Background: an optimization exercise with open tools, aiming at small area. Do not read the settings as production practice.
At most, simulation tests tie the RTL to the original design; equivalence was not proved.
Some runs may be left out. An edit can pass the tests and still lose a function that they never use.
The RTL of runs 4 to 6 was laid out without a check of its function.

--- flow/design.v: outline only ---
// module pe: 91 lines
// module mac_add_c0: 1011 lines
// module mac_add: 991 lines
// module mac_mul_c0: 906 lines
// module mac_mul: 881 lines
// module mac2_c0: 1694 lines
// module mac2: 1674 lines
// module fa: 4 lines
// module aoi222: 3 lines
// module times3: 17 lines
// module ha: 4 lines
// module hold_reg: 3 lines
// module or2m: 3 lines
// module nor2m: 3 lines
// module oai21: 3 lines
// module aoi21: 3 lines
// module sys_row: 85 lines
// module sys_array: 89 lines
// module sys_array_top: 43 lines
module sys_array_top #(
  parameter  int unsigned SYS_ROW = 4,
  parameter  int unsigned SYS_COL = 4,
  parameter  int unsigned DATA_WIDTH = 16,
  localparam int unsigned PSUM_WIDTH = DATA_WIDTH * 2
) (
  input                             clk,
  input                             rstn,
  input                             en,
  input  [SYS_ROW-1:0]              w_invalid,
  input  [SYS_COL-1:0]              w_wen,
  input  [SYS_ROW*DATA_WIDTH-1:0]   in,
  input  [SYS_COL*DATA_WIDTH-1:0]   w_in,
  output [SYS_COL*PSUM_WIDTH-1:0]   psum_out,
  output [SYS_COL-1:0]              en_out
);
  // ...
==> flow/run.sh <==
#!/bin/bash
# synth_recipe.tcl (not shown) runs the flow's synth.tcl, then flattens the netlist and writes it again
# the make line also repeats each setting of config.mk as NAME=value (left out here)
make -C /OpenROAD-flow-scripts/flow DESIGN_CONFIG=/design/flow/config.mk WORK_HOME=/design/flow/orfs CLKGATE_MAP_FILE= SYNTH_SCRIPT=/design/flow/synth_recipe.tcl finish
==> flow/config.mk <==
export PLATFORM = sky130hd
export DESIGN_NAME = sys_array_top
export DESIGN_NICKNAME = sys_array_top
export VERILOG_FILES = /design/flow/design.v
export SDC_FILE = /design/flow/constraint.sdc
export NUM_CORES = 4
export LEC_CHECK = 0
export CAP_MARGIN = 20
export CELL_PAD_IN_SITES_DETAIL_PLACEMENT = 1
export CORE_MARGIN = 2
export CORE_UTILIZATION = 30
export PLACE_DENSITY = 0.45
export SLEW_MARGIN = 20
export SYNTH_HIERARCHICAL = 1
export SYNTH_MINIMUM_KEEP_SIZE = 0
==> flow/constraint.sdc <==
create_clock -name core_clock -period 10.0 [get_ports {clk}]
set_input_delay 2.0000 -clock core_clock [delete_from_list [all_inputs] [get_ports {clk}]]
set_output_delay 2.0000 -clock core_clock [all_outputs]
set_load 0.01 [all_outputs]
Figure 1. Supply network (run 1).
Scale bar: 200 um. Pins as bars on the die edge. Tap cells in gray.
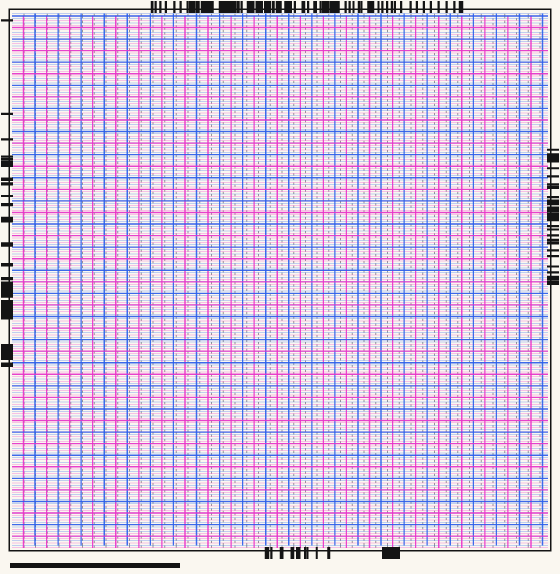
[VSS] magenta
[VDD] blue
met5 straps: 46
signal pins: 271
tap cells: 5242
met1 rails: 232
met4 straps: 46
die span in y: 635.3 um

Figure 2. Placed cells, one color a class (run 1).
Scale bar: 200 um.
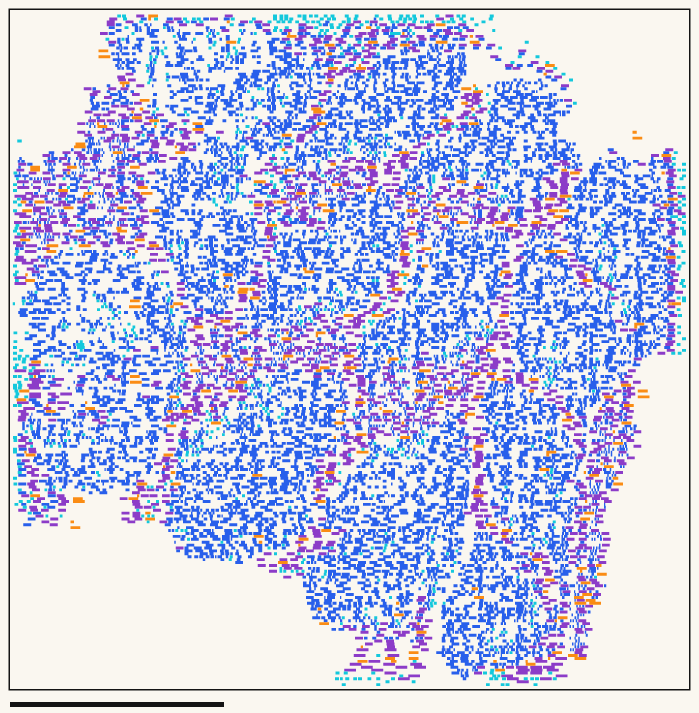
[combinational and other logic] blue | cells: 7735
[clock drivers and dummy loads] orange | cells: 333
[remaining buffers and delay cells] cyan | cells: 844
[sequential cells] purple | cells: 1478
Core Region: 0.3963 mm^2
Seq area share: 22.28%

Figure 3. Clock network drawn from the DEF (run 1).
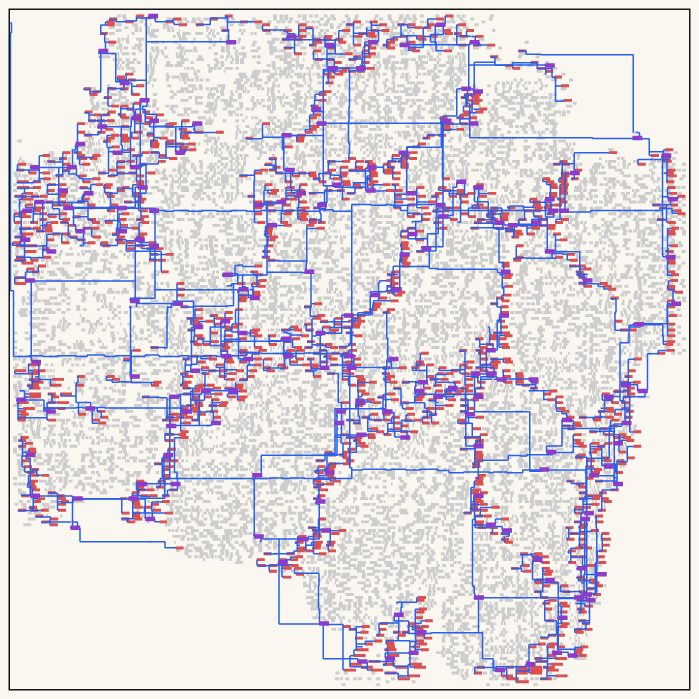
[clock wires] blue | length: 23.9 mm
[flip-flops] red | count: 1478
[clock drivers] purple | count: 183
routed clock nets: 184
Max Clock Skew: 0.08450 ns
clock latency on the worst-skew pair: 0.93 ns

==> qor.yml, run 1 <==
status: "complete, no violations"
crit_buf_inv: 0
period_share_pct: 93.48
gp_congestion: 0.9467
io_buffers: 270
report.final.slew_viol_count: 0
via_per_inst: 6.262
worst_setup_path_start_kind: "flop"
worst_slew_pin_slew_ns: 1.155
stdcell_area_mm2: 0.1357
ys_warn_count: 21
syn-instance-count: 9749
cp.depth: 32
max_stage_delay_ns: 0.95
grtUsageTotal_pct: 25.19
crit_required_ns: 10.68
cts.sinks: 1478
grtUsageMet1_pct: 31.17
wl_per_cell_um: 33.41
drc: 0
cts-root-buf: "clkbuf_16"
syn2layout_area_growth_pct: 13.47
fmax_mhz: 107.0
hold_depth: 0
antenna_found_initial: 40
drt-initial-drc-count: 22100
critical-path-top-delay-family: "compound AO/OA/AOI/OAI gates"
syn_area_mm2: 0.1196
syn_avg_cell_area_um2: 12.26
grt_pass1_vias: 104500
fin_crit_ns: 9.348
setup_ws_ns: 0.6516
worstSetupEndpointType: "flop"
final_util_pct: 34.24
die_w_um: 635.3
regToRegSetupSlack_ns: 0.65
dpl.hpwl_um: 398400
worst_hold_slack_ns: 0.3008
grt_pass1_wl_um: 759700
finalSetupViolCount: 0
grtUsageMet2_pct: 41.30
grt.overflow.total: 0
cts_hold_buf: 0
final_cell_mix: "a222oi_1 (1920), fa_1 (1902), dfxtp_1 (1412)"
slew_headroom_pct: 22.82
cts_max_level: 4
dieArea_mm2: 0.4036
busiest_layer: "met2"
final_antenna_net_count: 0
worst_path_max_delay_cell: "a222oi_1"
final_nets: 12300
r2r_cells: 32
grt_util_met3_pct: 3.966
clk_pin_slew_ns: 0.06
maxCapViolCount: 0
-- run 1: metrics by stage --
step | instances | setup TNS [ns]
final | 15660 | 0
after global routing | 15650 | 0
after CTS | 15630 | 0
after detailed placement | 15300 | 0
after global placement | 15300 | -0.04513
after floorplan | 9749 | 0
-- run 1: worst register-to-register path: cells and delay by family (launching register included) --
family	cells	cell delay, ns
AO/OA/AOI/OAI	25	5.40
adder cells (fa/ha/maj)	5	2.31
XOR/XNOR	1	0.65
AND/OR/NAND/NOR	1	0.38
flip-flops	1	0.36
-- run 1: routing by layer --
| layer | part of all wire (%) | up-vias |
|---|---|---|
| met5 | 0.018 | - |
| met4 | 7.3 | 14 |
| met3 | 8.9 | 1289 |
| met2 | 47 | 6629 |
| met1 | 37 | 50760 |
| li1 | - | 39350 |
-- run 1: what timing repair did --
item,CTS,global route
endpoints found under the setup margin,0,1
resized for setup,0,1
buffers inserted,0,0
-- run 1: cell type report --
cell class                      count  area (um^2)
Clock buffer                      248         5192
Tap cell                         5242         6559
Timing Repair Buffer              844         7061
Inverter                          225        844.6
Fill cell                       42430       260600
Antenna cell                       23        57.56
Sequential cell                  1478        30230
Multi-Input combinational cell   7510        84510
Clock inverter                     85         1229
==> run 2, diff against run 1 <==
==> flow/flow/run.sh (new file) <==
#!/bin/bash
# The standard layout (standard.sh: standard synthesis, floorplan,
# placement, CTS, routing, finish) with these changes:
#  - the buffers that synthesis leaves (ABC's and the pass-through ones) are
#    removed at floorplan (REMOVE_ABC_BUFFERS=1), and global placement is not
#    timing driven (GPL_TIMING_DRIVEN=0 in config.mk), so it adds no buffers
#    of its own; later repair steps still fix slew, capacitance and timing;
#  - the port buffers are the smallest buffer (buf_1) instead of the
#    default choice (clkdlybuf4s50_1);
#  - clock tree synthesis without dummy loads.
# make's full output goes to flow.log; ORFS's own per-step logs stay under
# orfs/logs.
set -uo pipefail
bash standard.sh \
  "REMOVE_ABC_BUFFERS=1" \
  "CTS_ARGS=-sink_clustering_enable -repair_clock_nets -dont_use_dummy_load" \
  "BUFFER_PORTS_ARGS=-buffer_cell sky130_fd_sc_hd__buf_1" \
  finish > flow.log 2>&1
status=$?
tail -20 flow.log
exit $status
==> flow/standard.sh (new file) <==
#!/bin/bash
# synth_recipe.tcl (not shown) runs the flow's synth.tcl, then flattens the netlist and writes it again
# the make line also repeats each setting of config.mk as NAME=value (left out here)
make -C /OpenROAD-flow-scripts/flow DESIGN_CONFIG=/design/flow/config.mk WORK_HOME=/design/flow/orfs CLKGATE_MAP_FILE= SYNTH_SCRIPT=/design/flow/synth_recipe.tcl "${@:-finish}"
--- a/flow/config.mk
+++ b/flow/config.mk
@@ -11,2 +11,3 @@
 export CORE_UTILIZATION = 30
+export GPL_TIMING_DRIVEN = 0
 export PLACE_DENSITY = 0.45
removed: flow/run.sh
Figure 4. Clock network drawn from the DEF (run 2).
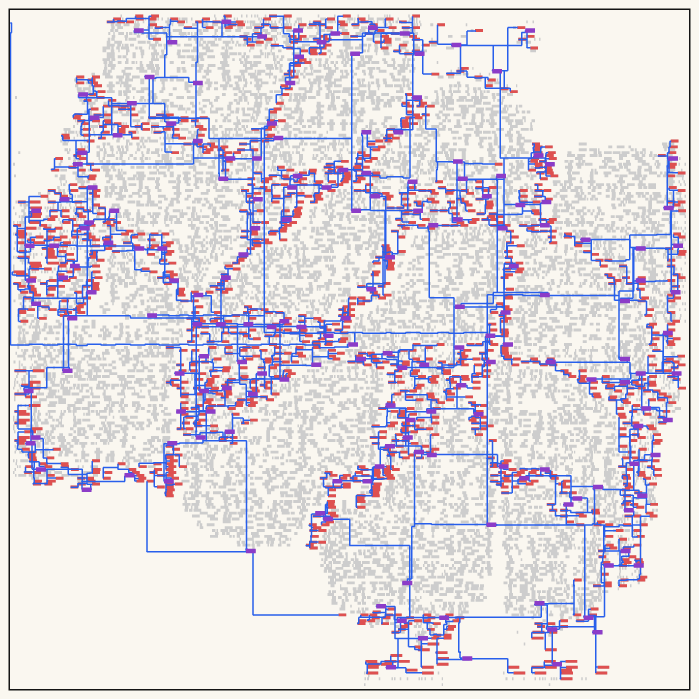
[clock drivers] purple | count: 184
[clock wires] blue | length: 22.9 mm
[flip-flops] red | count: 1478
routed clock nets: 185

==> run 2 against run 1 <==
Against the previous run:
- still clean on timing, DRC and antenna
- non-clock buffer count shrank 534
- core utilization shrank 1.6 points
- clock-buffer cell count shrank 64
- register-to-register slack lost 0.21 ns
==> qor.yml, run 2 <==
status: "complete, no violations"
syn2layout_area_growth_pct: 8.118
antenna_found_initial: 35  # -13%
core_mm2: 0.3963  # unchanged
maxCapViolCount: 0  # unchanged
period_share_pct: 96.49  # +3.0 points
clk_pin_slew_ns: 0.06  # about the same
regToRegSetupSlack_ns: 0.44  # -0.21 ns
final_antenna_net_count: 0  # unchanged
syn-instance-count: 9749  # unchanged
io_buffers: 270  # unchanged
hold_depth: 0  # unchanged
grt_pass1_vias: 102800  # -1.6%
syn_area_mm2: 0.1196  # unchanged
slew_headroom_pct: 13.41  # -9.4 points
finalSetupViolCount: 0  # unchanged
final_cell_mix: "a222oi_1 (1920), fa_1 (1902), dfxtp_1 (1392)"
drc: 0  # unchanged
cts_max_level: 4  # unchanged
worst_path_max_delay_cell: "nor2b_2"
via_per_inst: 6.380  # +1.9%
worst_setup_path_start_kind: "input pin"
fmax_mhz: 103.6  # -3.1%
cts_hold_buf: 0  # unchanged
clock_skew_ns: 0.09659  # +0.01209 ns
post_cts_buffers: 0  # unchanged
wl_per_cell_um: 32.82  # -1.8%
fin_cells: 14970  # -4.4%
worstSetupEndpointType: "flop"
fill_cells: 42670  # +0.57%
crit_required_ns: 10.74  # +0.06 ns
dieArea_mm2: 0.4036  # unchanged
clk_latency_ns: 0.92  # about the same
fin_crit_ns: 9.649  # +0.3006 ns
max_stage_delay_ns: 0.79  # -0.16 ns
syn_avg_cell_area_um2: 12.26  # unchanged
Figure 5. Supply network (run 2).
Scale bar: 200 um. Pins as bars on the die edge. Tap cells in gray.
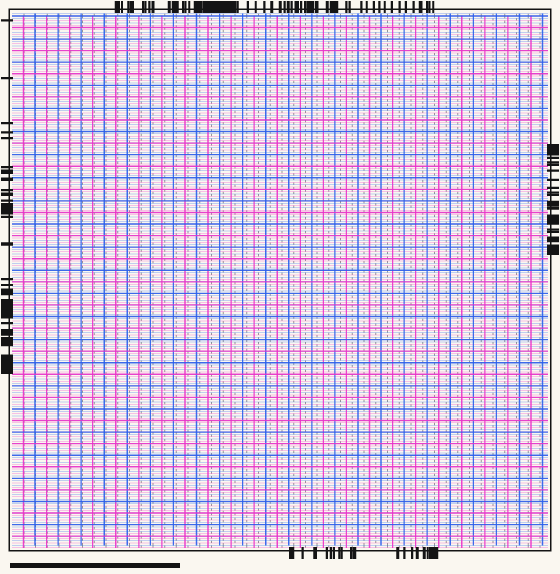
Chip Width: 635.3 um

[run 2: changes by cell type in the layout (fill, tap and decap cells not counted), sizes merged]
cell           before  now
clkinv             34    0
buf               577  303
bufinv             25    0
clkinvlp           10    0
clkdlybuf4s15       0    1
diode              23   19
clkbuf            248  190
inv               241  225
clkdlybuf4s50     267    0
[run 2: area by class of cell]
class	count	area (um^2)	area share, %
diodes	19	47.55	0.03678
clock buffers	184	4604	3.562
inverters	225	844.6	0.6533
multi-input cells	7510	85170	65.88
flip-flops and latches	1478	30260	23.40
well taps	5242	6559	5.073
repair buffers	310	1792	1.386
[run 2: layer usage]
layer | GRT usage, % | up-vias | share of wire [%]
met2 | 38.46 | 6428 | 46
met4 | 14.38 | 14 | 7.3
met1 | 29.12 | 49670 | 37
met5 | 0.1182 | - | 0.028
met3 | 4.510 | 1281 | 9.5
li1 | - | 38110 | -
[run 2: critical path: cells and delay by family]
kind,cells,cell delay (ns)
simple gates,1,0.79
xor+xnor,3,0.73
compound gates,22,4.21
fa+ha+maj,4,1.97
buf+inv,1,0.65
[run 2: what timing repair did]
action / CTS / global route
cloned: 0 / 0
resized for setup: 13 / 28
endpoints found under the setup margin: 3 / 4
[run 2: stage by stage]
step	area (um^2)	worst slack [ns]	util, %	TNS, ns	hold WS (ns)
finish	129300	0.3510	32.62	0	0.3209
global route	129300	-0.02902	32.62	-0.02902	0.3310
floorplan	115500	1.357	-	0	0.3316
CTS	128900	0.01136	32.54	0	0.3238
detailed placement	124300	-1.326	31.37	-6.552	0.3415
global placement	123100	-1.871	31.06	-204.27	0.3387
==> run 3, diff against run 2 <==
--- a/flow/design.v
+++ b/flow/design.v
@@ -659,3 +659,3 @@
 aoi222 u_pp18 (.a1(d1_0), .a2(x[15]), .b1(d2_1), .b2(x[14]), .c1(d3_2), .c2(x3[15]), .y(pp18));
-assign pp19 = ~((d2_1 & x[15]) | (d3_2 & x3[16]));
+aoi22 u_pp19 (.a1(d2_1), .a2(x[15]), .b1(d3_2), .b2(x3[16]), .y(pp19));
 assign pp20 = ~((d3_2 & x3[17]));
@@ -680,3 +680,3 @@
 aoi222 u_pp39 (.a1(d1_21), .a2(x[15]), .b1(d2_22), .b2(x[14]), .c1(d3_23), .c2(x3[15]), .y(pp39));
-assign pp40 = ~((d2_22 & x[15]) | (d3_23 & x3[16]));
+aoi22 u_pp40 (.a1(d2_22), .a2(x[15]), .b1(d3_23), .b2(x3[16]), .y(pp40));
 assign pp41 = ~((d3_23 & x3[17]));
@@ -701,3 +701,3 @@
 aoi222 u_pp60 (.a1(d1_42), .a2(x[15]), .b1(d2_43), .b2(x[14]), .c1(d3_44), .c2(x3[15]), .y(pp60));
-assign pp61 = ~((d2_43 & x[15]) | (d3_44 & x3[16]));
+aoi22 u_pp61 (.a1(d2_43), .a2(x[15]), .b1(d3_44), .b2(x3[16]), .y(pp61));
 assign pp62 = ~((d3_44 & x3[17]));
@@ -722,3 +722,3 @@
 aoi222 u_pp81 (.a1(d1_63), .a2(x[15]), .b1(d2_64), .b2(x[14]), .c1(d3_65), .c2(x3[15]), .y(pp81));
-assign pp82 = ~((d2_64 & x[15]) | (d3_65 & x3[16]));
+aoi22 u_pp82 (.a1(d2_64), .a2(x[15]), .b1(d3_65), .b2(x3[16]), .y(pp82));
 assign pp83 = ~((d3_65 & x3[17]));
@@ -743,3 +743,3 @@
 aoi222 u_pp102 (.a1(d1_84), .a2(x[15]), .b1(d2_85), .b2(x[14]), .c1(d3_86), .c2(x3[15]), .y(pp102));
-assign pp103 = ~((d2_85 & x[15]) | (d3_86 & x3[16]));
+aoi22 u_pp103 (.a1(d2_85), .a2(x[15]), .b1(d3_86), .b2(x3[16]), .y(pp103));
 assign pp104 = ~((d3_86 & x3[17]));
@@ -764,3 +764,3 @@
 aoi222 u_pp123 (.a1(d1_105), .a2(x[15]), .b1(d2_106), .b2(x[14]), .c1(d3_107), .c2(x3[15]), .y(pp123));
-assign pp124 = ~((d2_106 & x[15]) | (d3_107 & x3[16]));
+aoi22 u_pp124 (.a1(d2_106), .a2(x[15]), .b1(d3_107), .b2(x3[16]), .y(pp124));
 assign pp125 = ~((d3_107 & x3[17]));
@@ -785,3 +785,3 @@
 aoi222 u_pp144 (.a1(d1_126), .a2(x[15]), .b1(d2_127), .b2(x[14]), .c1(d3_128), .c2(x3[15]), .y(pp144));
-assign pp145 = ~((d2_127 & x[15]) | (d3_128 & x3[16]));
+aoi22 u_pp145 (.a1(d2_127), .a2(x[15]), .b1(d3_128), .b2(x3[16]), .y(pp145));
 assign pp146 = ~((d3_128 & x3[17]));
@@ -806,3 +806,3 @@
 aoi222 u_pp165 (.a1(d1_147), .a2(x[15]), .b1(d2_148), .b2(x[14]), .c1(d3_149), .c2(x3[15]), .y(pp165));
-assign pp166 = ~((d2_148 & x[15]) | (d3_149 & x3[16]));
+aoi22 u_pp166 (.a1(d2_148), .a2(x[15]), .b1(d3_149), .b2(x3[16]), .y(pp166));
 assign pp167 = ~((d3_149 & x3[17]));
@@ -1662,3 +1662,3 @@
 aoi222 u_pp18 (.a1(d1_0), .a2(x[15]), .b1(d2_1), .b2(x[14]), .c1(d3_2), .c2(x3[15]), .y(pp18));
-assign pp19 = ~((d2_1 & x[15]) | (d3_2 & x3[16]));
+aoi22 u_pp19 (.a1(d2_1), .a2(x[15]), .b1(d3_2), .b2(x3[16]), .y(pp19));
 assign pp20 = ~((d3_2 & x3[17]));
@@ -1683,3 +1683,3 @@
 aoi222 u_pp39 (.a1(d1_21), .a2(x[15]), .b1(d2_22), .b2(x[14]), .c1(d3_23), .c2(x3[15]), .y(pp39));
-assign pp40 = ~((d2_22 & x[15]) | (d3_23 & x3[16]));
+aoi22 u_pp40 (.a1(d2_22), .a2(x[15]), .b1(d3_23), .b2(x3[16]), .y(pp40));
 assign pp41 = ~((d3_23 & x3[17]));
@@ -1704,3 +1704,3 @@
 aoi222 u_pp60 (.a1(d1_42), .a2(x[15]), .b1(d2_43), .b2(x[14]), .c1(d3_44), .c2(x3[15]), .y(pp60));
-assign pp61 = ~((d2_43 & x[15]) | (d3_44 & x3[16]));
+aoi22 u_pp61 (.a1(d2_43), .a2(x[15]), .b1(d3_44), .b2(x3[16]), .y(pp61));
 assign pp62 = ~((d3_44 & x3[17]));
@@ -1725,3 +1725,3 @@
 aoi222 u_pp81 (.a1(d1_63), .a2(x[15]), .b1(d2_64), .b2(x[14]), .c1(d3_65), .c2(x3[15]), .y(pp81));
-assign pp82 = ~((d2_64 & x[15]) | (d3_65 & x3[16]));
+aoi22 u_pp82 (.a1(d2_64), .a2(x[15]), .b1(d3_65), .b2(x3[16]), .y(pp82));
 assign pp83 = ~((d3_65 & x3[17]));
@@ -1746,3 +1746,3 @@
 aoi222 u_pp102 (.a1(d1_84), .a2(x[15]), .b1(d2_85), .b2(x[14]), .c1(d3_86), .c2(x3[15]), .y(pp102));
-assign pp103 = ~((d2_85 & x[15]) | (d3_86 & x3[16]));
+aoi22 u_pp103 (.a1(d2_85), .a2(x[15]), .b1(d3_86), .b2(x3[16]), .y(pp103));
 assign pp104 = ~((d3_86 & x3[17]));
@@ -1767,3 +1767,3 @@
 aoi222 u_pp123 (.a1(d1_105), .a2(x[15]), .b1(d2_106), .b2(x[14]), .c1(d3_107), .c2(x3[15]), .y(pp123));
-assign pp124 = ~((d2_106 & x[15]) | (d3_107 & x3[16]));
+aoi22 u_pp124 (.a1(d2_106), .a2(x[15]), .b1(d3_107), .b2(x3[16]), .y(pp124));
 assign pp125 = ~((d3_107 & x3[17]));
@@ -1788,3 +1788,3 @@
 aoi222 u_pp144 (.a1(d1_126), .a2(x[15]), .b1(d2_127), .b2(x[14]), .c1(d3_128), .c2(x3[15]), .y(pp144));
-assign pp145 = ~((d2_127 & x[15]) | (d3_128 & x3[16]));
+aoi22 u_pp145 (.a1(d2_127), .a2(x[15]), .b1(d3_128), .b2(x3[16]), .y(pp145));
 assign pp146 = ~((d3_128 & x3[17]));
@@ -1809,3 +1809,3 @@
 aoi222 u_pp165 (.a1(d1_147), .a2(x[15]), .b1(d2_148), .b2(x[14]), .c1(d3_149), .c2(x3[15]), .y(pp165));
-assign pp166 = ~((d2_148 & x[15]) | (d3_149 & x3[16]));
+aoi22 u_pp166 (.a1(d2_148), .a2(x[15]), .b1(d3_149), .b2(x3[16]), .y(pp166));
 assign pp167 = ~((d3_149 & x3[17]));
@@ -2593,3 +2593,3 @@
 aoi222 u_pp18 (.a1(d1_0), .a2(x[15]), .b1(d2_1), .b2(x[14]), .c1(d3_2), .c2(x3[15]), .y(pp18));
-assign pp19 = ~((d2_1 & x[15]) | (d3_2 & x3[16]));
+aoi22 u_pp19 (.a1(d2_1), .a2(x[15]), .b1(d3_2), .b2(x3[16]), .y(pp19));
 assign pp20 = ~((d3_2 & x3[17]));
@@ -2614,3 +2614,3 @@
 aoi222 u_pp39 (.a1(d1_21), .a2(x[15]), .b1(d2_22), .b2(x[14]), .c1(d3_23), .c2(x3[15]), .y(pp39));
-assign pp40 = ~((d2_22 & x[15]) | (d3_23 & x3[16]));
+aoi22 u_pp40 (.a1(d2_22), .a2(x[15]), .b1(d3_23), .b2(x3[16]), .y(pp40));
 assign pp41 = ~((d3_23 & x3[17]));
@@ -2635,3 +2635,3 @@
 aoi222 u_pp60 (.a1(d1_42), .a2(x[15]), .b1(d2_43), .b2(x[14]), .c1(d3_44), .c2(x3[15]), .y(pp60));
-assign pp61 = ~((d2_43 & x[15]) | (d3_44 & x3[16]));
+aoi22 u_pp61 (.a1(d2_43), .a2(x[15]), .b1(d3_44), .b2(x3[16]), .y(pp61));
 assign pp62 = ~((d3_44 & x3[17]));
@@ -2656,3 +2656,3 @@
 aoi222 u_pp81 (.a1(d1_63), .a2(x[15]), .b1(d2_64), .b2(x[14]), .c1(d3_65), .c2(x3[15]), .y(pp81));
-assign pp82 = ~((d2_64 & x[15]) | (d3_65 & x3[16]));
+aoi22 u_pp82 (.a1(d2_64), .a2(x[15]), .b1(d3_65), .b2(x3[16]), .y(pp82));
 assign pp83 = ~((d3_65 & x3[17]));
@@ -2677,3 +2677,3 @@
 aoi222 u_pp102 (.a1(d1_84), .a2(x[15]), .b1(d2_85), .b2(x[14]), .c1(d3_86), .c2(x3[15]), .y(pp102));
-assign pp103 = ~((d2_85 & x[15]) | (d3_86 & x3[16]));
+aoi22 u_pp103 (.a1(d2_85), .a2(x[15]), .b1(d3_86), .b2(x3[16]), .y(pp103));
 assign pp104 = ~((d3_86 & x3[17]));
@@ -2698,3 +2698,3 @@
 aoi222 u_pp123 (.a1(d1_105), .a2(x[15]), .b1(d2_106), .b2(x[14]), .c1(d3_107), .c2(x3[15]), .y(pp123));
-assign pp124 = ~((d2_106 & x[15]) | (d3_107 & x3[16]));
+aoi22 u_pp124 (.a1(d2_106), .a2(x[15]), .b1(d3_107), .b2(x3[16]), .y(pp124));
 assign pp125 = ~((d3_107 & x3[17]));
@@ -2719,3 +2719,3 @@
 aoi222 u_pp144 (.a1(d1_126), .a2(x[15]), .b1(d2_127), .b2(x[14]), .c1(d3_128), .c2(x3[15]), .y(pp144));
-assign pp145 = ~((d2_127 & x[15]) | (d3_128 & x3[16]));
+aoi22 u_pp145 (.a1(d2_127), .a2(x[15]), .b1(d3_128), .b2(x3[16]), .y(pp145));
 assign pp146 = ~((d3_128 & x3[17]));
@@ -2740,3 +2740,3 @@
 aoi222 u_pp165 (.a1(d1_147), .a2(x[15]), .b1(d2_148), .b2(x[14]), .c1(d3_149), .c2(x3[15]), .y(pp165));
-assign pp166 = ~((d2_148 & x[15]) | (d3_149 & x3[16]));
+aoi22 u_pp166 (.a1(d2_148), .a2(x[15]), .b1(d3_149), .b2(x3[16]), .y(pp166));
 assign pp167 = ~((d3_149 & x3[17]));
@@ -3489,3 +3489,3 @@
 aoi222 u_pp18 (.a1(d1_0), .a2(x[15]), .b1(d2_1), .b2(x[14]), .c1(d3_2), .c2(x3[15]), .y(pp18));
-assign pp19 = ~((d2_1 & x[15]) | (d3_2 & x3[16]));
+aoi22 u_pp19 (.a1(d2_1), .a2(x[15]), .b1(d3_2), .b2(x3[16]), .y(pp19));
 assign pp20 = ~((d3_2 & x3[17]));
@@ -3510,3 +3510,3 @@
 aoi222 u_pp39 (.a1(d1_21), .a2(x[15]), .b1(d2_22), .b2(x[14]), .c1(d3_23), .c2(x3[15]), .y(pp39));
-assign pp40 = ~((d2_22 & x[15]) | (d3_23 & x3[16]));
+aoi22 u_pp40 (.a1(d2_22), .a2(x[15]), .b1(d3_23), .b2(x3[16]), .y(pp40));
 assign pp41 = ~((d3_23 & x3[17]));
@@ -3531,3 +3531,3 @@
 aoi222 u_pp60 (.a1(d1_42), .a2(x[15]), .b1(d2_43), .b2(x[14]), .c1(d3_44), .c2(x3[15]), .y(pp60));
-assign pp61 = ~((d2_43 & x[15]) | (d3_44 & x3[16]));
+aoi22 u_pp61 (.a1(d2_43), .a2(x[15]), .b1(d3_44), .b2(x3[16]), .y(pp61));
 assign pp62 = ~((d3_44 & x3[17]));
@@ -3552,3 +3552,3 @@
 aoi222 u_pp81 (.a1(d1_63), .a2(x[15]), .b1(d2_64), .b2(x[14]), .c1(d3_65), .c2(x3[15]), .y(pp81));
-assign pp82 = ~((d2_64 & x[15]) | (d3_65 & x3[16]));
+aoi22 u_pp82 (.a1(d2_64), .a2(x[15]), .b1(d3_65), .b2(x3[16]), .y(pp82));
 assign pp83 = ~((d3_65 & x3[17]));
@@ -3573,3 +3573,3 @@
 aoi222 u_pp102 (.a1(d1_84), .a2(x[15]), .b1(d2_85), .b2(x[14]), .c1(d3_86), .c2(x3[15]), .y(pp102));
-assign pp103 = ~((d2_85 & x[15]) | (d3_86 & x3[16]));
+aoi22 u_pp103 (.a1(d2_85), .a2(x[15]), .b1(d3_86), .b2(x3[16]), .y(pp103));
 assign pp104 = ~((d3_86 & x3[17]));
@@ -3594,3 +3594,3 @@
 aoi222 u_pp123 (.a1(d1_105), .a2(x[15]), .b1(d2_106), .b2(x[14]), .c1(d3_107), .c2(x3[15]), .y(pp123));
-assign pp124 = ~((d2_106 & x[15]) | (d3_107 & x3[16]));
+aoi22 u_pp124 (.a1(d2_106), .a2(x[15]), .b1(d3_107), .b2(x3[16]), .y(pp124));
 assign pp125 = ~((d3_107 & x3[17]));
@@ -3615,3 +3615,3 @@
 aoi222 u_pp144 (.a1(d1_126), .a2(x[15]), .b1(d2_127), .b2(x[14]), .c1(d3_128), .c2(x3[15]), .y(pp144));
-assign pp145 = ~((d2_127 & x[15]) | (d3_128 & x3[16]));
+aoi22 u_pp145 (.a1(d2_127), .a2(x[15]), .b1(d3_128), .b2(x3[16]), .y(pp145));
 assign pp146 = ~((d3_128 & x3[17]));
@@ -3636,3 +3636,3 @@
 aoi222 u_pp165 (.a1(d1_147), .a2(x[15]), .b1(d2_148), .b2(x[14]), .c1(d3_149), .c2(x3[15]), .y(pp165));
-assign pp166 = ~((d2_148 & x[15]) | (d3_149 & x3[16]));
+aoi22 u_pp166 (.a1(d2_148), .a2(x[15]), .b1(d3_149), .b2(x3[16]), .y(pp166));
 assign pp167 = ~((d3_149 & x3[17]));
@@ -4846,3 +4846,3 @@
 aoi222 u_pp18 (.a1(d1_0), .a2(x[15]), .b1(d2_1), .b2(x[14]), .c1(d3_2), .c2(x3[15]), .y(pp18));
-assign pp19 = ~((d2_1 & x[15]) | (d3_2 & x3[16]));
+aoi22 u_pp19 (.a1(d2_1), .a2(x[15]), .b1(d3_2), .b2(x3[16]), .y(pp19));
 assign pp20 = ~((d3_2 & x3[17]));
@@ -4867,3 +4867,3 @@
 aoi222 u_pp39 (.a1(d1_21), .a2(x[15]), .b1(d2_22), .b2(x[14]), .c1(d3_23), .c2(x3[15]), .y(pp39));
-assign pp40 = ~((d2_22 & x[15]) | (d3_23 & x3[16]));
+aoi22 u_pp40 (.a1(d2_22), .a2(x[15]), .b1(d3_23), .b2(x3[16]), .y(pp40));
 assign pp41 = ~((d3_23 & x3[17]));
@@ -4888,3 +4888,3 @@
 aoi222 u_pp60 (.a1(d1_42), .a2(x[15]), .b1(d2_43), .b2(x[14]), .c1(d3_44), .c2(x3[15]), .y(pp60));
-assign pp61 = ~((d2_43 & x[15]) | (d3_44 & x3[16]));
+aoi22 u_pp61 (.a1(d2_43), .a2(x[15]), .b1(d3_44), .b2(x3[16]), .y(pp61));
 assign pp62 = ~((d3_44 & x3[17]));
@@ -4909,3 +4909,3 @@
 aoi222 u_pp81 (.a1(d1_63), .a2(x[15]), .b1(d2_64), .b2(x[14]), .c1(d3_65), .c2(x3[15]), .y(pp81));
-assign pp82 = ~((d2_64 & x[15]) | (d3_65 & x3[16]));
+aoi22 u_pp82 (.a1(d2_64), .a2(x[15]), .b1(d3_65), .b2(x3[16]), .y(pp82));
 assign pp83 = ~((d3_65 & x3[17]));
@@ -4930,3 +4930,3 @@
 aoi222 u_pp102 (.a1(d1_84), .a2(x[15]), .b1(d2_85), .b2(x[14]), .c1(d3_86), .c2(x3[15]), .y(pp102));
-assign pp103 = ~((d2_85 & x[15]) | (d3_86 & x3[16]));
+aoi22 u_pp103 (.a1(d2_85), .a2(x[15]), .b1(d3_86), .b2(x3[16]), .y(pp103));
 assign pp104 = ~((d3_86 & x3[17]));
@@ -4951,3 +4951,3 @@
 aoi222 u_pp123 (.a1(d1_105), .a2(x[15]), .b1(d2_106), .b2(x[14]), .c1(d3_107), .c2(x3[15]), .y(pp123));
-assign pp124 = ~((d2_106 & x[15]) | (d3_107 & x3[16]));
+aoi22 u_pp124 (.a1(d2_106), .a2(x[15]), .b1(d3_107), .b2(x3[16]), .y(pp124));
 assign pp125 = ~((d3_107 & x3[17]));
@@ -4972,3 +4972,3 @@
 aoi222 u_pp144 (.a1(d1_126), .a2(x[15]), .b1(d2_127), .b2(x[14]), .c1(d3_128), .c2(x3[15]), .y(pp144));
-assign pp145 = ~((d2_127 & x[15]) | (d3_128 & x3[16]));
+aoi22 u_pp145 (.a1(d2_127), .a2(x[15]), .b1(d3_128), .b2(x3[16]), .y(pp145));
 assign pp146 = ~((d3_128 & x3[17]));
@@ -4993,3 +4993,3 @@
 aoi222 u_pp165 (.a1(d1_147), .a2(x[15]), .b1(d2_148), .b2(x[14]), .c1(d3_149), .c2(x3[15]), .y(pp165));
-assign pp166 = ~((d2_148 & x[15]) | (d3_149 & x3[16]));
+aoi22 u_pp166 (.a1(d2_148), .a2(x[15]), .b1(d3_149), .b2(x3[16]), .y(pp166));
 assign pp167 = ~((d3_149 & x3[17]));
@@ -5014,3 +5014,3 @@
 aoi222 u_pp186 (.a1(d1_168), .a2(xa[15]), .b1(d2_169), .b2(xa[14]), .c1(d3_170), .c2(xa3[15]), .y(pp186));
-assign pp187 = ~((d2_169 & xa[15]) | (d3_170 & xa3[16]));
+aoi22 u_pp187 (.a1(d2_169), .a2(xa[15]), .b1(d3_170), .b2(xa3[16]), .y(pp187));
 assign pp188 = ~((d3_170 & xa3[17]));
@@ -5035,3 +5035,3 @@
 aoi222 u_pp207 (.a1(d1_189), .a2(xa[15]), .b1(d2_190), .b2(xa[14]), .c1(d3_191), .c2(xa3[15]), .y(pp207));
-assign pp208 = ~((d2_190 & xa[15]) | (d3_191 & xa3[16]));
+aoi22 u_pp208 (.a1(d2_190), .a2(xa[15]), .b1(d3_191), .b2(xa3[16]), .y(pp208));
 assign pp209 = ~((d3_191 & xa3[17]));
@@ -5056,3 +5056,3 @@
 aoi222 u_pp228 (.a1(d1_210), .a2(xa[15]), .b1(d2_211), .b2(xa[14]), .c1(d3_212), .c2(xa3[15]), .y(pp228));
-assign pp229 = ~((d2_211 & xa[15]) | (d3_212 & xa3[16]));
+aoi22 u_pp229 (.a1(d2_211), .a2(xa[15]), .b1(d3_212), .b2(xa3[16]), .y(pp229));
 assign pp230 = ~((d3_212 & xa3[17]));
@@ -5077,3 +5077,3 @@
 aoi222 u_pp249 (.a1(d1_231), .a2(xa[15]), .b1(d2_232), .b2(xa[14]), .c1(d3_233), .c2(xa3[15]), .y(pp249));
-assign pp250 = ~((d2_232 & xa[15]) | (d3_233 & xa3[16]));
+aoi22 u_pp250 (.a1(d2_232), .a2(xa[15]), .b1(d3_233), .b2(xa3[16]), .y(pp250));
 assign pp251 = ~((d3_233 & xa3[17]));
@@ -5098,3 +5098,3 @@
 aoi222 u_pp270 (.a1(d1_252), .a2(xa[15]), .b1(d2_253), .b2(xa[14]), .c1(d3_254), .c2(xa3[15]), .y(pp270));
-assign pp271 = ~((d2_253 & xa[15]) | (d3_254 & xa3[16]));
+aoi22 u_pp271 (.a1(d2_253), .a2(xa[15]), .b1(d3_254), .b2(xa3[16]), .y(pp271));
 assign pp272 = ~((d3_254 & xa3[17]));
@@ -5119,3 +5119,3 @@
 aoi222 u_pp291 (.a1(d1_273), .a2(xa[15]), .b1(d2_274), .b2(xa[14]), .c1(d3_275), .c2(xa3[15]), .y(pp291));
-assign pp292 = ~((d2_274 & xa[15]) | (d3_275 & xa3[16]));
+aoi22 u_pp292 (.a1(d2_274), .a2(xa[15]), .b1(d3_275), .b2(xa3[16]), .y(pp292));
 assign pp293 = ~((d3_275 & xa3[17]));
@@ -5140,3 +5140,3 @@
 aoi222 u_pp312 (.a1(d1_294), .a2(xa[15]), .b1(d2_295), .b2(xa[14]), .c1(d3_296), .c2(xa3[15]), .y(pp312));
-assign pp313 = ~((d2_295 & xa[15]) | (d3_296 & xa3[16]));
+aoi22 u_pp313 (.a1(d2_295), .a2(xa[15]), .b1(d3_296), .b2(xa3[16]), .y(pp313));
 assign pp314 = ~((d3_296 & xa3[17]));
@@ -5161,3 +5161,3 @@
 aoi222 u_pp333 (.a1(d1_315), .a2(xa[15]), .b1(d2_316), .b2(xa[14]), .c1(d3_317), .c2(xa3[15]), .y(pp333));
-assign pp334 = ~((d2_316 & xa[15]) | (d3_317 & xa3[16]));
+aoi22 u_pp334 (.a1(d2_316), .a2(xa[15]), .b1(d3_317), .b2(xa3[16]), .y(pp334));
 assign pp335 = ~((d3_317 & xa3[17]));
@@ -6532,3 +6532,3 @@
 aoi222 u_pp18 (.a1(d1_0), .a2(x[15]), .b1(d2_1), .b2(x[14]), .c1(d3_2), .c2(x3[15]), .y(pp18));
-assign pp19 = ~((d2_1 & x[15]) | (d3_2 & x3[16]));
+aoi22 u_pp19 (.a1(d2_1), .a2(x[15]), .b1(d3_2), .b2(x3[16]), .y(pp19));
 assign pp20 = ~((d3_2 & x3[17]));
@@ -6553,3 +6553,3 @@
 aoi222 u_pp39 (.a1(d1_21), .a2(x[15]), .b1(d2_22), .b2(x[14]), .c1(d3_23), .c2(x3[15]), .y(pp39));
-assign pp40 = ~((d2_22 & x[15]) | (d3_23 & x3[16]));
+aoi22 u_pp40 (.a1(d2_22), .a2(x[15]), .b1(d3_23), .b2(x3[16]), .y(pp40));
 assign pp41 = ~((d3_23 & x3[17]));
@@ -6574,3 +6574,3 @@
 aoi222 u_pp60 (.a1(d1_42), .a2(x[15]), .b1(d2_43), .b2(x[14]), .c1(d3_44), .c2(x3[15]), .y(pp60));
-assign pp61 = ~((d2_43 & x[15]) | (d3_44 & x3[16]));
+aoi22 u_pp61 (.a1(d2_43), .a2(x[15]), .b1(d3_44), .b2(x3[16]), .y(pp61));
 assign pp62 = ~((d3_44 & x3[17]));
@@ -6595,3 +6595,3 @@
 aoi222 u_pp81 (.a1(d1_63), .a2(x[15]), .b1(d2_64), .b2(x[14]), .c1(d3_65), .c2(x3[15]), .y(pp81));
-assign pp82 = ~((d2_64 & x[15]) | (d3_65 & x3[16]));
+aoi22 u_pp82 (.a1(d2_64), .a2(x[15]), .b1(d3_65), .b2(x3[16]), .y(pp82));
 assign pp83 = ~((d3_65 & x3[17]));
@@ -6616,3 +6616,3 @@
 aoi222 u_pp102 (.a1(d1_84), .a2(x[15]), .b1(d2_85), .b2(x[14]), .c1(d3_86), .c2(x3[15]), .y(pp102));
-assign pp103 = ~((d2_85 & x[15]) | (d3_86 & x3[16]));
+aoi22 u_pp103 (.a1(d2_85), .a2(x[15]), .b1(d3_86), .b2(x3[16]), .y(pp103));
 assign pp104 = ~((d3_86 & x3[17]));
@@ -6637,3 +6637,3 @@
 aoi222 u_pp123 (.a1(d1_105), .a2(x[15]), .b1(d2_106), .b2(x[14]), .c1(d3_107), .c2(x3[15]), .y(pp123));
-assign pp124 = ~((d2_106 & x[15]) | (d3_107 & x3[16]));
+aoi22 u_pp124 (.a1(d2_106), .a2(x[15]), .b1(d3_107), .b2(x3[16]), .y(pp124));
 assign pp125 = ~((d3_107 & x3[17]));
@@ -6658,3 +6658,3 @@
 aoi222 u_pp144 (.a1(d1_126), .a2(x[15]), .b1(d2_127), .b2(x[14]), .c1(d3_128), .c2(x3[15]), .y(pp144));
-assign pp145 = ~((d2_127 & x[15]) | (d3_128 & x3[16]));
+aoi22 u_pp145 (.a1(d2_127), .a2(x[15]), .b1(d3_128), .b2(x3[16]), .y(pp145));
 assign pp146 = ~((d3_128 & x3[17]));
@@ -6679,3 +6679,3 @@
 aoi222 u_pp165 (.a1(d1_147), .a2(x[15]), .b1(d2_148), .b2(x[14]), .c1(d3_149), .c2(x3[15]), .y(pp165));
-assign pp166 = ~((d2_148 & x[15]) | (d3_149 & x3[16]));
+aoi22 u_pp166 (.a1(d2_148), .a2(x[15]), .b1(d3_149), .b2(x3[16]), .y(pp166));
 assign pp167 = ~((d3_149 & x3[17]));
@@ -6700,3 +6700,3 @@
 aoi222 u_pp186 (.a1(d1_168), .a2(xa[15]), .b1(d2_169), .b2(xa[14]), .c1(d3_170), .c2(xa3[15]), .y(pp186));
-assign pp187 = ~((d2_169 & xa[15]) | (d3_170 & xa3[16]));
+aoi22 u_pp187 (.a1(d2_169), .a2(xa[15]), .b1(d3_170), .b2(xa3[16]), .y(pp187));
 assign pp188 = ~((d3_170 & xa3[17]));
@@ -6721,3 +6721,3 @@
 aoi222 u_pp207 (.a1(d1_189), .a2(xa[15]), .b1(d2_190), .b2(xa[14]), .c1(d3_191), .c2(xa3[15]), .y(pp207));
-assign pp208 = ~((d2_190 & xa[15]) | (d3_191 & xa3[16]));
+aoi22 u_pp208 (.a1(d2_190), .a2(xa[15]), .b1(d3_191), .b2(xa3[16]), .y(pp208));
 assign pp209 = ~((d3_191 & xa3[17]));
@@ -6742,3 +6742,3 @@
 aoi222 u_pp228 (.a1(d1_210), .a2(xa[15]), .b1(d2_211), .b2(xa[14]), .c1(d3_212), .c2(xa3[15]), .y(pp228));
-assign pp229 = ~((d2_211 & xa[15]) | (d3_212 & xa3[16]));
+aoi22 u_pp229 (.a1(d2_211), .a2(xa[15]), .b1(d3_212), .b2(xa3[16]), .y(pp229));
 assign pp230 = ~((d3_212 & xa3[17]));
@@ -6763,3 +6763,3 @@
 aoi222 u_pp249 (.a1(d1_231), .a2(xa[15]), .b1(d2_232), .b2(xa[14]), .c1(d3_233), .c2(xa3[15]), .y(pp249));
-assign pp250 = ~((d2_232 & xa[15]) | (d3_233 & xa3[16]));
+aoi22 u_pp250 (.a1(d2_232), .a2(xa[15]), .b1(d3_233), .b2(xa3[16]), .y(pp250));
 assign pp251 = ~((d3_233 & xa3[17]));
@@ -6784,3 +6784,3 @@
 aoi222 u_pp270 (.a1(d1_252), .a2(xa[15]), .b1(d2_253), .b2(xa[14]), .c1(d3_254), .c2(xa3[15]), .y(pp270));
-assign pp271 = ~((d2_253 & xa[15]) | (d3_254 & xa3[16]));
+aoi22 u_pp271 (.a1(d2_253), .a2(xa[15]), .b1(d3_254), .b2(xa3[16]), .y(pp271));
 assign pp272 = ~((d3_254 & xa3[17]));
@@ -6805,3 +6805,3 @@
 aoi222 u_pp291 (.a1(d1_273), .a2(xa[15]), .b1(d2_274), .b2(xa[14]), .c1(d3_275), .c2(xa3[15]), .y(pp291));
-assign pp292 = ~((d2_274 & xa[15]) | (d3_275 & xa3[16]));
+aoi22 u_pp292 (.a1(d2_274), .a2(xa[15]), .b1(d3_275), .b2(xa3[16]), .y(pp292));
 assign pp293 = ~((d3_275 & xa3[17]));
@@ -6826,3 +6826,3 @@
 aoi222 u_pp312 (.a1(d1_294), .a2(xa[15]), .b1(d2_295), .b2(xa[14]), .c1(d3_296), .c2(xa3[15]), .y(pp312));
-assign pp313 = ~((d2_295 & xa[15]) | (d3_296 & xa3[16]));
+aoi22 u_pp313 (.a1(d2_295), .a2(xa[15]), .b1(d3_296), .b2(xa3[16]), .y(pp313));
 assign pp314 = ~((d3_296 & xa3[17]));
@@ -6847,3 +6847,3 @@
 aoi222 u_pp333 (.a1(d1_315), .a2(xa[15]), .b1(d2_316), .b2(xa[14]), .c1(d3_317), .c2(xa3[15]), .y(pp333));
-assign pp334 = ~((d2_316 & xa[15]) | (d3_317 & xa3[16]));
+aoi22 u_pp334 (.a1(d2_316), .a2(xa[15]), .b1(d3_317), .b2(xa3[16]), .y(pp334));
 assign pp335 = ~((d3_317 & xa3[17]));
@@ -7252,2 +7252,5 @@
 endmodule
+module aoi22 (input a1, a2, b1, b2, output y);
+assign y = ~((a1 & a2) | (b1 & b2));
+endmodule
 module aoi222 (input a1, a2, b1, b2, c1, c2, output y);
--- a/flow/flow/run.sh
+++ b/flow/flow/run.sh
@@ -9,3 +9,7 @@
 #    default choice (clkdlybuf4s50_1);
-#  - clock tree synthesis without dummy loads.
+#  - clock tree synthesis without dummy loads;
+#  - synthesis maps with ABC_LOAD_IN_FF=1: the design is synthesized module by
+#    module (SYNTH_HIERARCHICAL), and with the default 5 fF on every module
+#    output ABC picks double-size gates for the one-gate modules. Only the
+#    combinational mapping changes; the registers are the standard ones.
 # make's full output goes to flow.log; ORFS's own per-step logs stay under
@@ -14,2 +18,3 @@
 bash standard.sh \
+  "ABC_LOAD_IN_FF=1" \
   "REMOVE_ABC_BUFFERS=1" \
==> run 3 against run 2 <==
Against the previous run:
- synthesized area fell by 2.1%
- global-route usage rose by 0.19 points
- die area fell by 2.1%
- synthesized cell count fell by 1.3%
- sequential cell count did not move
- routed wire length fell by 1.5%
- final area fell by 1.7%
- sequential share of layout area rose by 0.40 points
- final cell count fell by 0.93%
- largest cell class unchanged
==> qor.yml, run 3 <==
cp.arrival_ns: 10.18
syn2layout_area_growth_pct: 8.610
die_h_um: 628.6
crit_fanout: 15
grt_pass1_vias: 103400  # +0.61%
drt-initial-drc-count: 22030
crit_required_ns: 10.76  # +0.02 ns
ios: 271
regToRegSetupSlack_ns: 0.68  # +0.24 ns
hold_violations: 0
worst_slew_pin_slew_ns: 1.259
ff_latch_area_mm2: 0.03026  # about the same
cts_max_level: 4  # unchanged
max_stage_delay_ns: 0.61  # -0.18 ns
dieArea_mm2: 0.3951  # -2.1%
io_buffers: 270  # unchanged
rsz0062_at_grt: "true"
r2r_cells: 34
hold_class: "reg2reg"
gp_congestion: 0.9295
worst_setup_path_start_kind: "input pin"
slew_headroom_pct: 15.97  # +2.6 points
dpl.hpwl_um: 357900
start_util_pct: 30.10
via_per_inst: 6.447  # +1.0%
fin_cells: 14830  # -0.93%
fmax_mhz: 106.2  # +2.4%
syn-instance-count: 9621  # -1.3%
cts-root-buf: "clkbuf_16"
cts_max_path_buffers: 4
grtUsageTotal_pct: 23.88
die_w_um: 628.6  # -1.1%
worst_path_max_delay_cell: "nor2b_4"
period_share_pct: 94.20  # -2.3 points
hold_depth: 0  # unchanged
antenna_found_initial: 24  # -31%
crit_top_cell: "o21ai_1"
clock_skew_ns: 0.1145  # +0.01793 ns
cts_buffers: 180
cts.sinks: 1478
worstSetupEndpointType: "flop"
core_mm2: 0.3888  # -1.9%
fill_cells: 42020  # -1.5%
grt.overflow.total: 0
dp.cells: 14620
clk_latency_ns: 0.91  # about the same
finalSetupViolCount: 0  # unchanged
setup_tns_ns: 0  # unchanged
vias: 95600
report.final.slew_viol_count: 0
final_antenna_net_count: 0  # unchanged
final_cell_mix: "a222oi_1 (1920), fa_1 (1902), dfxtp_1 (1388)"
final_nets: 11670
fin_crit_ns: 9.420  # -0.2287 ns
multiInputGateArea_mm2: 0.08270  # -2.9%
grt_pass1_wl_um: 711500
maxCapViolCount: 0  # unchanged
grt_max_degree: 35
wl_per_cell_um: 32.62  # -0.60%
syn_avg_cell_area_um2: 12.17  # -0.81%
crit_type: "in2reg"
ys_warn_count: 21
rows: 229
syn_area_mm2: 0.1170  # -2.1%
drc: 0  # unchanged
clk_pin_slew_ns: 0.05  # about the same
layout_commonest_cell: "a222oi_1"
drive_gt1_share_pct: 7.810
status: "complete, no violations"
routed_wirelength_um: 483700
tritoncts: "yes"
drt_pass1_iterations: 28
-- run 3: final cells by class --
type                    count  share of cell area [%]
repair buffers            351                   1.781
flip-flops and latches   1478                   23.81
diodes                     16                 0.03150
inverters                 224                  0.6614
well taps                5197                   5.115
multi-input cells        7383                   65.06
clock buffers             180                   3.543
-- run 3: through the flow --
step | util [%] | worst slack, ns | hold slack (ns) | area [um^2]
floorplan | - | 1.256 | 0.3316 | 113000
global placement | 30.99 | -1.882 | 0.3384 | 120500
detailed placement | 31.43 | -1.331 | 0.3394 | 122200
CTS | 32.60 | 0.08037 | 0.3277 | 126700
global route | 32.69 | -0.07940 | 0.3427 | 127100
finish | 32.69 | 0.5797 | 0.3271 | 127100
-- run 3: repair_timing --
item | 4_1_cts | 5_1_grt
setup endpoints to repair | 1 | 8
hold buffers | 0 | 0
endpoints found under the hold margin | 0 | 0
resized for setup | 6 | 37
cloned | 0 | 0
buffers inserted | 0 | 8
-- run 3: routing by layer --
layer / GRT usage (%) / share of wire [%] / wire [um]
met2: 39.07 / 47 / 226100
met1: 28.53 / 35 / 170500
met4: 16.13 / 8.1 / 39100
met5: 0 / 0.0076 / 37
met3: 4.515 / 9.9 / 47980
-- run 3: critical path: cells and delay by family --
| family | cells | cell delay, ns |
|---|---|---|
| XOR/XNOR | 3 | 0.78 |
| AND/OR/NAND/NOR | 1 | 0.61 |
| AO/OA/AOI/OAI | 22 | 4.24 |
| adder cells (fa/ha/maj) | 4 | 1.92 |
| buffers and inverters | 1 | 0.60 |
Figure 6. Placed cells, one color a class (run 3).
Scale bar: 200 um.
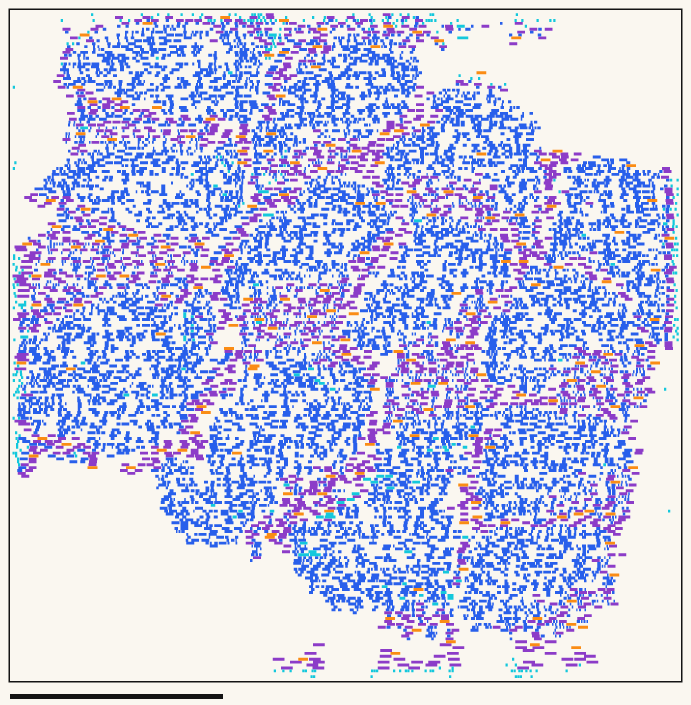
[combinational and other logic] blue | cells: 7607
[clock drivers] orange | cells: 180
[remaining buffers and delay cells] cyan | cells: 351
[sequential cells] purple | cells: 1478

Figure 7. Routed metal, one color a layer (run 3).
Two of the layers only.
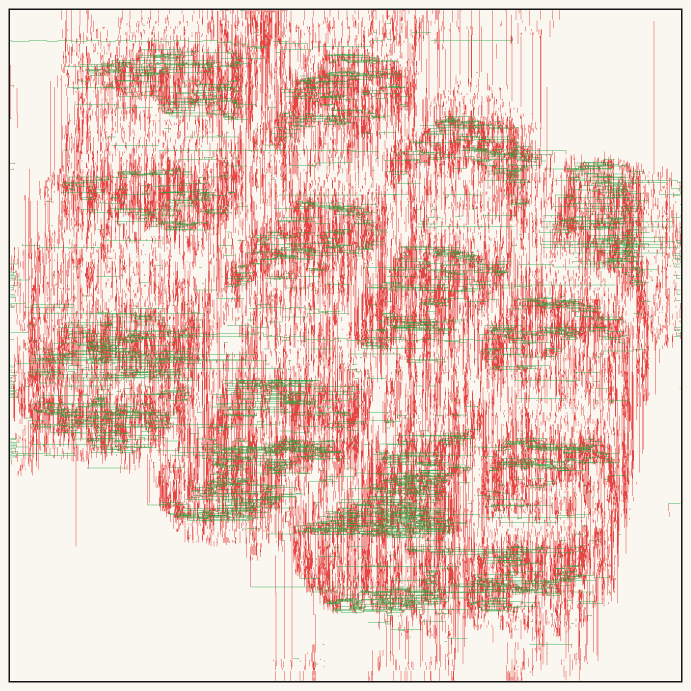
[metal 2] red | wire length: 226 mm
[metal 3] green | wire length: 48.0 mm

## Run 4: files that changed since run 3, shown whole
removed: flow/flow/run.sh
removed: flow/standard.sh
==> flow/design.v <==
module pe #(
  parameter  int unsigned DATA_WIDTH = 16,
  localparam int unsigned PSUM_WIDTH = 2 * DATA_WIDTH
)
(
  input                         clk,
  input                         rstn,  
  input                         en_in,
  input                         w_invalid,
  input                         global_w_wen_in,
  input                         w_wen_in,
  input [DATA_WIDTH-1:0]        in,
  input [DATA_WIDTH-1:0]        w_in,
  input [PSUM_WIDTH-1:0]        psum_in,
  output logic                  w_wen_out,
  output logic                  en_out,
  output logic [DATA_WIDTH-1:0] pass_out,
  output logic [DATA_WIDTH-1:0] w_out,
  output logic [PSUM_WIDTH-1:0] psum_out
);
logic                  m_w_wen;
logic                  m_en;
logic [DATA_WIDTH-1:0] m_pass_out;
logic [PSUM_WIDTH-1:0] m_psum_out;
logic [DATA_WIDTH-1:0] w;   
logic [DATA_WIDTH-1:0] w2;  
logic [DATA_WIDTH-1:0] m_w;
logic [DATA_WIDTH-1:0] m_w2;
logic [DATA_WIDTH-1:0] m_w_out;
logic                  valid, valid2;
logic                  m_valid, m_valid2;
logic                  prev_global_w_wen;
logic                  w_set_done;
always_ff @(posedge clk) begin
  w_wen_out <= m_w_wen;
  en_out <= m_en;
  pass_out <= m_pass_out;
  psum_out <= m_psum_out;
  w <= m_w;
  w2 <= m_w2;
  w_out <= m_w_out;
  valid <= m_valid;
  valid2 <= m_valid2;
end
always_comb begin
  m_en = en_in;
  if (en_in) begin
    m_pass_out = in;
    m_psum_out = in * w + psum_in;
  end else begin
    m_pass_out = pass_out;
    m_psum_out = psum_out;
  end
  if (!rstn) begin
    m_en = 1'b0;
    m_pass_out = {DATA_WIDTH{1'd0}};
    m_psum_out = {PSUM_WIDTH{1'd0}};
  end
end
assign w_set_done = !global_w_wen_in && prev_global_w_wen;
always_ff @(posedge clk) begin
  prev_global_w_wen <= global_w_wen_in;
end
always_comb begin
  m_w_wen = w_wen_in;
  if (global_w_wen_in && w_wen_in) begin
    m_w2 = w_in;
    m_w_out = w_in;
    m_valid2 = 1'b1;
  end else begin
    m_w2 = w2;
    m_w_out = {DATA_WIDTH{1'b0}};
    m_valid2 = valid2;
  end
  if (w_set_done && !valid && valid2) begin
    m_w = w2;
    m_valid = 1'b1;
    m_valid2 = 1'b0;
  end else begin
    m_w = w;
    m_valid = valid;
  end
  if (w_invalid) begin
    if (valid2) begin
      m_w = w2;
      m_valid = 1'b1;
      m_valid2 = 1'b0;
    end else begin
      m_w = {DATA_WIDTH{1'b0}};
      m_valid = 1'b0;
    end
  end
  if (!rstn) begin
    m_w_wen = 1'b0;
    m_w = {DATA_WIDTH{1'b0}};
    m_w2 = {DATA_WIDTH{1'b0}};
    m_w_out = {DATA_WIDTH{1'b0}};
    m_valid = 1'b0;
    m_valid2 = 1'b0;
  end
end
endmodule
module sys_row #(
  parameter  int unsigned SYS_COL = 16,
  parameter  int unsigned DATA_WIDTH = 16,
  localparam int unsigned PSUM_WIDTH = DATA_WIDTH * 2
) (
  input                   clk,
  input                   rstn,
  input [SYS_COL-1:0]     en_in,
  input                   w_invalid,
  input [SYS_COL-1:0]     global_w_wen_in,
  input [SYS_COL-1:0]     w_wen_in,
  input [DATA_WIDTH-1:0]  in,
  input [0:SYS_COL-1][DATA_WIDTH-1:0]  w_in,
  input [0:SYS_COL-1][PSUM_WIDTH-1:0]  psum_in,
  output [SYS_COL-1:0]    w_wen_out,
  output [SYS_COL-1:0]    en_out,
  output [0:SYS_COL-1][DATA_WIDTH-1:0] w_out,
  output [0:SYS_COL-1][PSUM_WIDTH-1:0] psum_out
);
logic [0:SYS_COL-2][DATA_WIDTH-1:0]    m_pass_out;
logic [SYS_COL-1:0]       m_en_out;
assign en_out = m_en_out;
genvar i;
generate
  for (i = 0; i < SYS_COL; i = i + 1) begin : pe_arr
    if (i == 0) begin
      pe #(.DATA_WIDTH(DATA_WIDTH))
      m_first_pe(
        .clk            (clk),
        .rstn           (rstn),
        .en_in          (en_in[0]),
        .w_invalid      (w_invalid),
        .global_w_wen_in(global_w_wen_in[i]),
        .w_wen_in       (w_wen_in[i]),
        .in             (in),
        .w_in           (w_in[i]),
        .psum_in        (psum_in[i]),
        .w_wen_out      (w_wen_out[i]),
        .en_out         (m_en_out[i]),
        .pass_out       (m_pass_out[i]),
        .w_out          (w_out[i]),
        .psum_out       (psum_out[i])
      );
    end else if (i == SYS_COL - 1) begin
      pe #(.DATA_WIDTH(DATA_WIDTH))
      m_last_pe(
        .clk            (clk),
        .rstn           (rstn),
        .en_in          (m_en_out[i-1]),
        .w_invalid      (w_invalid),
        .global_w_wen_in(global_w_wen_in[i]),
        .w_wen_in       (w_wen_in[i]),
        .in             (m_pass_out[i-1]),
        .w_in           (w_in[i]),
        .psum_in        (psum_in[i]),
        .w_wen_out      (w_wen_out[i]),
        .en_out         (m_en_out[i]),
        .pass_out       (),
        .w_out          (w_out[i]),
        .psum_out       (psum_out[i])
      );
    end else begin
      pe #(.DATA_WIDTH(DATA_WIDTH))
      m_middle_pe(
        .clk            (clk),
        .rstn           (rstn),
        .en_in          (m_en_out[i-1]),
        .w_invalid      (w_invalid),
        .global_w_wen_in(global_w_wen_in[i]),
        .w_wen_in       (w_wen_in[i]),
        .in             (m_pass_out[i-1]),
        .w_in           (w_in[i]),
        .psum_in        (psum_in[i]),
        .w_wen_out      (w_wen_out[i]),
        .en_out         (m_en_out[i]),
        .pass_out       (m_pass_out[i]),
        .w_out          (w_out[i]),
        .psum_out       (psum_out[i])
      );
    end
  end
endgenerate
endmodule
module sys_array #(
  parameter  int unsigned SYS_ROW = 16,
  parameter  int unsigned SYS_COL = 16,
  parameter  int unsigned DATA_WIDTH = 16,
  localparam int unsigned PSUM_WIDTH = DATA_WIDTH * 2
) (
  input                   clk,
  input                   rstn,
  input                   en,
  input [SYS_ROW-1:0]     w_invalid,
  input [SYS_COL-1:0]     w_wen,
  input [0:SYS_ROW-1][DATA_WIDTH-1:0]  in,
  input [0:SYS_COL-1][DATA_WIDTH-1:0]  w_in,
  output [0:SYS_COL-1][PSUM_WIDTH-1:0] psum_out,
  output [SYS_COL-1:0]    en_out
);
logic [0:SYS_ROW-2][0:SYS_COL-1][DATA_WIDTH-1:0]    m_w_out;
logic [0:SYS_ROW-2][0:SYS_COL-1][PSUM_WIDTH-1:0]    m_psum_out;
logic [0:SYS_ROW-2][SYS_COL-1:0]       m_en;
logic [0:SYS_ROW-2][SYS_COL-1:0]       m_w_wen;
logic [0:SYS_COL-1][PSUM_WIDTH-1:0]    zero_psum;
genvar i;
generate
  for (i = 0; i < SYS_ROW; i = i + 1) begin : sys_row_arr
    if (i == 0) begin
      sys_row #(
        .SYS_COL(SYS_COL),
        .DATA_WIDTH(DATA_WIDTH)
      ) m_first_sys_row
      (
        .clk        (clk),
        .rstn       (rstn),
        .en_in      ({SYS_COL{en}}),
        .w_invalid  (w_invalid[i]),
        .global_w_wen_in(w_wen),
        .w_wen_in   (w_wen),
        .in         (in[i]),
        .w_in       (w_in),
        .psum_in    (zero_psum),
        .w_wen_out  (m_w_wen[i]),
        .en_out     (m_en[i]),
        .w_out      (m_w_out[i]),
        .psum_out   (m_psum_out[i])
      );
    end else if (i == SYS_ROW - 1) begin
      sys_row #(
        .SYS_COL(SYS_COL),
        .DATA_WIDTH(DATA_WIDTH)
      ) m_last_sys_row 
      (
        .clk        (clk),
        .rstn       (rstn),
        .en_in      (m_en[i-1]),
        .w_invalid  (w_invalid[i]),
        .global_w_wen_in(w_wen),
        .w_wen_in   (m_w_wen[i-1]),
        .in         (in[i]),
        .w_in       (m_w_out[i-1]),
        .psum_in    (m_psum_out[i-1]),
        .w_wen_out  (),
        .en_out     (en_out),
        .w_out      (),
        .psum_out   (psum_out)
      );
    end else begin
      sys_row #(
        .SYS_COL(SYS_COL),
        .DATA_WIDTH(DATA_WIDTH)
      ) m_middle_sys_row 
      (
        .clk        (clk),
        .rstn       (rstn),
        .en_in      (m_en[i-1]),
        .w_invalid  (w_invalid[i]),
        .global_w_wen_in   (w_wen),
        .w_wen_in   (m_w_wen[i-1]),
        .in         (in[i]),
        .w_in       (m_w_out[i-1]),
        .psum_in    (m_psum_out[i-1]),
        .w_wen_out  (m_w_wen[i]),
        .en_out     (m_en[i]),
        .w_out      (m_w_out[i]),
        .psum_out   (m_psum_out[i])
      );
    end
  end
endgenerate
int j;
always_comb begin
  for (j = 0; j < SYS_COL; j = j + 1) begin
    zero_psum[j] = {PSUM_WIDTH{1'b0}};
  end
end
endmodule
module sys_array_top #(
  parameter  int unsigned SYS_ROW = 4,
  parameter  int unsigned SYS_COL = 4,
  parameter  int unsigned DATA_WIDTH = 16,
  localparam int unsigned PSUM_WIDTH = DATA_WIDTH * 2
) (
  input                             clk,
  input                             rstn,
  input                             en,
  input  [SYS_ROW-1:0]              w_invalid,
  input  [SYS_COL-1:0]              w_wen,
  input  [SYS_ROW*DATA_WIDTH-1:0]   in,
  input  [SYS_COL*DATA_WIDTH-1:0]   w_in,
  output [SYS_COL*PSUM_WIDTH-1:0]   psum_out,
  output [SYS_COL-1:0]              en_out
);
logic [0:SYS_ROW-1][DATA_WIDTH-1:0] in_arr;
logic [0:SYS_COL-1][DATA_WIDTH-1:0] w_in_arr;
logic [0:SYS_COL-1][PSUM_WIDTH-1:0] psum_arr;
genvar g;
generate
  for (g = 0; g < SYS_ROW; g = g + 1) begin : in_unpack
    assign in_arr[g] = in[g*DATA_WIDTH +: DATA_WIDTH];
  end
  for (g = 0; g < SYS_COL; g = g + 1) begin : col_unpack
    assign w_in_arr[g] = w_in[g*DATA_WIDTH +: DATA_WIDTH];
    assign psum_out[g*PSUM_WIDTH +: PSUM_WIDTH] = psum_arr[g];
  end
endgenerate
sys_array #(
  .SYS_ROW(SYS_ROW), .SYS_COL(SYS_COL), .DATA_WIDTH(DATA_WIDTH)
) SYS_ARR (
  .clk      (clk),
  .rstn     (rstn),
  .en       (en),
  .w_invalid(w_invalid),
  .w_wen    (w_wen),
  .in       (in_arr),
  .w_in     (w_in_arr),
  .psum_out (psum_arr),
  .en_out   (en_out)
);
endmodule
==> flow/run.sh <==
#!/bin/bash
# synth_recipe.tcl (not shown) runs the flow's synth.tcl, then flattens the netlist and writes it again
# the make line also repeats each setting of config.mk as NAME=value (left out here)
make -C /OpenROAD-flow-scripts/flow DESIGN_CONFIG=/design/flow/config.mk WORK_HOME=/design/flow/orfs CLKGATE_MAP_FILE= SYNTH_SCRIPT=/design/flow/synth_recipe.tcl finish
==> flow/config.mk <==
export PLATFORM = sky130hd
export DESIGN_NAME = sys_array_top
export DESIGN_NICKNAME = sys_array_top
export VERILOG_FILES = /design/flow/design.v
export SDC_FILE = /design/flow/constraint.sdc
export NUM_CORES = 4
export LEC_CHECK = 0
export CAP_MARGIN = 20
export CORE_MARGIN = 2
export CORE_UTILIZATION = 40
export PLACE_DENSITY = 0.6
export SLEW_MARGIN = 20
Figure 8. Clock network drawn from the DEF (run 4).
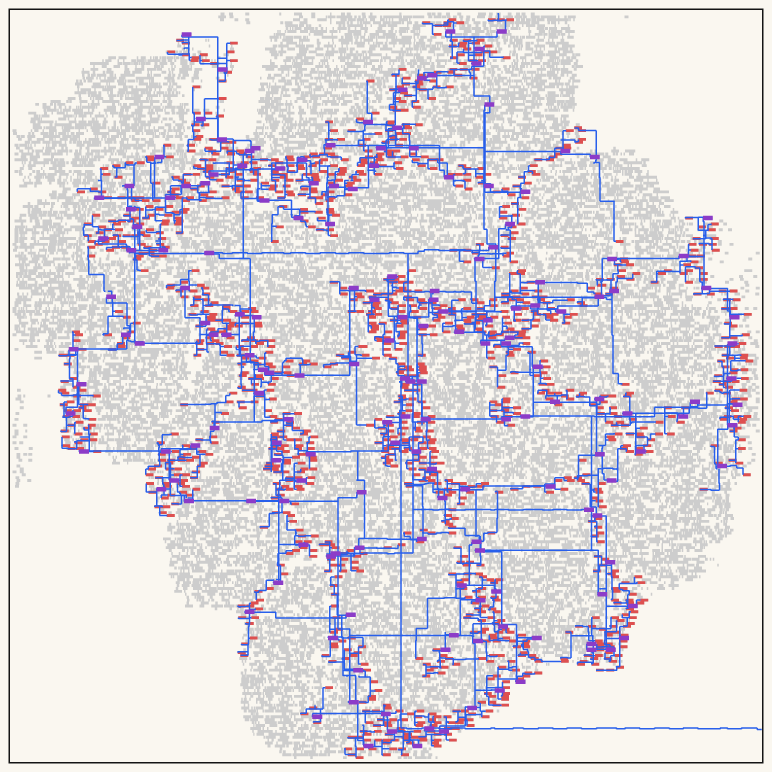
[clock wires] blue | length: 23.6 mm
[flip-flops] red | count: 1463
[clock drivers] purple | count: 176
routed clock nets: 177
Max Clock Skew: 0.08631 ns

Figure 9. Routed metal, one color a layer (run 4).
Two of the layers only.
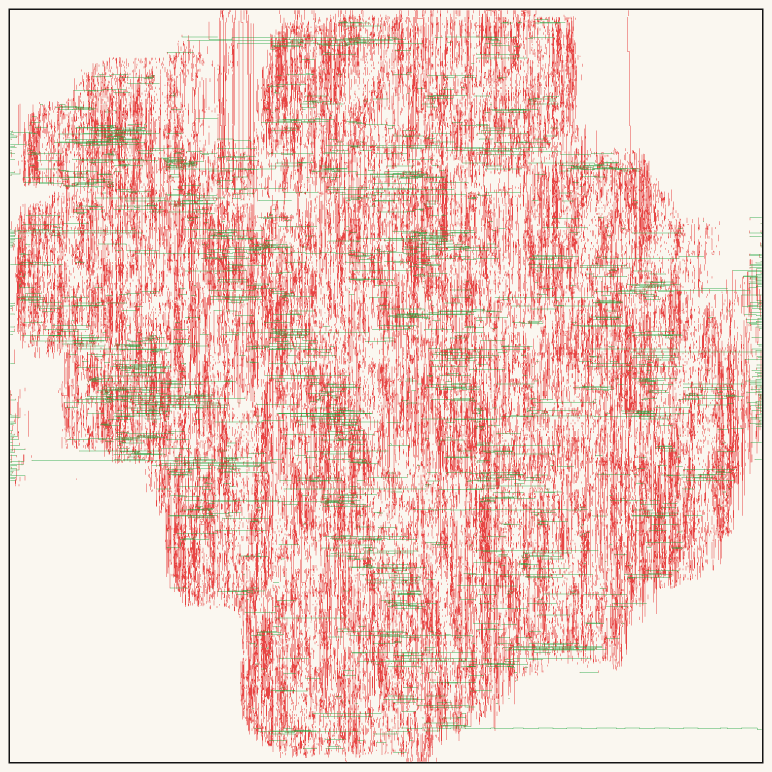
vias post-DR: 142.6k
wirelength, routed: 552500 um
overall routing resource usage: 22.54%
drt wl/cell: 19.53 um

==> run 4 against run 3 <==
Against the previous run:
- final area is 65% higher
- worst setup slack better by 1.3 ns
- still clean on timing, DRC and antenna
- global-route usage is 1.3 points lower
- maximum frequency is 15% higher
- via count is 49% higher
- register-to-register slack better by 1.8 ns
- die area is 25% higher
- clock-buffer cell count is 52 higher
- routed wire length is 14% higher
==> qor.yml, run 4 <==
status: "complete, no violations"
io_buffers: 270  # unchanged
r2r_cells: 22  # -35%
hold_violations: 0  # unchanged
report.final.slew_viol_count: 0  # unchanged
hold_depth: 2  # +2
period_share_pct: 81.59  # -13 points
die_h_um: 701.4  # +12%
via_per_inst: 5.042  # -22%
grt_pass1_vias: 149600  # +45%
grt_max_degree: 161  # +360%
grt.overflow.total: 0  # unchanged
rows: 256  # +12%
cts_max_path_buffers: 4  # unchanged
worst_setup_path_start_kind: "input pin"
drt-initial-drc-count: 9624  # -56%
worstSetupEndpointType: "flop"
max_stage_delay_ns: 1.02  # +0.41 ns
ctsResizeCount: 0  # -6
syn_area_mm2: 0.1945  # +66%
regToRegSetupSlack_ns: 2.49  # +1.81 ns
dieArea_mm2: 0.4920  # +25%
cts_buffers: 176  # -2.2%
fin_cells: 28290  # +91%
crit_top_cell: "fa_1"
drt_pass1_iterations: 5  # -82%
cts_max_level: 4  # unchanged
worst_slew_pin_slew_ns: 1.148  # -0.1110 ns
clk_latency_ns: 0.93  # +0.02 ns
gp_congestion: 0.8868  # -4.6%
crit_required_ns: 10.79  # +0.03 ns
final_nets: 26900  # +130%
drive_gt1_share_pct: 2.736  # -5.1 points
crit_type: "in2reg"
worst_path_max_delay_cell: "clkdlybuf4s50_1"
dp.cells: 27950  # +91%
## run 4: changes by cell type in the layout (fill, tap and decap cells not counted), sizes merged, moves of 263 or more
cell           delta
nor2            +792
nand2          +2456
a222oi         -1920
fa             +1574
clkdlybuf4s50   +263
ha             +1590
or2             -359
a21oi           +547
and2           +1818
inv            +4777
mux2i           +563
xnor2           -462
## run 4: kinds of logic after synthesis
kind of cell,count (synthesis)
fa+ha+maj,5080
xor+xnor,388
mux,574
simple gates,6644
compound gates,1905
flops,1463
buf+inv,5969
## run 4: final cells by class
class	instances	area [um^2]	area share [%]
multi-input combinational	14590	142900	68.24
sequential	1463	29310	14.00
inverter	4976	18690	8.924
tap	6450	8070	3.854
clock buffer	232	4989	2.383
timing repair buffer	470	4219	2.015
clock inverter	90	1199	0.5725
antenna	13	32.53	0.01554
## run 4: layer usage
| metal | vias to the layer above | routed length [um] | GRT usage [%] | share of wire [%] |
|---|---|---|---|---|
| met1 | 72490 | 258600 | 32.57 | 47 |
| met3 | 626 | 34700 | 3.072 | 6.3 |
| met5 | - | 27 | 0 | 0.0049 |
| met4 | 4 | 11890 | 4.708 | 2.2 |
| li1 | 65510 | - | - | - |
| met2 | 3994 | 247300 | 36.05 | 45 |
## run 4: worst max-delay path, delay by kind of cell
family                   cells  cell delay [ns]
adder cells (fa/ha/maj)      7             3.46
AO/OA/AOI/OAI                7             1.80
buffers and inverters        4             1.16
AND/OR/NAND/NOR              2             0.39
XOR/XNOR                     1             0.13
## run 4: metrics by stage
step           utilization, %  hold WS, ns  worst slack (ns)  instance area (um^2)
2_1_floorplan               -       0.4174             2.295                194500
3_3_place_gp            41.86       0.4280             1.023                203100
3_5_place_dp            41.86       0.4318            0.9956                203100
4_1_cts                 43.14       0.4395             1.949                209300
5_1_grt                 43.14       0.4516             1.516                209300
6_report                43.15       0.4319             1.841                209400
==> run 5: too many edits to list; what changed since run 4 <==
flow/design.v: 322 -> 6114 lines; modules unchanged: 1
  pe: edited, 102 -> 61 lines
  mac_add_c0: new, 1531 lines
  mac_add: new, 1506 lines
  mac_mul_c0: new, 1426 lines
  mac_mul: new, 1401 lines
  fa: new, 4 lines
  or2m: new, 3 lines
  nor2m: new, 3 lines
  oai21: new, 3 lines
  aoi21: new, 3 lines
  sys_row: edited, 83 -> 50 lines
  sys_array: edited, 94 -> 80 lines
==> module oai21 as of run 5 <==
module oai21 (input a1, a2, b1, output y);
assign y = ~((a1 | a2) & b1);
endmodule
==> module nor2m as of run 5 <==
module nor2m (input a, b, output y);
assign y = ~(a | b);
endmodule
==> module sys_array as of run 5 <==
module sys_array #(
  parameter  int unsigned SYS_ROW = 4,
  parameter  int unsigned SYS_COL = 4,
  parameter  int unsigned DATA_WIDTH = 16,
  localparam int unsigned PSUM_WIDTH = DATA_WIDTH * 2
) (
  input                   clk,
  input                   rstn,
  input                   en,
  input [SYS_ROW-1:0]     w_invalid,
  input [SYS_COL-1:0]     w_wen,
  input [0:SYS_ROW-1][DATA_WIDTH-1:0]  in,
  input [0:SYS_COL-1][DATA_WIDTH-1:0]  w_in,
  output [0:SYS_COL-1][PSUM_WIDTH-1:0] psum_out,
  output [SYS_COL-1:0]    en_out
);
localparam int unsigned NE = SYS_ROW + SYS_COL - 1;
logic [NE:0] e;
logic [NE:1] e_q;
assign e = {e_q, en};
always_ff @(posedge clk) begin
  for (int k = 1; k <= NE; k++) e_q[k] <= rstn & e[k-1];
end
generate
  for (genvar c = 0; c < SYS_COL; c++) begin : g_en_out
    assign en_out[c] = e[SYS_ROW + c];
  end
endgenerate
logic [0:SYS_ROW-1][SYS_COL-1:0] d;
logic [1:SYS_ROW-1][SYS_COL-1:0] d_q;
logic [SYS_COL-1:0] prev_w_wen;    
assign d[0] = w_wen;
always_ff @(posedge clk) begin
  prev_w_wen <= w_wen;
  for (int r = 1; r < SYS_ROW; r++) d_q[r] <= {SYS_COL{rstn}} & d[r-1];
end
generate
  for (genvar r = 1; r < SYS_ROW; r++) begin : g_d
    assign d[r] = d_q[r];
  end
endgenerate
logic [SYS_COL-1:0] set_done;
assign set_done = ~w_wen & prev_w_wen;
logic [0:SYS_ROW-1][0:SYS_COL-1][DATA_WIDTH-1:0] w2;
logic [0:SYS_ROW-1][0:SYS_COL-1][DATA_WIDTH-1:0] wi;
logic [0:SYS_ROW-1][0:SYS_COL-1][PSUM_WIDTH-1:0] ps;
logic [0:SYS_ROW-1][0:SYS_COL-1][PSUM_WIDTH-1:0] pi;
logic [0:SYS_ROW-1][SYS_COL-1:0]                 en_r;
generate
  for (genvar r = 0; r < SYS_ROW; r++) begin : sys_row_arr
    for (genvar c = 0; c < SYS_COL; c++) begin : g_col
      assign en_r[r][c] = e[r + c];
      if (r == 0) begin : g_top
        assign wi[r][c] = w_in[c];
        assign pi[r][c] = '0;
      end else begin : g_below
        assign wi[r][c] = w2[r-1][c];
        assign pi[r][c] = ps[r-1][c];
      end
    end
    sys_row #(
      .SYS_COL(SYS_COL), .DATA_WIDTH(DATA_WIDTH), .FIRST(r == 0), .LAST(r == SYS_ROW - 1)
    ) m_sys_row (
      .clk      (clk),
      .rstn     (rstn),
      .en_in    (en_r[r]),
      .w_invalid(w_invalid[r]),
      .cap      (w_wen & d[r]),
      .set_done (set_done),
      .in       (in[r]),
      .w_in     (wi[r]),
      .w_in_ok  (prev_w_wen),
      .psum_in_n(pi[r]),
      .w2       (w2[r]),
      .psum_out (ps[r])
    );
  end
endgenerate
assign psum_out = ps[SYS_ROW-1];
endmodule
==> module sys_row as of run 5 <==
module sys_row #(
  parameter  int unsigned SYS_COL = 4,
  parameter  int unsigned DATA_WIDTH = 16,
  parameter  bit          FIRST = 1'b0,
  parameter  bit          LAST = 1'b0,
  localparam int unsigned PSUM_WIDTH = DATA_WIDTH * 2
) (
  input                   clk,
  input                   rstn,
  input [SYS_COL-1:0]     en_in,
  input                   w_invalid,
  input [SYS_COL-1:0]     cap,
  input [SYS_COL-1:0]     set_done,
  input [DATA_WIDTH-1:0]  in,
  input [0:SYS_COL-1][DATA_WIDTH-1:0]  w_in,
  input [SYS_COL-1:0]     w_in_ok,
  input [0:SYS_COL-1][PSUM_WIDTH-1:0]  psum_in_n,
  output [0:SYS_COL-1][DATA_WIDTH-1:0] w2,
  output [0:SYS_COL-1][PSUM_WIDTH-1:0] psum_out
);
logic [0:SYS_COL-1][DATA_WIDTH-1:0] x;
logic [0:SYS_COL-2][DATA_WIDTH-1:0] pass;
assign x[0] = in;
always_ff @(posedge clk) begin
  pass[0] <= in;
  for (int k = 1; k < SYS_COL - 1; k++) pass[k] <= pass[k-1];
end
genvar i;
generate
  for (i = 0; i < SYS_COL; i = i + 1) begin : pe_arr
    if (i > 0) begin : g_x
      assign x[i] = pass[i-1];
    end
    pe #(.DATA_WIDTH(DATA_WIDTH), .FIRST(FIRST), .LAST(LAST), .COL0(i == 0)) m_pe (
      .clk      (clk),
      .rstn     (rstn),
      .en_in    (en_in[i]),
      .w_invalid(w_invalid),
      .cap      (cap[i]),
      .set_done (set_done[i]),
      .in       (x[i]),
      .w_in     (w_in[i]),
      .w_in_ok  (w_in_ok[i]),
      .psum_in_n(psum_in_n[i]),
      .w2       (w2[i]),
      .psum_out (psum_out[i])
    );
  end
endgenerate
endmodule
==> module fa as of run 5 <==
module fa (input a, b, c, output s, co);
assign s  = a ^ b ^ c;
assign co = (a & b) | (c & (a ^ b));
endmodule
==> module or2m as of run 5 <==
module or2m (input a, b, output y);
assign y = a | b;
endmodule
==> module aoi21 as of run 5 <==
module aoi21 (input a1, a2, b1, output y);
assign y = ~((a1 & a2) | b1);
endmodule
==> module pe as of run 5 <==
module pe #(
  parameter  int unsigned DATA_WIDTH = 16,
  parameter  bit          FIRST      = 1'b0,   
  parameter  bit          LAST       = 1'b0,   
  parameter  bit          COL0       = 1'b0,   
  localparam int unsigned PSUM_WIDTH = 2 * DATA_WIDTH
)
(
  input                         clk,
  input                         rstn,
  input                         en_in,       
  input                         w_invalid,
  input                         cap,         
  input                         set_done,    
  input [DATA_WIDTH-1:0]        in,
  input [DATA_WIDTH-1:0]        w_in,
  input                         w_in_ok,     
  input [PSUM_WIDTH-1:0]        psum_in_n,   
  output logic [DATA_WIDTH-1:0] w2,
  output logic [PSUM_WIDTH-1:0] psum_out     
);
logic [DATA_WIDTH-1:0] w;
logic                  valid, valid2;
logic                  load, clr;
logic                  w2_ld, w2_keep, w_ld, w_keep;
assign load = (w_invalid | (set_done & !valid)) & valid2;
assign clr  = w_invalid & !valid2;
assign w2_ld   = cap & (FIRST | w_in_ok);
assign w2_keep = !cap;
assign w_ld    = rstn & load;
assign w_keep  = rstn & !load & !clr;
always_ff @(posedge clk) begin
  w2     <= ({DATA_WIDTH{w2_ld}} & w_in) | ({DATA_WIDTH{w2_keep}} & w2);
  w      <= ({DATA_WIDTH{w_ld}}  & w2)   | ({DATA_WIDTH{w_keep}}  & w);
  valid  <= rstn & (load | (valid & !clr));
  valid2 <= rstn & !load & (cap | valid2);
end
logic [PSUM_WIDTH-1:0] mac_n;
generate
  if (FIRST && COL0) begin : g_mul_c0
    mac_mul_c0 u_mac (.x(in), .w(w), .yn(mac_n));
  end else if (FIRST) begin : g_mul
    mac_mul u_mac (.x(in), .w(w), .yn(mac_n));
  end else if (COL0) begin : g_mac_c0
    mac_add_c0 u_mac (.x(in), .w(w), .pn(psum_in_n), .yn(mac_n));
  end else begin : g_mac
    mac_add u_mac (.x(in), .w(w), .pn(psum_in_n), .yn(mac_n));
  end
endgenerate
generate
  if (LAST) begin : g_last
    logic p_ld, p_keep;
    assign p_ld   = rstn & en_in;
    assign p_keep = rstn & !en_in;
    always_ff @(posedge clk)
      psum_out <= ({PSUM_WIDTH{p_ld}} & ~mac_n) | ({PSUM_WIDTH{p_keep}} & psum_out);
  end else begin : g_mid
    always_ff @(posedge clk) psum_out <= mac_n;
  end
endgenerate
endmodule
--- a/flow/config.mk
+++ b/flow/config.mk
@@ -8,5 +8,7 @@
 export CAP_MARGIN = 20
 export CORE_MARGIN = 2
-export CORE_UTILIZATION = 40
-export PLACE_DENSITY = 0.6
+export CORE_UTILIZATION = 60
+export PLACE_DENSITY = 0.7
 export SLEW_MARGIN = 20
+export SYNTH_HIERARCHICAL = 1
+export SYNTH_MINIMUM_KEEP_SIZE = 0
==> run 5 against run 4 <==
Against the previous run:
- synthesized cell count is 36% lower
- final area fell by 27%
- die area fell by 49%
- worst hold slack better by 0.011 ns
- still clean on timing, DRC and antenna
- critical path type unchanged
==> qor.yml, run 5 <==
cts_max_level: 4  # unchanged
drt_pass1_iterations: 6  # +1
routed_wirelength_um: 396500  # -28%
r2r_cells: 36  # +64%
report.final.slew_viol_count: 0  # unchanged
status: "complete, no violations"
multiInputGateArea_mm2: 0.1102  # -23%
ios: 271
top_layer: "met5"
worstSetupEndpointType: "flop"
crit_type: "in2reg"
met1_length_um: 155500  # -40%
syn-instance-count: 14140
final_util_pct: 62.05  # +19 points
dpl.hpwl_um: 309700
met3WireLength_um: 47660  # +37%
grt_pass1_vias: 109300  # -27%
drt-initial-drc-count: 9056  # -5.9%
hold_violations: 0  # unchanged
vias: 97690  # -32%
ctsResizeCount: 0  # unchanged
wl_met2_um: 177400  # -28%
ff_latch_area_mm2: 0.02609  # -11%
grt_max_degree: 96  # -40%
cts_buffers: 149  # -15%
start_util_pct: 60.20
cts_max_path_buffers: 3  # -1
ys_warn_count: 16
worst_path_max_delay_cell: "clkdlybuf4s50_1"
core_mm2: 0.2453
via_per_inst: 5.881  # +17%
layout_commonest_cell: "nand2_1"
die_h_um: 500.0  # -29%
grt.overflow.total: 0  # unchanged
period_share_pct: 92.65  # +11 points
cp.arrival_ns: 10.01
die_w_um: 500.0
crit_required_ns: 10.74  # -0.05 ns
syn_area_mm2: 0.1476  # -24%
syn2layout_area_growth_pct: 3.086
final_cell_mix: "nand2_1 (4284), fa_1 (3544), dfxtp_1 (1203)"
final_nets: 16930  # -37%
post_cts_buffers: 0
tritoncts: "yes"
worst_setup_path_start_kind: "input pin"
clk_latency_ns: 0.86  # -0.07 ns
finalSetupViolCount: 0
gp_congestion: 0.9476  # +6.9%
dieArea_mm2: 0.2500  # -49%
hold_depth: 1  # -1
drive_gt1_share_pct: 7.358  # +4.6 points
max_stage_delay_ns: 0.66  # -0.36 ns
io_buffers: 270  # unchanged
worst_slew_pin_slew_ns: 1.095  # -0.05264 ns
grtUsageTotal_pct: 32.83  # +10 points
cts-root-buf: "clkbuf_16"
regToRegSetupSlack_ns: 1.17  # -1.32 ns
wl_per_cell_um: 23.87  # +22%
drc: 0
rsz0062_at_grt: "false"
clock_skew_ns: 0.03482  # -0.05150 ns
syn_avg_cell_area_um2: 10.44
## run 5: metal layers
layer | track usage, % | vias to the layer above
met1 | 44.92 | 50580
met5 | 0 | -
met2 | 49.91 | 5623
li1 | - | 40460
met3 | 9.592 | 1010
met4 | 12.38 | 16
## run 5: worst max-delay path: cells and delay by family
kind,cells,cell delay (ns)
compound gates,24,4.44
fa+ha+maj,4,1.90
buf+inv,1,0.66
xor+xnor,3,0.60
simple gates,2,0.30
mux,1,0.08
## run 5: final cells by class
class | instances | area share [%]
diodes | 16 | 0.02631
clock buffers | 194 | 2.749
inverters | 351 | 0.8657
clock inverters | 83 | 0.7555
flip-flops and latches | 1271 | 17.14
repair buffers | 599 | 3.401
multi-input cells | 10880 | 72.41
well taps | 3220 | 2.647
## run 5: through the flow
step / area, um^2 / worst slack [ns] / hold slack, ns / cells
finish: 152200 / 0.7354 / 0.4428 / 16610
global placement: 146800 / 0.03016 / 0.4382 / 16320
detailed placement: 146800 / 0.02433 / 0.4323 / 16320
CTS: 152100 / 0.8693 / 0.4510 / 16590
floorplan: 147600 / 1.178 / 0.3258 / 14140
global route: 152200 / 0.2437 / 0.4706 / 16610
Figure 10. Placed cells, one color a class (run 5).
Scale bar: 200 um.
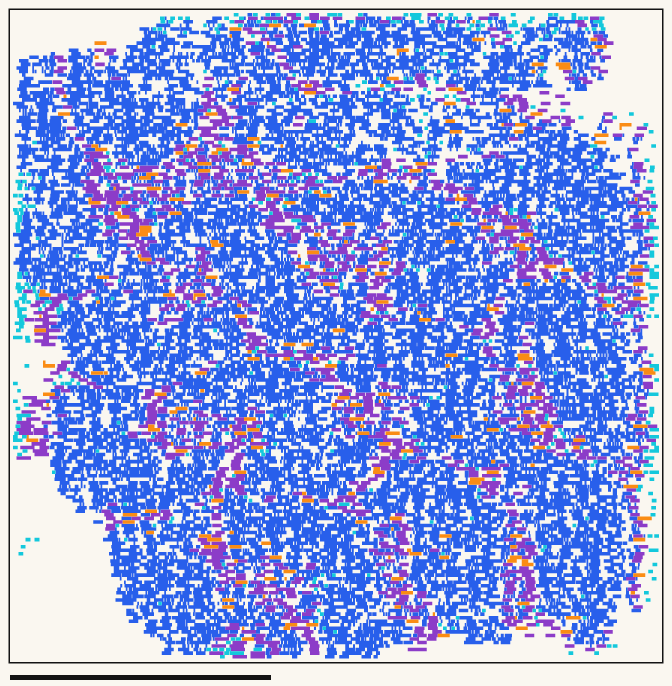
site row count: 182
Seq area share: 17.14%

Figure 11. Clock network drawn from the DEF (run 5).
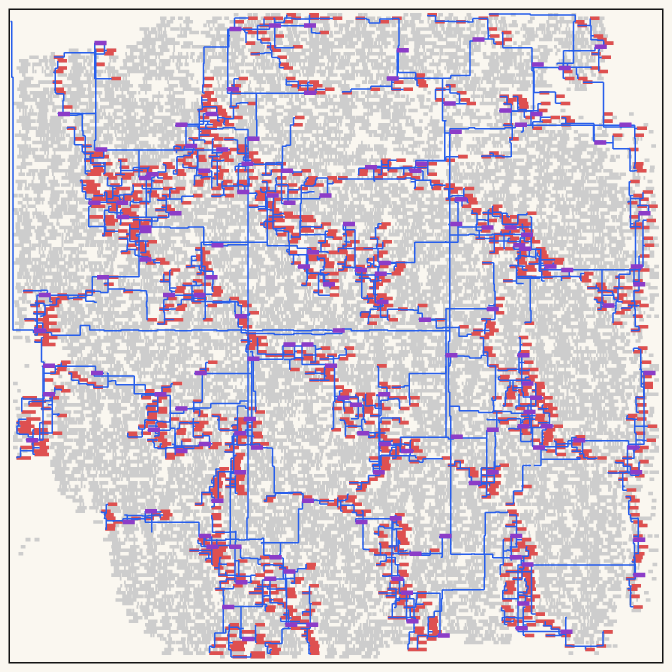
[clock wires] blue | length: 17900 um
[clock drivers] purple | count: 149
[flip-flops] red | count: 1271
flops lie: spread over the die
routed clock nets: 150

==> run 6, diff against run 5 <==
--- a/flow/config.mk
+++ b/flow/config.mk
@@ -9,4 +9,4 @@
 export CORE_MARGIN = 2
-export CORE_UTILIZATION = 60
-export PLACE_DENSITY = 0.7
+export CORE_UTILIZATION = 40
+export PLACE_DENSITY = 0.6
 export SLEW_MARGIN = 20
Figure 12. Supply network (run 6).
Scale bar: 200 um. Pins as bars on the die edge. Tap cells in gray.
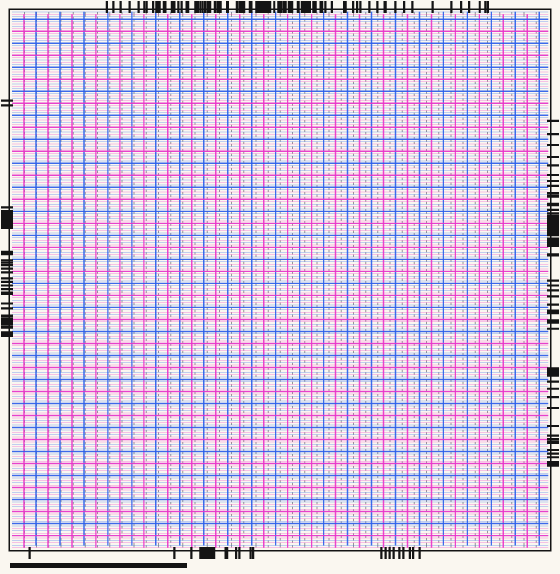
[VSS] magenta
[VDD] blue
rows: 223
met5 straps: 44
tap cells: 4837
signal pins: 271
Core Region: 0.3683 mm^2
die span in y: 611.5 um
Chip Width: 611.5 um

Figure 13. Placed cells, one color a class (run 6).
Scale bar: 200 um.
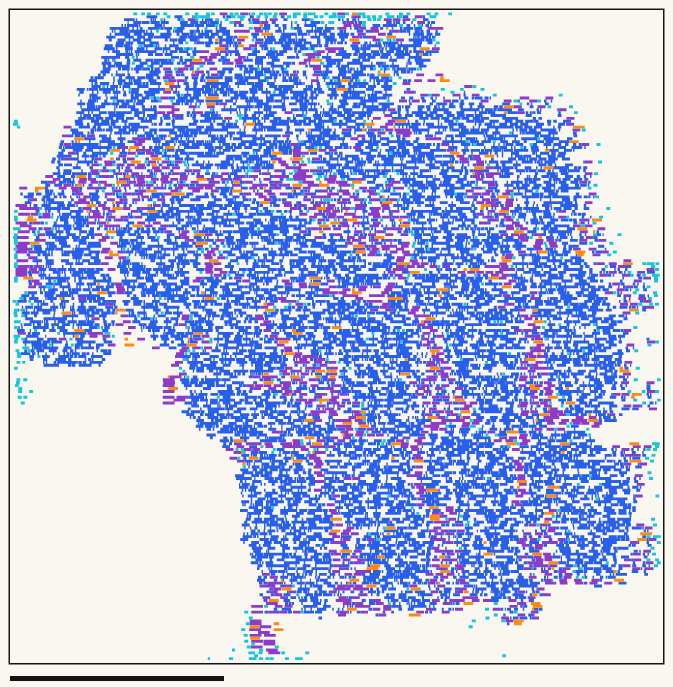
[clock drivers and dummy loads] orange | cells: 287
[remaining buffers and delay cells] cyan | cells: 663
[sequential cells] purple | cells: 1271
[combinational and other logic] blue | cells: 11226
cell area after layout: 0.1548 mm^2
Seq area share: 16.86%
Core Util, Final: 42.02%
site row count: 223

==> run 6 against run 5 <==
Against the previous run:
- maximum frequency up 0.90%
- synthesized area unchanged
- worst hold slack better by 0.0078 ns
- die area up 50%
- global-route usage down 11 points
- synthesized cell count unchanged
- clock skew up 0.035 ns
- worst setup slack better by 0.083 ns
- sequential share of layout area down 0.28 points
==> qor.yml, run 6 <==
drt-initial-drc-count: 7410  # -18%
fin_crit_ns: 9.182
hold_violations: 0  # unchanged
drt_pass1_iterations: 6  # unchanged
fmax_mhz: 108.9
crit_fanout: 12
regToRegSetupSlack_ns: 1.28  # +0.11 ns
final_antenna_net_count: 0
via_per_inst: 5.180  # -12%
start_util_pct: 40.08  # -20 points
cp.arrival_ns: 9.96  # -0.05 ns
status: "complete, no violations"
grt.overflow.total: 0  # unchanged
cts_hold_buf: 0
drive_gt1_share_pct: 7.927  # +0.57 points
finalSetupViolCount: 0  # unchanged
cts.sinks: 1271
fin_cells: 18300  # +10%
r2r_cells: 34  # -5.6%
place_worst_setup_slack_ns: -0.06955  # -0.09388 ns
setup_ws_ns: 0.8183  # +0.08293 ns
worst_path_max_delay_cell: "clkdlybuf4s50_1"
cts-root-buf: "clkbuf_16"
antenna_found_initial: 33
clock_skew_ns: 0.07002  # +0.03520 ns
clk_pin_slew_ns: 0.07
cts_buffers: 159  # +6.7%
crit_type: "in2reg"
slew_headroom_pct: 20.52
period_share_pct: 91.82  # -0.83 points
syn2layout_area_growth_pct: 4.837
syn_avg_cell_area_um2: 10.44  # unchanged
post_cts_buffers: 0  # unchanged
layout_commonest_cell: "nand2_1"
ys_warn_count: 16  # unchanged
cts_max_path_buffers: 4  # +1
grt_pass1_vias: 104300  # -4.6%
wl_per_cell_um: 22.20  # -7.0%
syn-instance-count: 14140  # unchanged
final_nets: 17000  # +0.44%
grt_max_degree: 146  # +52%
maxCapViolCount: 0
hold_class: "reg2reg"
crit_required_ns: 10.78  # +0.04 ns
routed_wirelength_um: 406300  # +2.5%
worst_slew_pin_slew_ns: 1.191  # +0.09558 ns
crit_top_cell: "o21ai_1"
dpl_cell_area_mm2: 0.1493  # +1.7%
ios: 271  # unchanged
dpl.hpwl_um: 319800  # +3.3%
syn_area_mm2: 0.1476  # unchanged
dp.cells: 18000  # +10%
largest_reg_flops: 512
fill_cells: 34980
hold_depth: 1  # unchanged
dieArea_mm2: 0.3740  # +50%
gp_congestion: 0.8936  # -5.7%
worstSetupEndpointType: "flop"
grtUsageTotal_pct: 22.31  # -11 points
cts_max_level: 4  # unchanged
grt_pass1_wl_um: 639700
worst_setup_path_start_kind: "input pin"
io_buffers: 270  # unchanged
tritoncts: "yes"
ctsResizeCount: 0  # unchanged
rsz0062_at_grt: "false"
final_cell_mix: "nand2_1 (4284), fa_1 (3544), dfxtp_1 (1203)"
vias: 94800  # -3.0%
report.final.slew_viol_count: 0  # unchanged
clk_latency_ns: 0.90  # +0.04 ns
max_stage_delay_ns: 0.66  # about the same
drc: 0  # unchanged
[run 6: per-stage QoR]
step | hold WS (ns) | setup TNS, ns
2_1_floorplan | 0.3258 | 0
3_3_place_gp | 0.4352 | 0
3_5_place_dp | 0.4282 | -0.06955
4_1_cts | 0.4538 | 0
5_1_grt | 0.4540 | 0
6_report | 0.4505 | 0
[run 6: critical path, delay by kind of cell]
family	cells	cell delay [ns]
and+or+nand+nor	2	0.27
buffers and inverters	2	0.94
adders and majority gates	4	1.85
muxes	1	0.08
xor gates and xnor gates	3	0.48
AOI/OAI and AO/OA	23	4.32
[run 6: layer usage]
metal	part of all wire (%)	vias up	GRT usage, %
met4	3.9	10	7.845
li1	-	40630	-
met2	45	3841	34.71
met3	8.3	690	4.309
met1	43	49620	31.12
met5	0.015	-	0
[run 6: final cells by class]
type	instances	area [um^2]	share of cell area, %
sequential	1271	26090	16.86
multi-input combinational	10880	110200	71.20
clock buffer	195	4347	2.808
tap	4837	6052	3.910
antenna	16	40.04	0.02587
clock inverter	92	1059	0.6839
inverter	351	1318	0.8513
timing repair buffer	663	5664	3.660

-- separate check: timing with driven ports --
No port has a modelled driver above. Below, the same layouts with a new extraction and two added sets of constraints. Step 1 sets driving cells, clkbuf_16 on the clock port and buf_2 on the other inputs (assumed; they add their load-dependent delay and slew). Step 2 also shifts input and output timing later by t, the mid clock arrival at the registers, as if the neighbouring blocks saw the same clock. a / b / c = ideal ports / drivers / drivers and shift; a / b = the first two.
run | t, ns | setup slack, ns | clock arrival spread, ns | cell pins on the clock port's net
run 1 | 1.010 | 0.652 / 0.652 / 0.061 | 0.109 / 0.109 | 1
run 2 | 0.976 | 0.351 / 0.426 / -0.551 | 0.097 / 0.097 | 1
run 3 | 0.969 | 0.580 / 0.671 / -0.298 | 0.123 / 0.124 | 1
run 4 | 1.018 | 1.841 / 1.908 / 0.890 | 0.108 / 0.108 | 1
run 5 | 0.937 | 0.735 / 0.807 / -0.130 | 0.042 / 0.042 | 1
run 6 | 0.963 | 0.818 / 0.899 / -0.064 | 0.078 / 0.078 | 1
Met with ideal ports but missed after step 2: setup timing in run 2, run 3, run 5 and run 6. For run 4, which loses most, drivers alone change the setup slack by +0.067 ns; drivers and shift together by -0.951 ns.
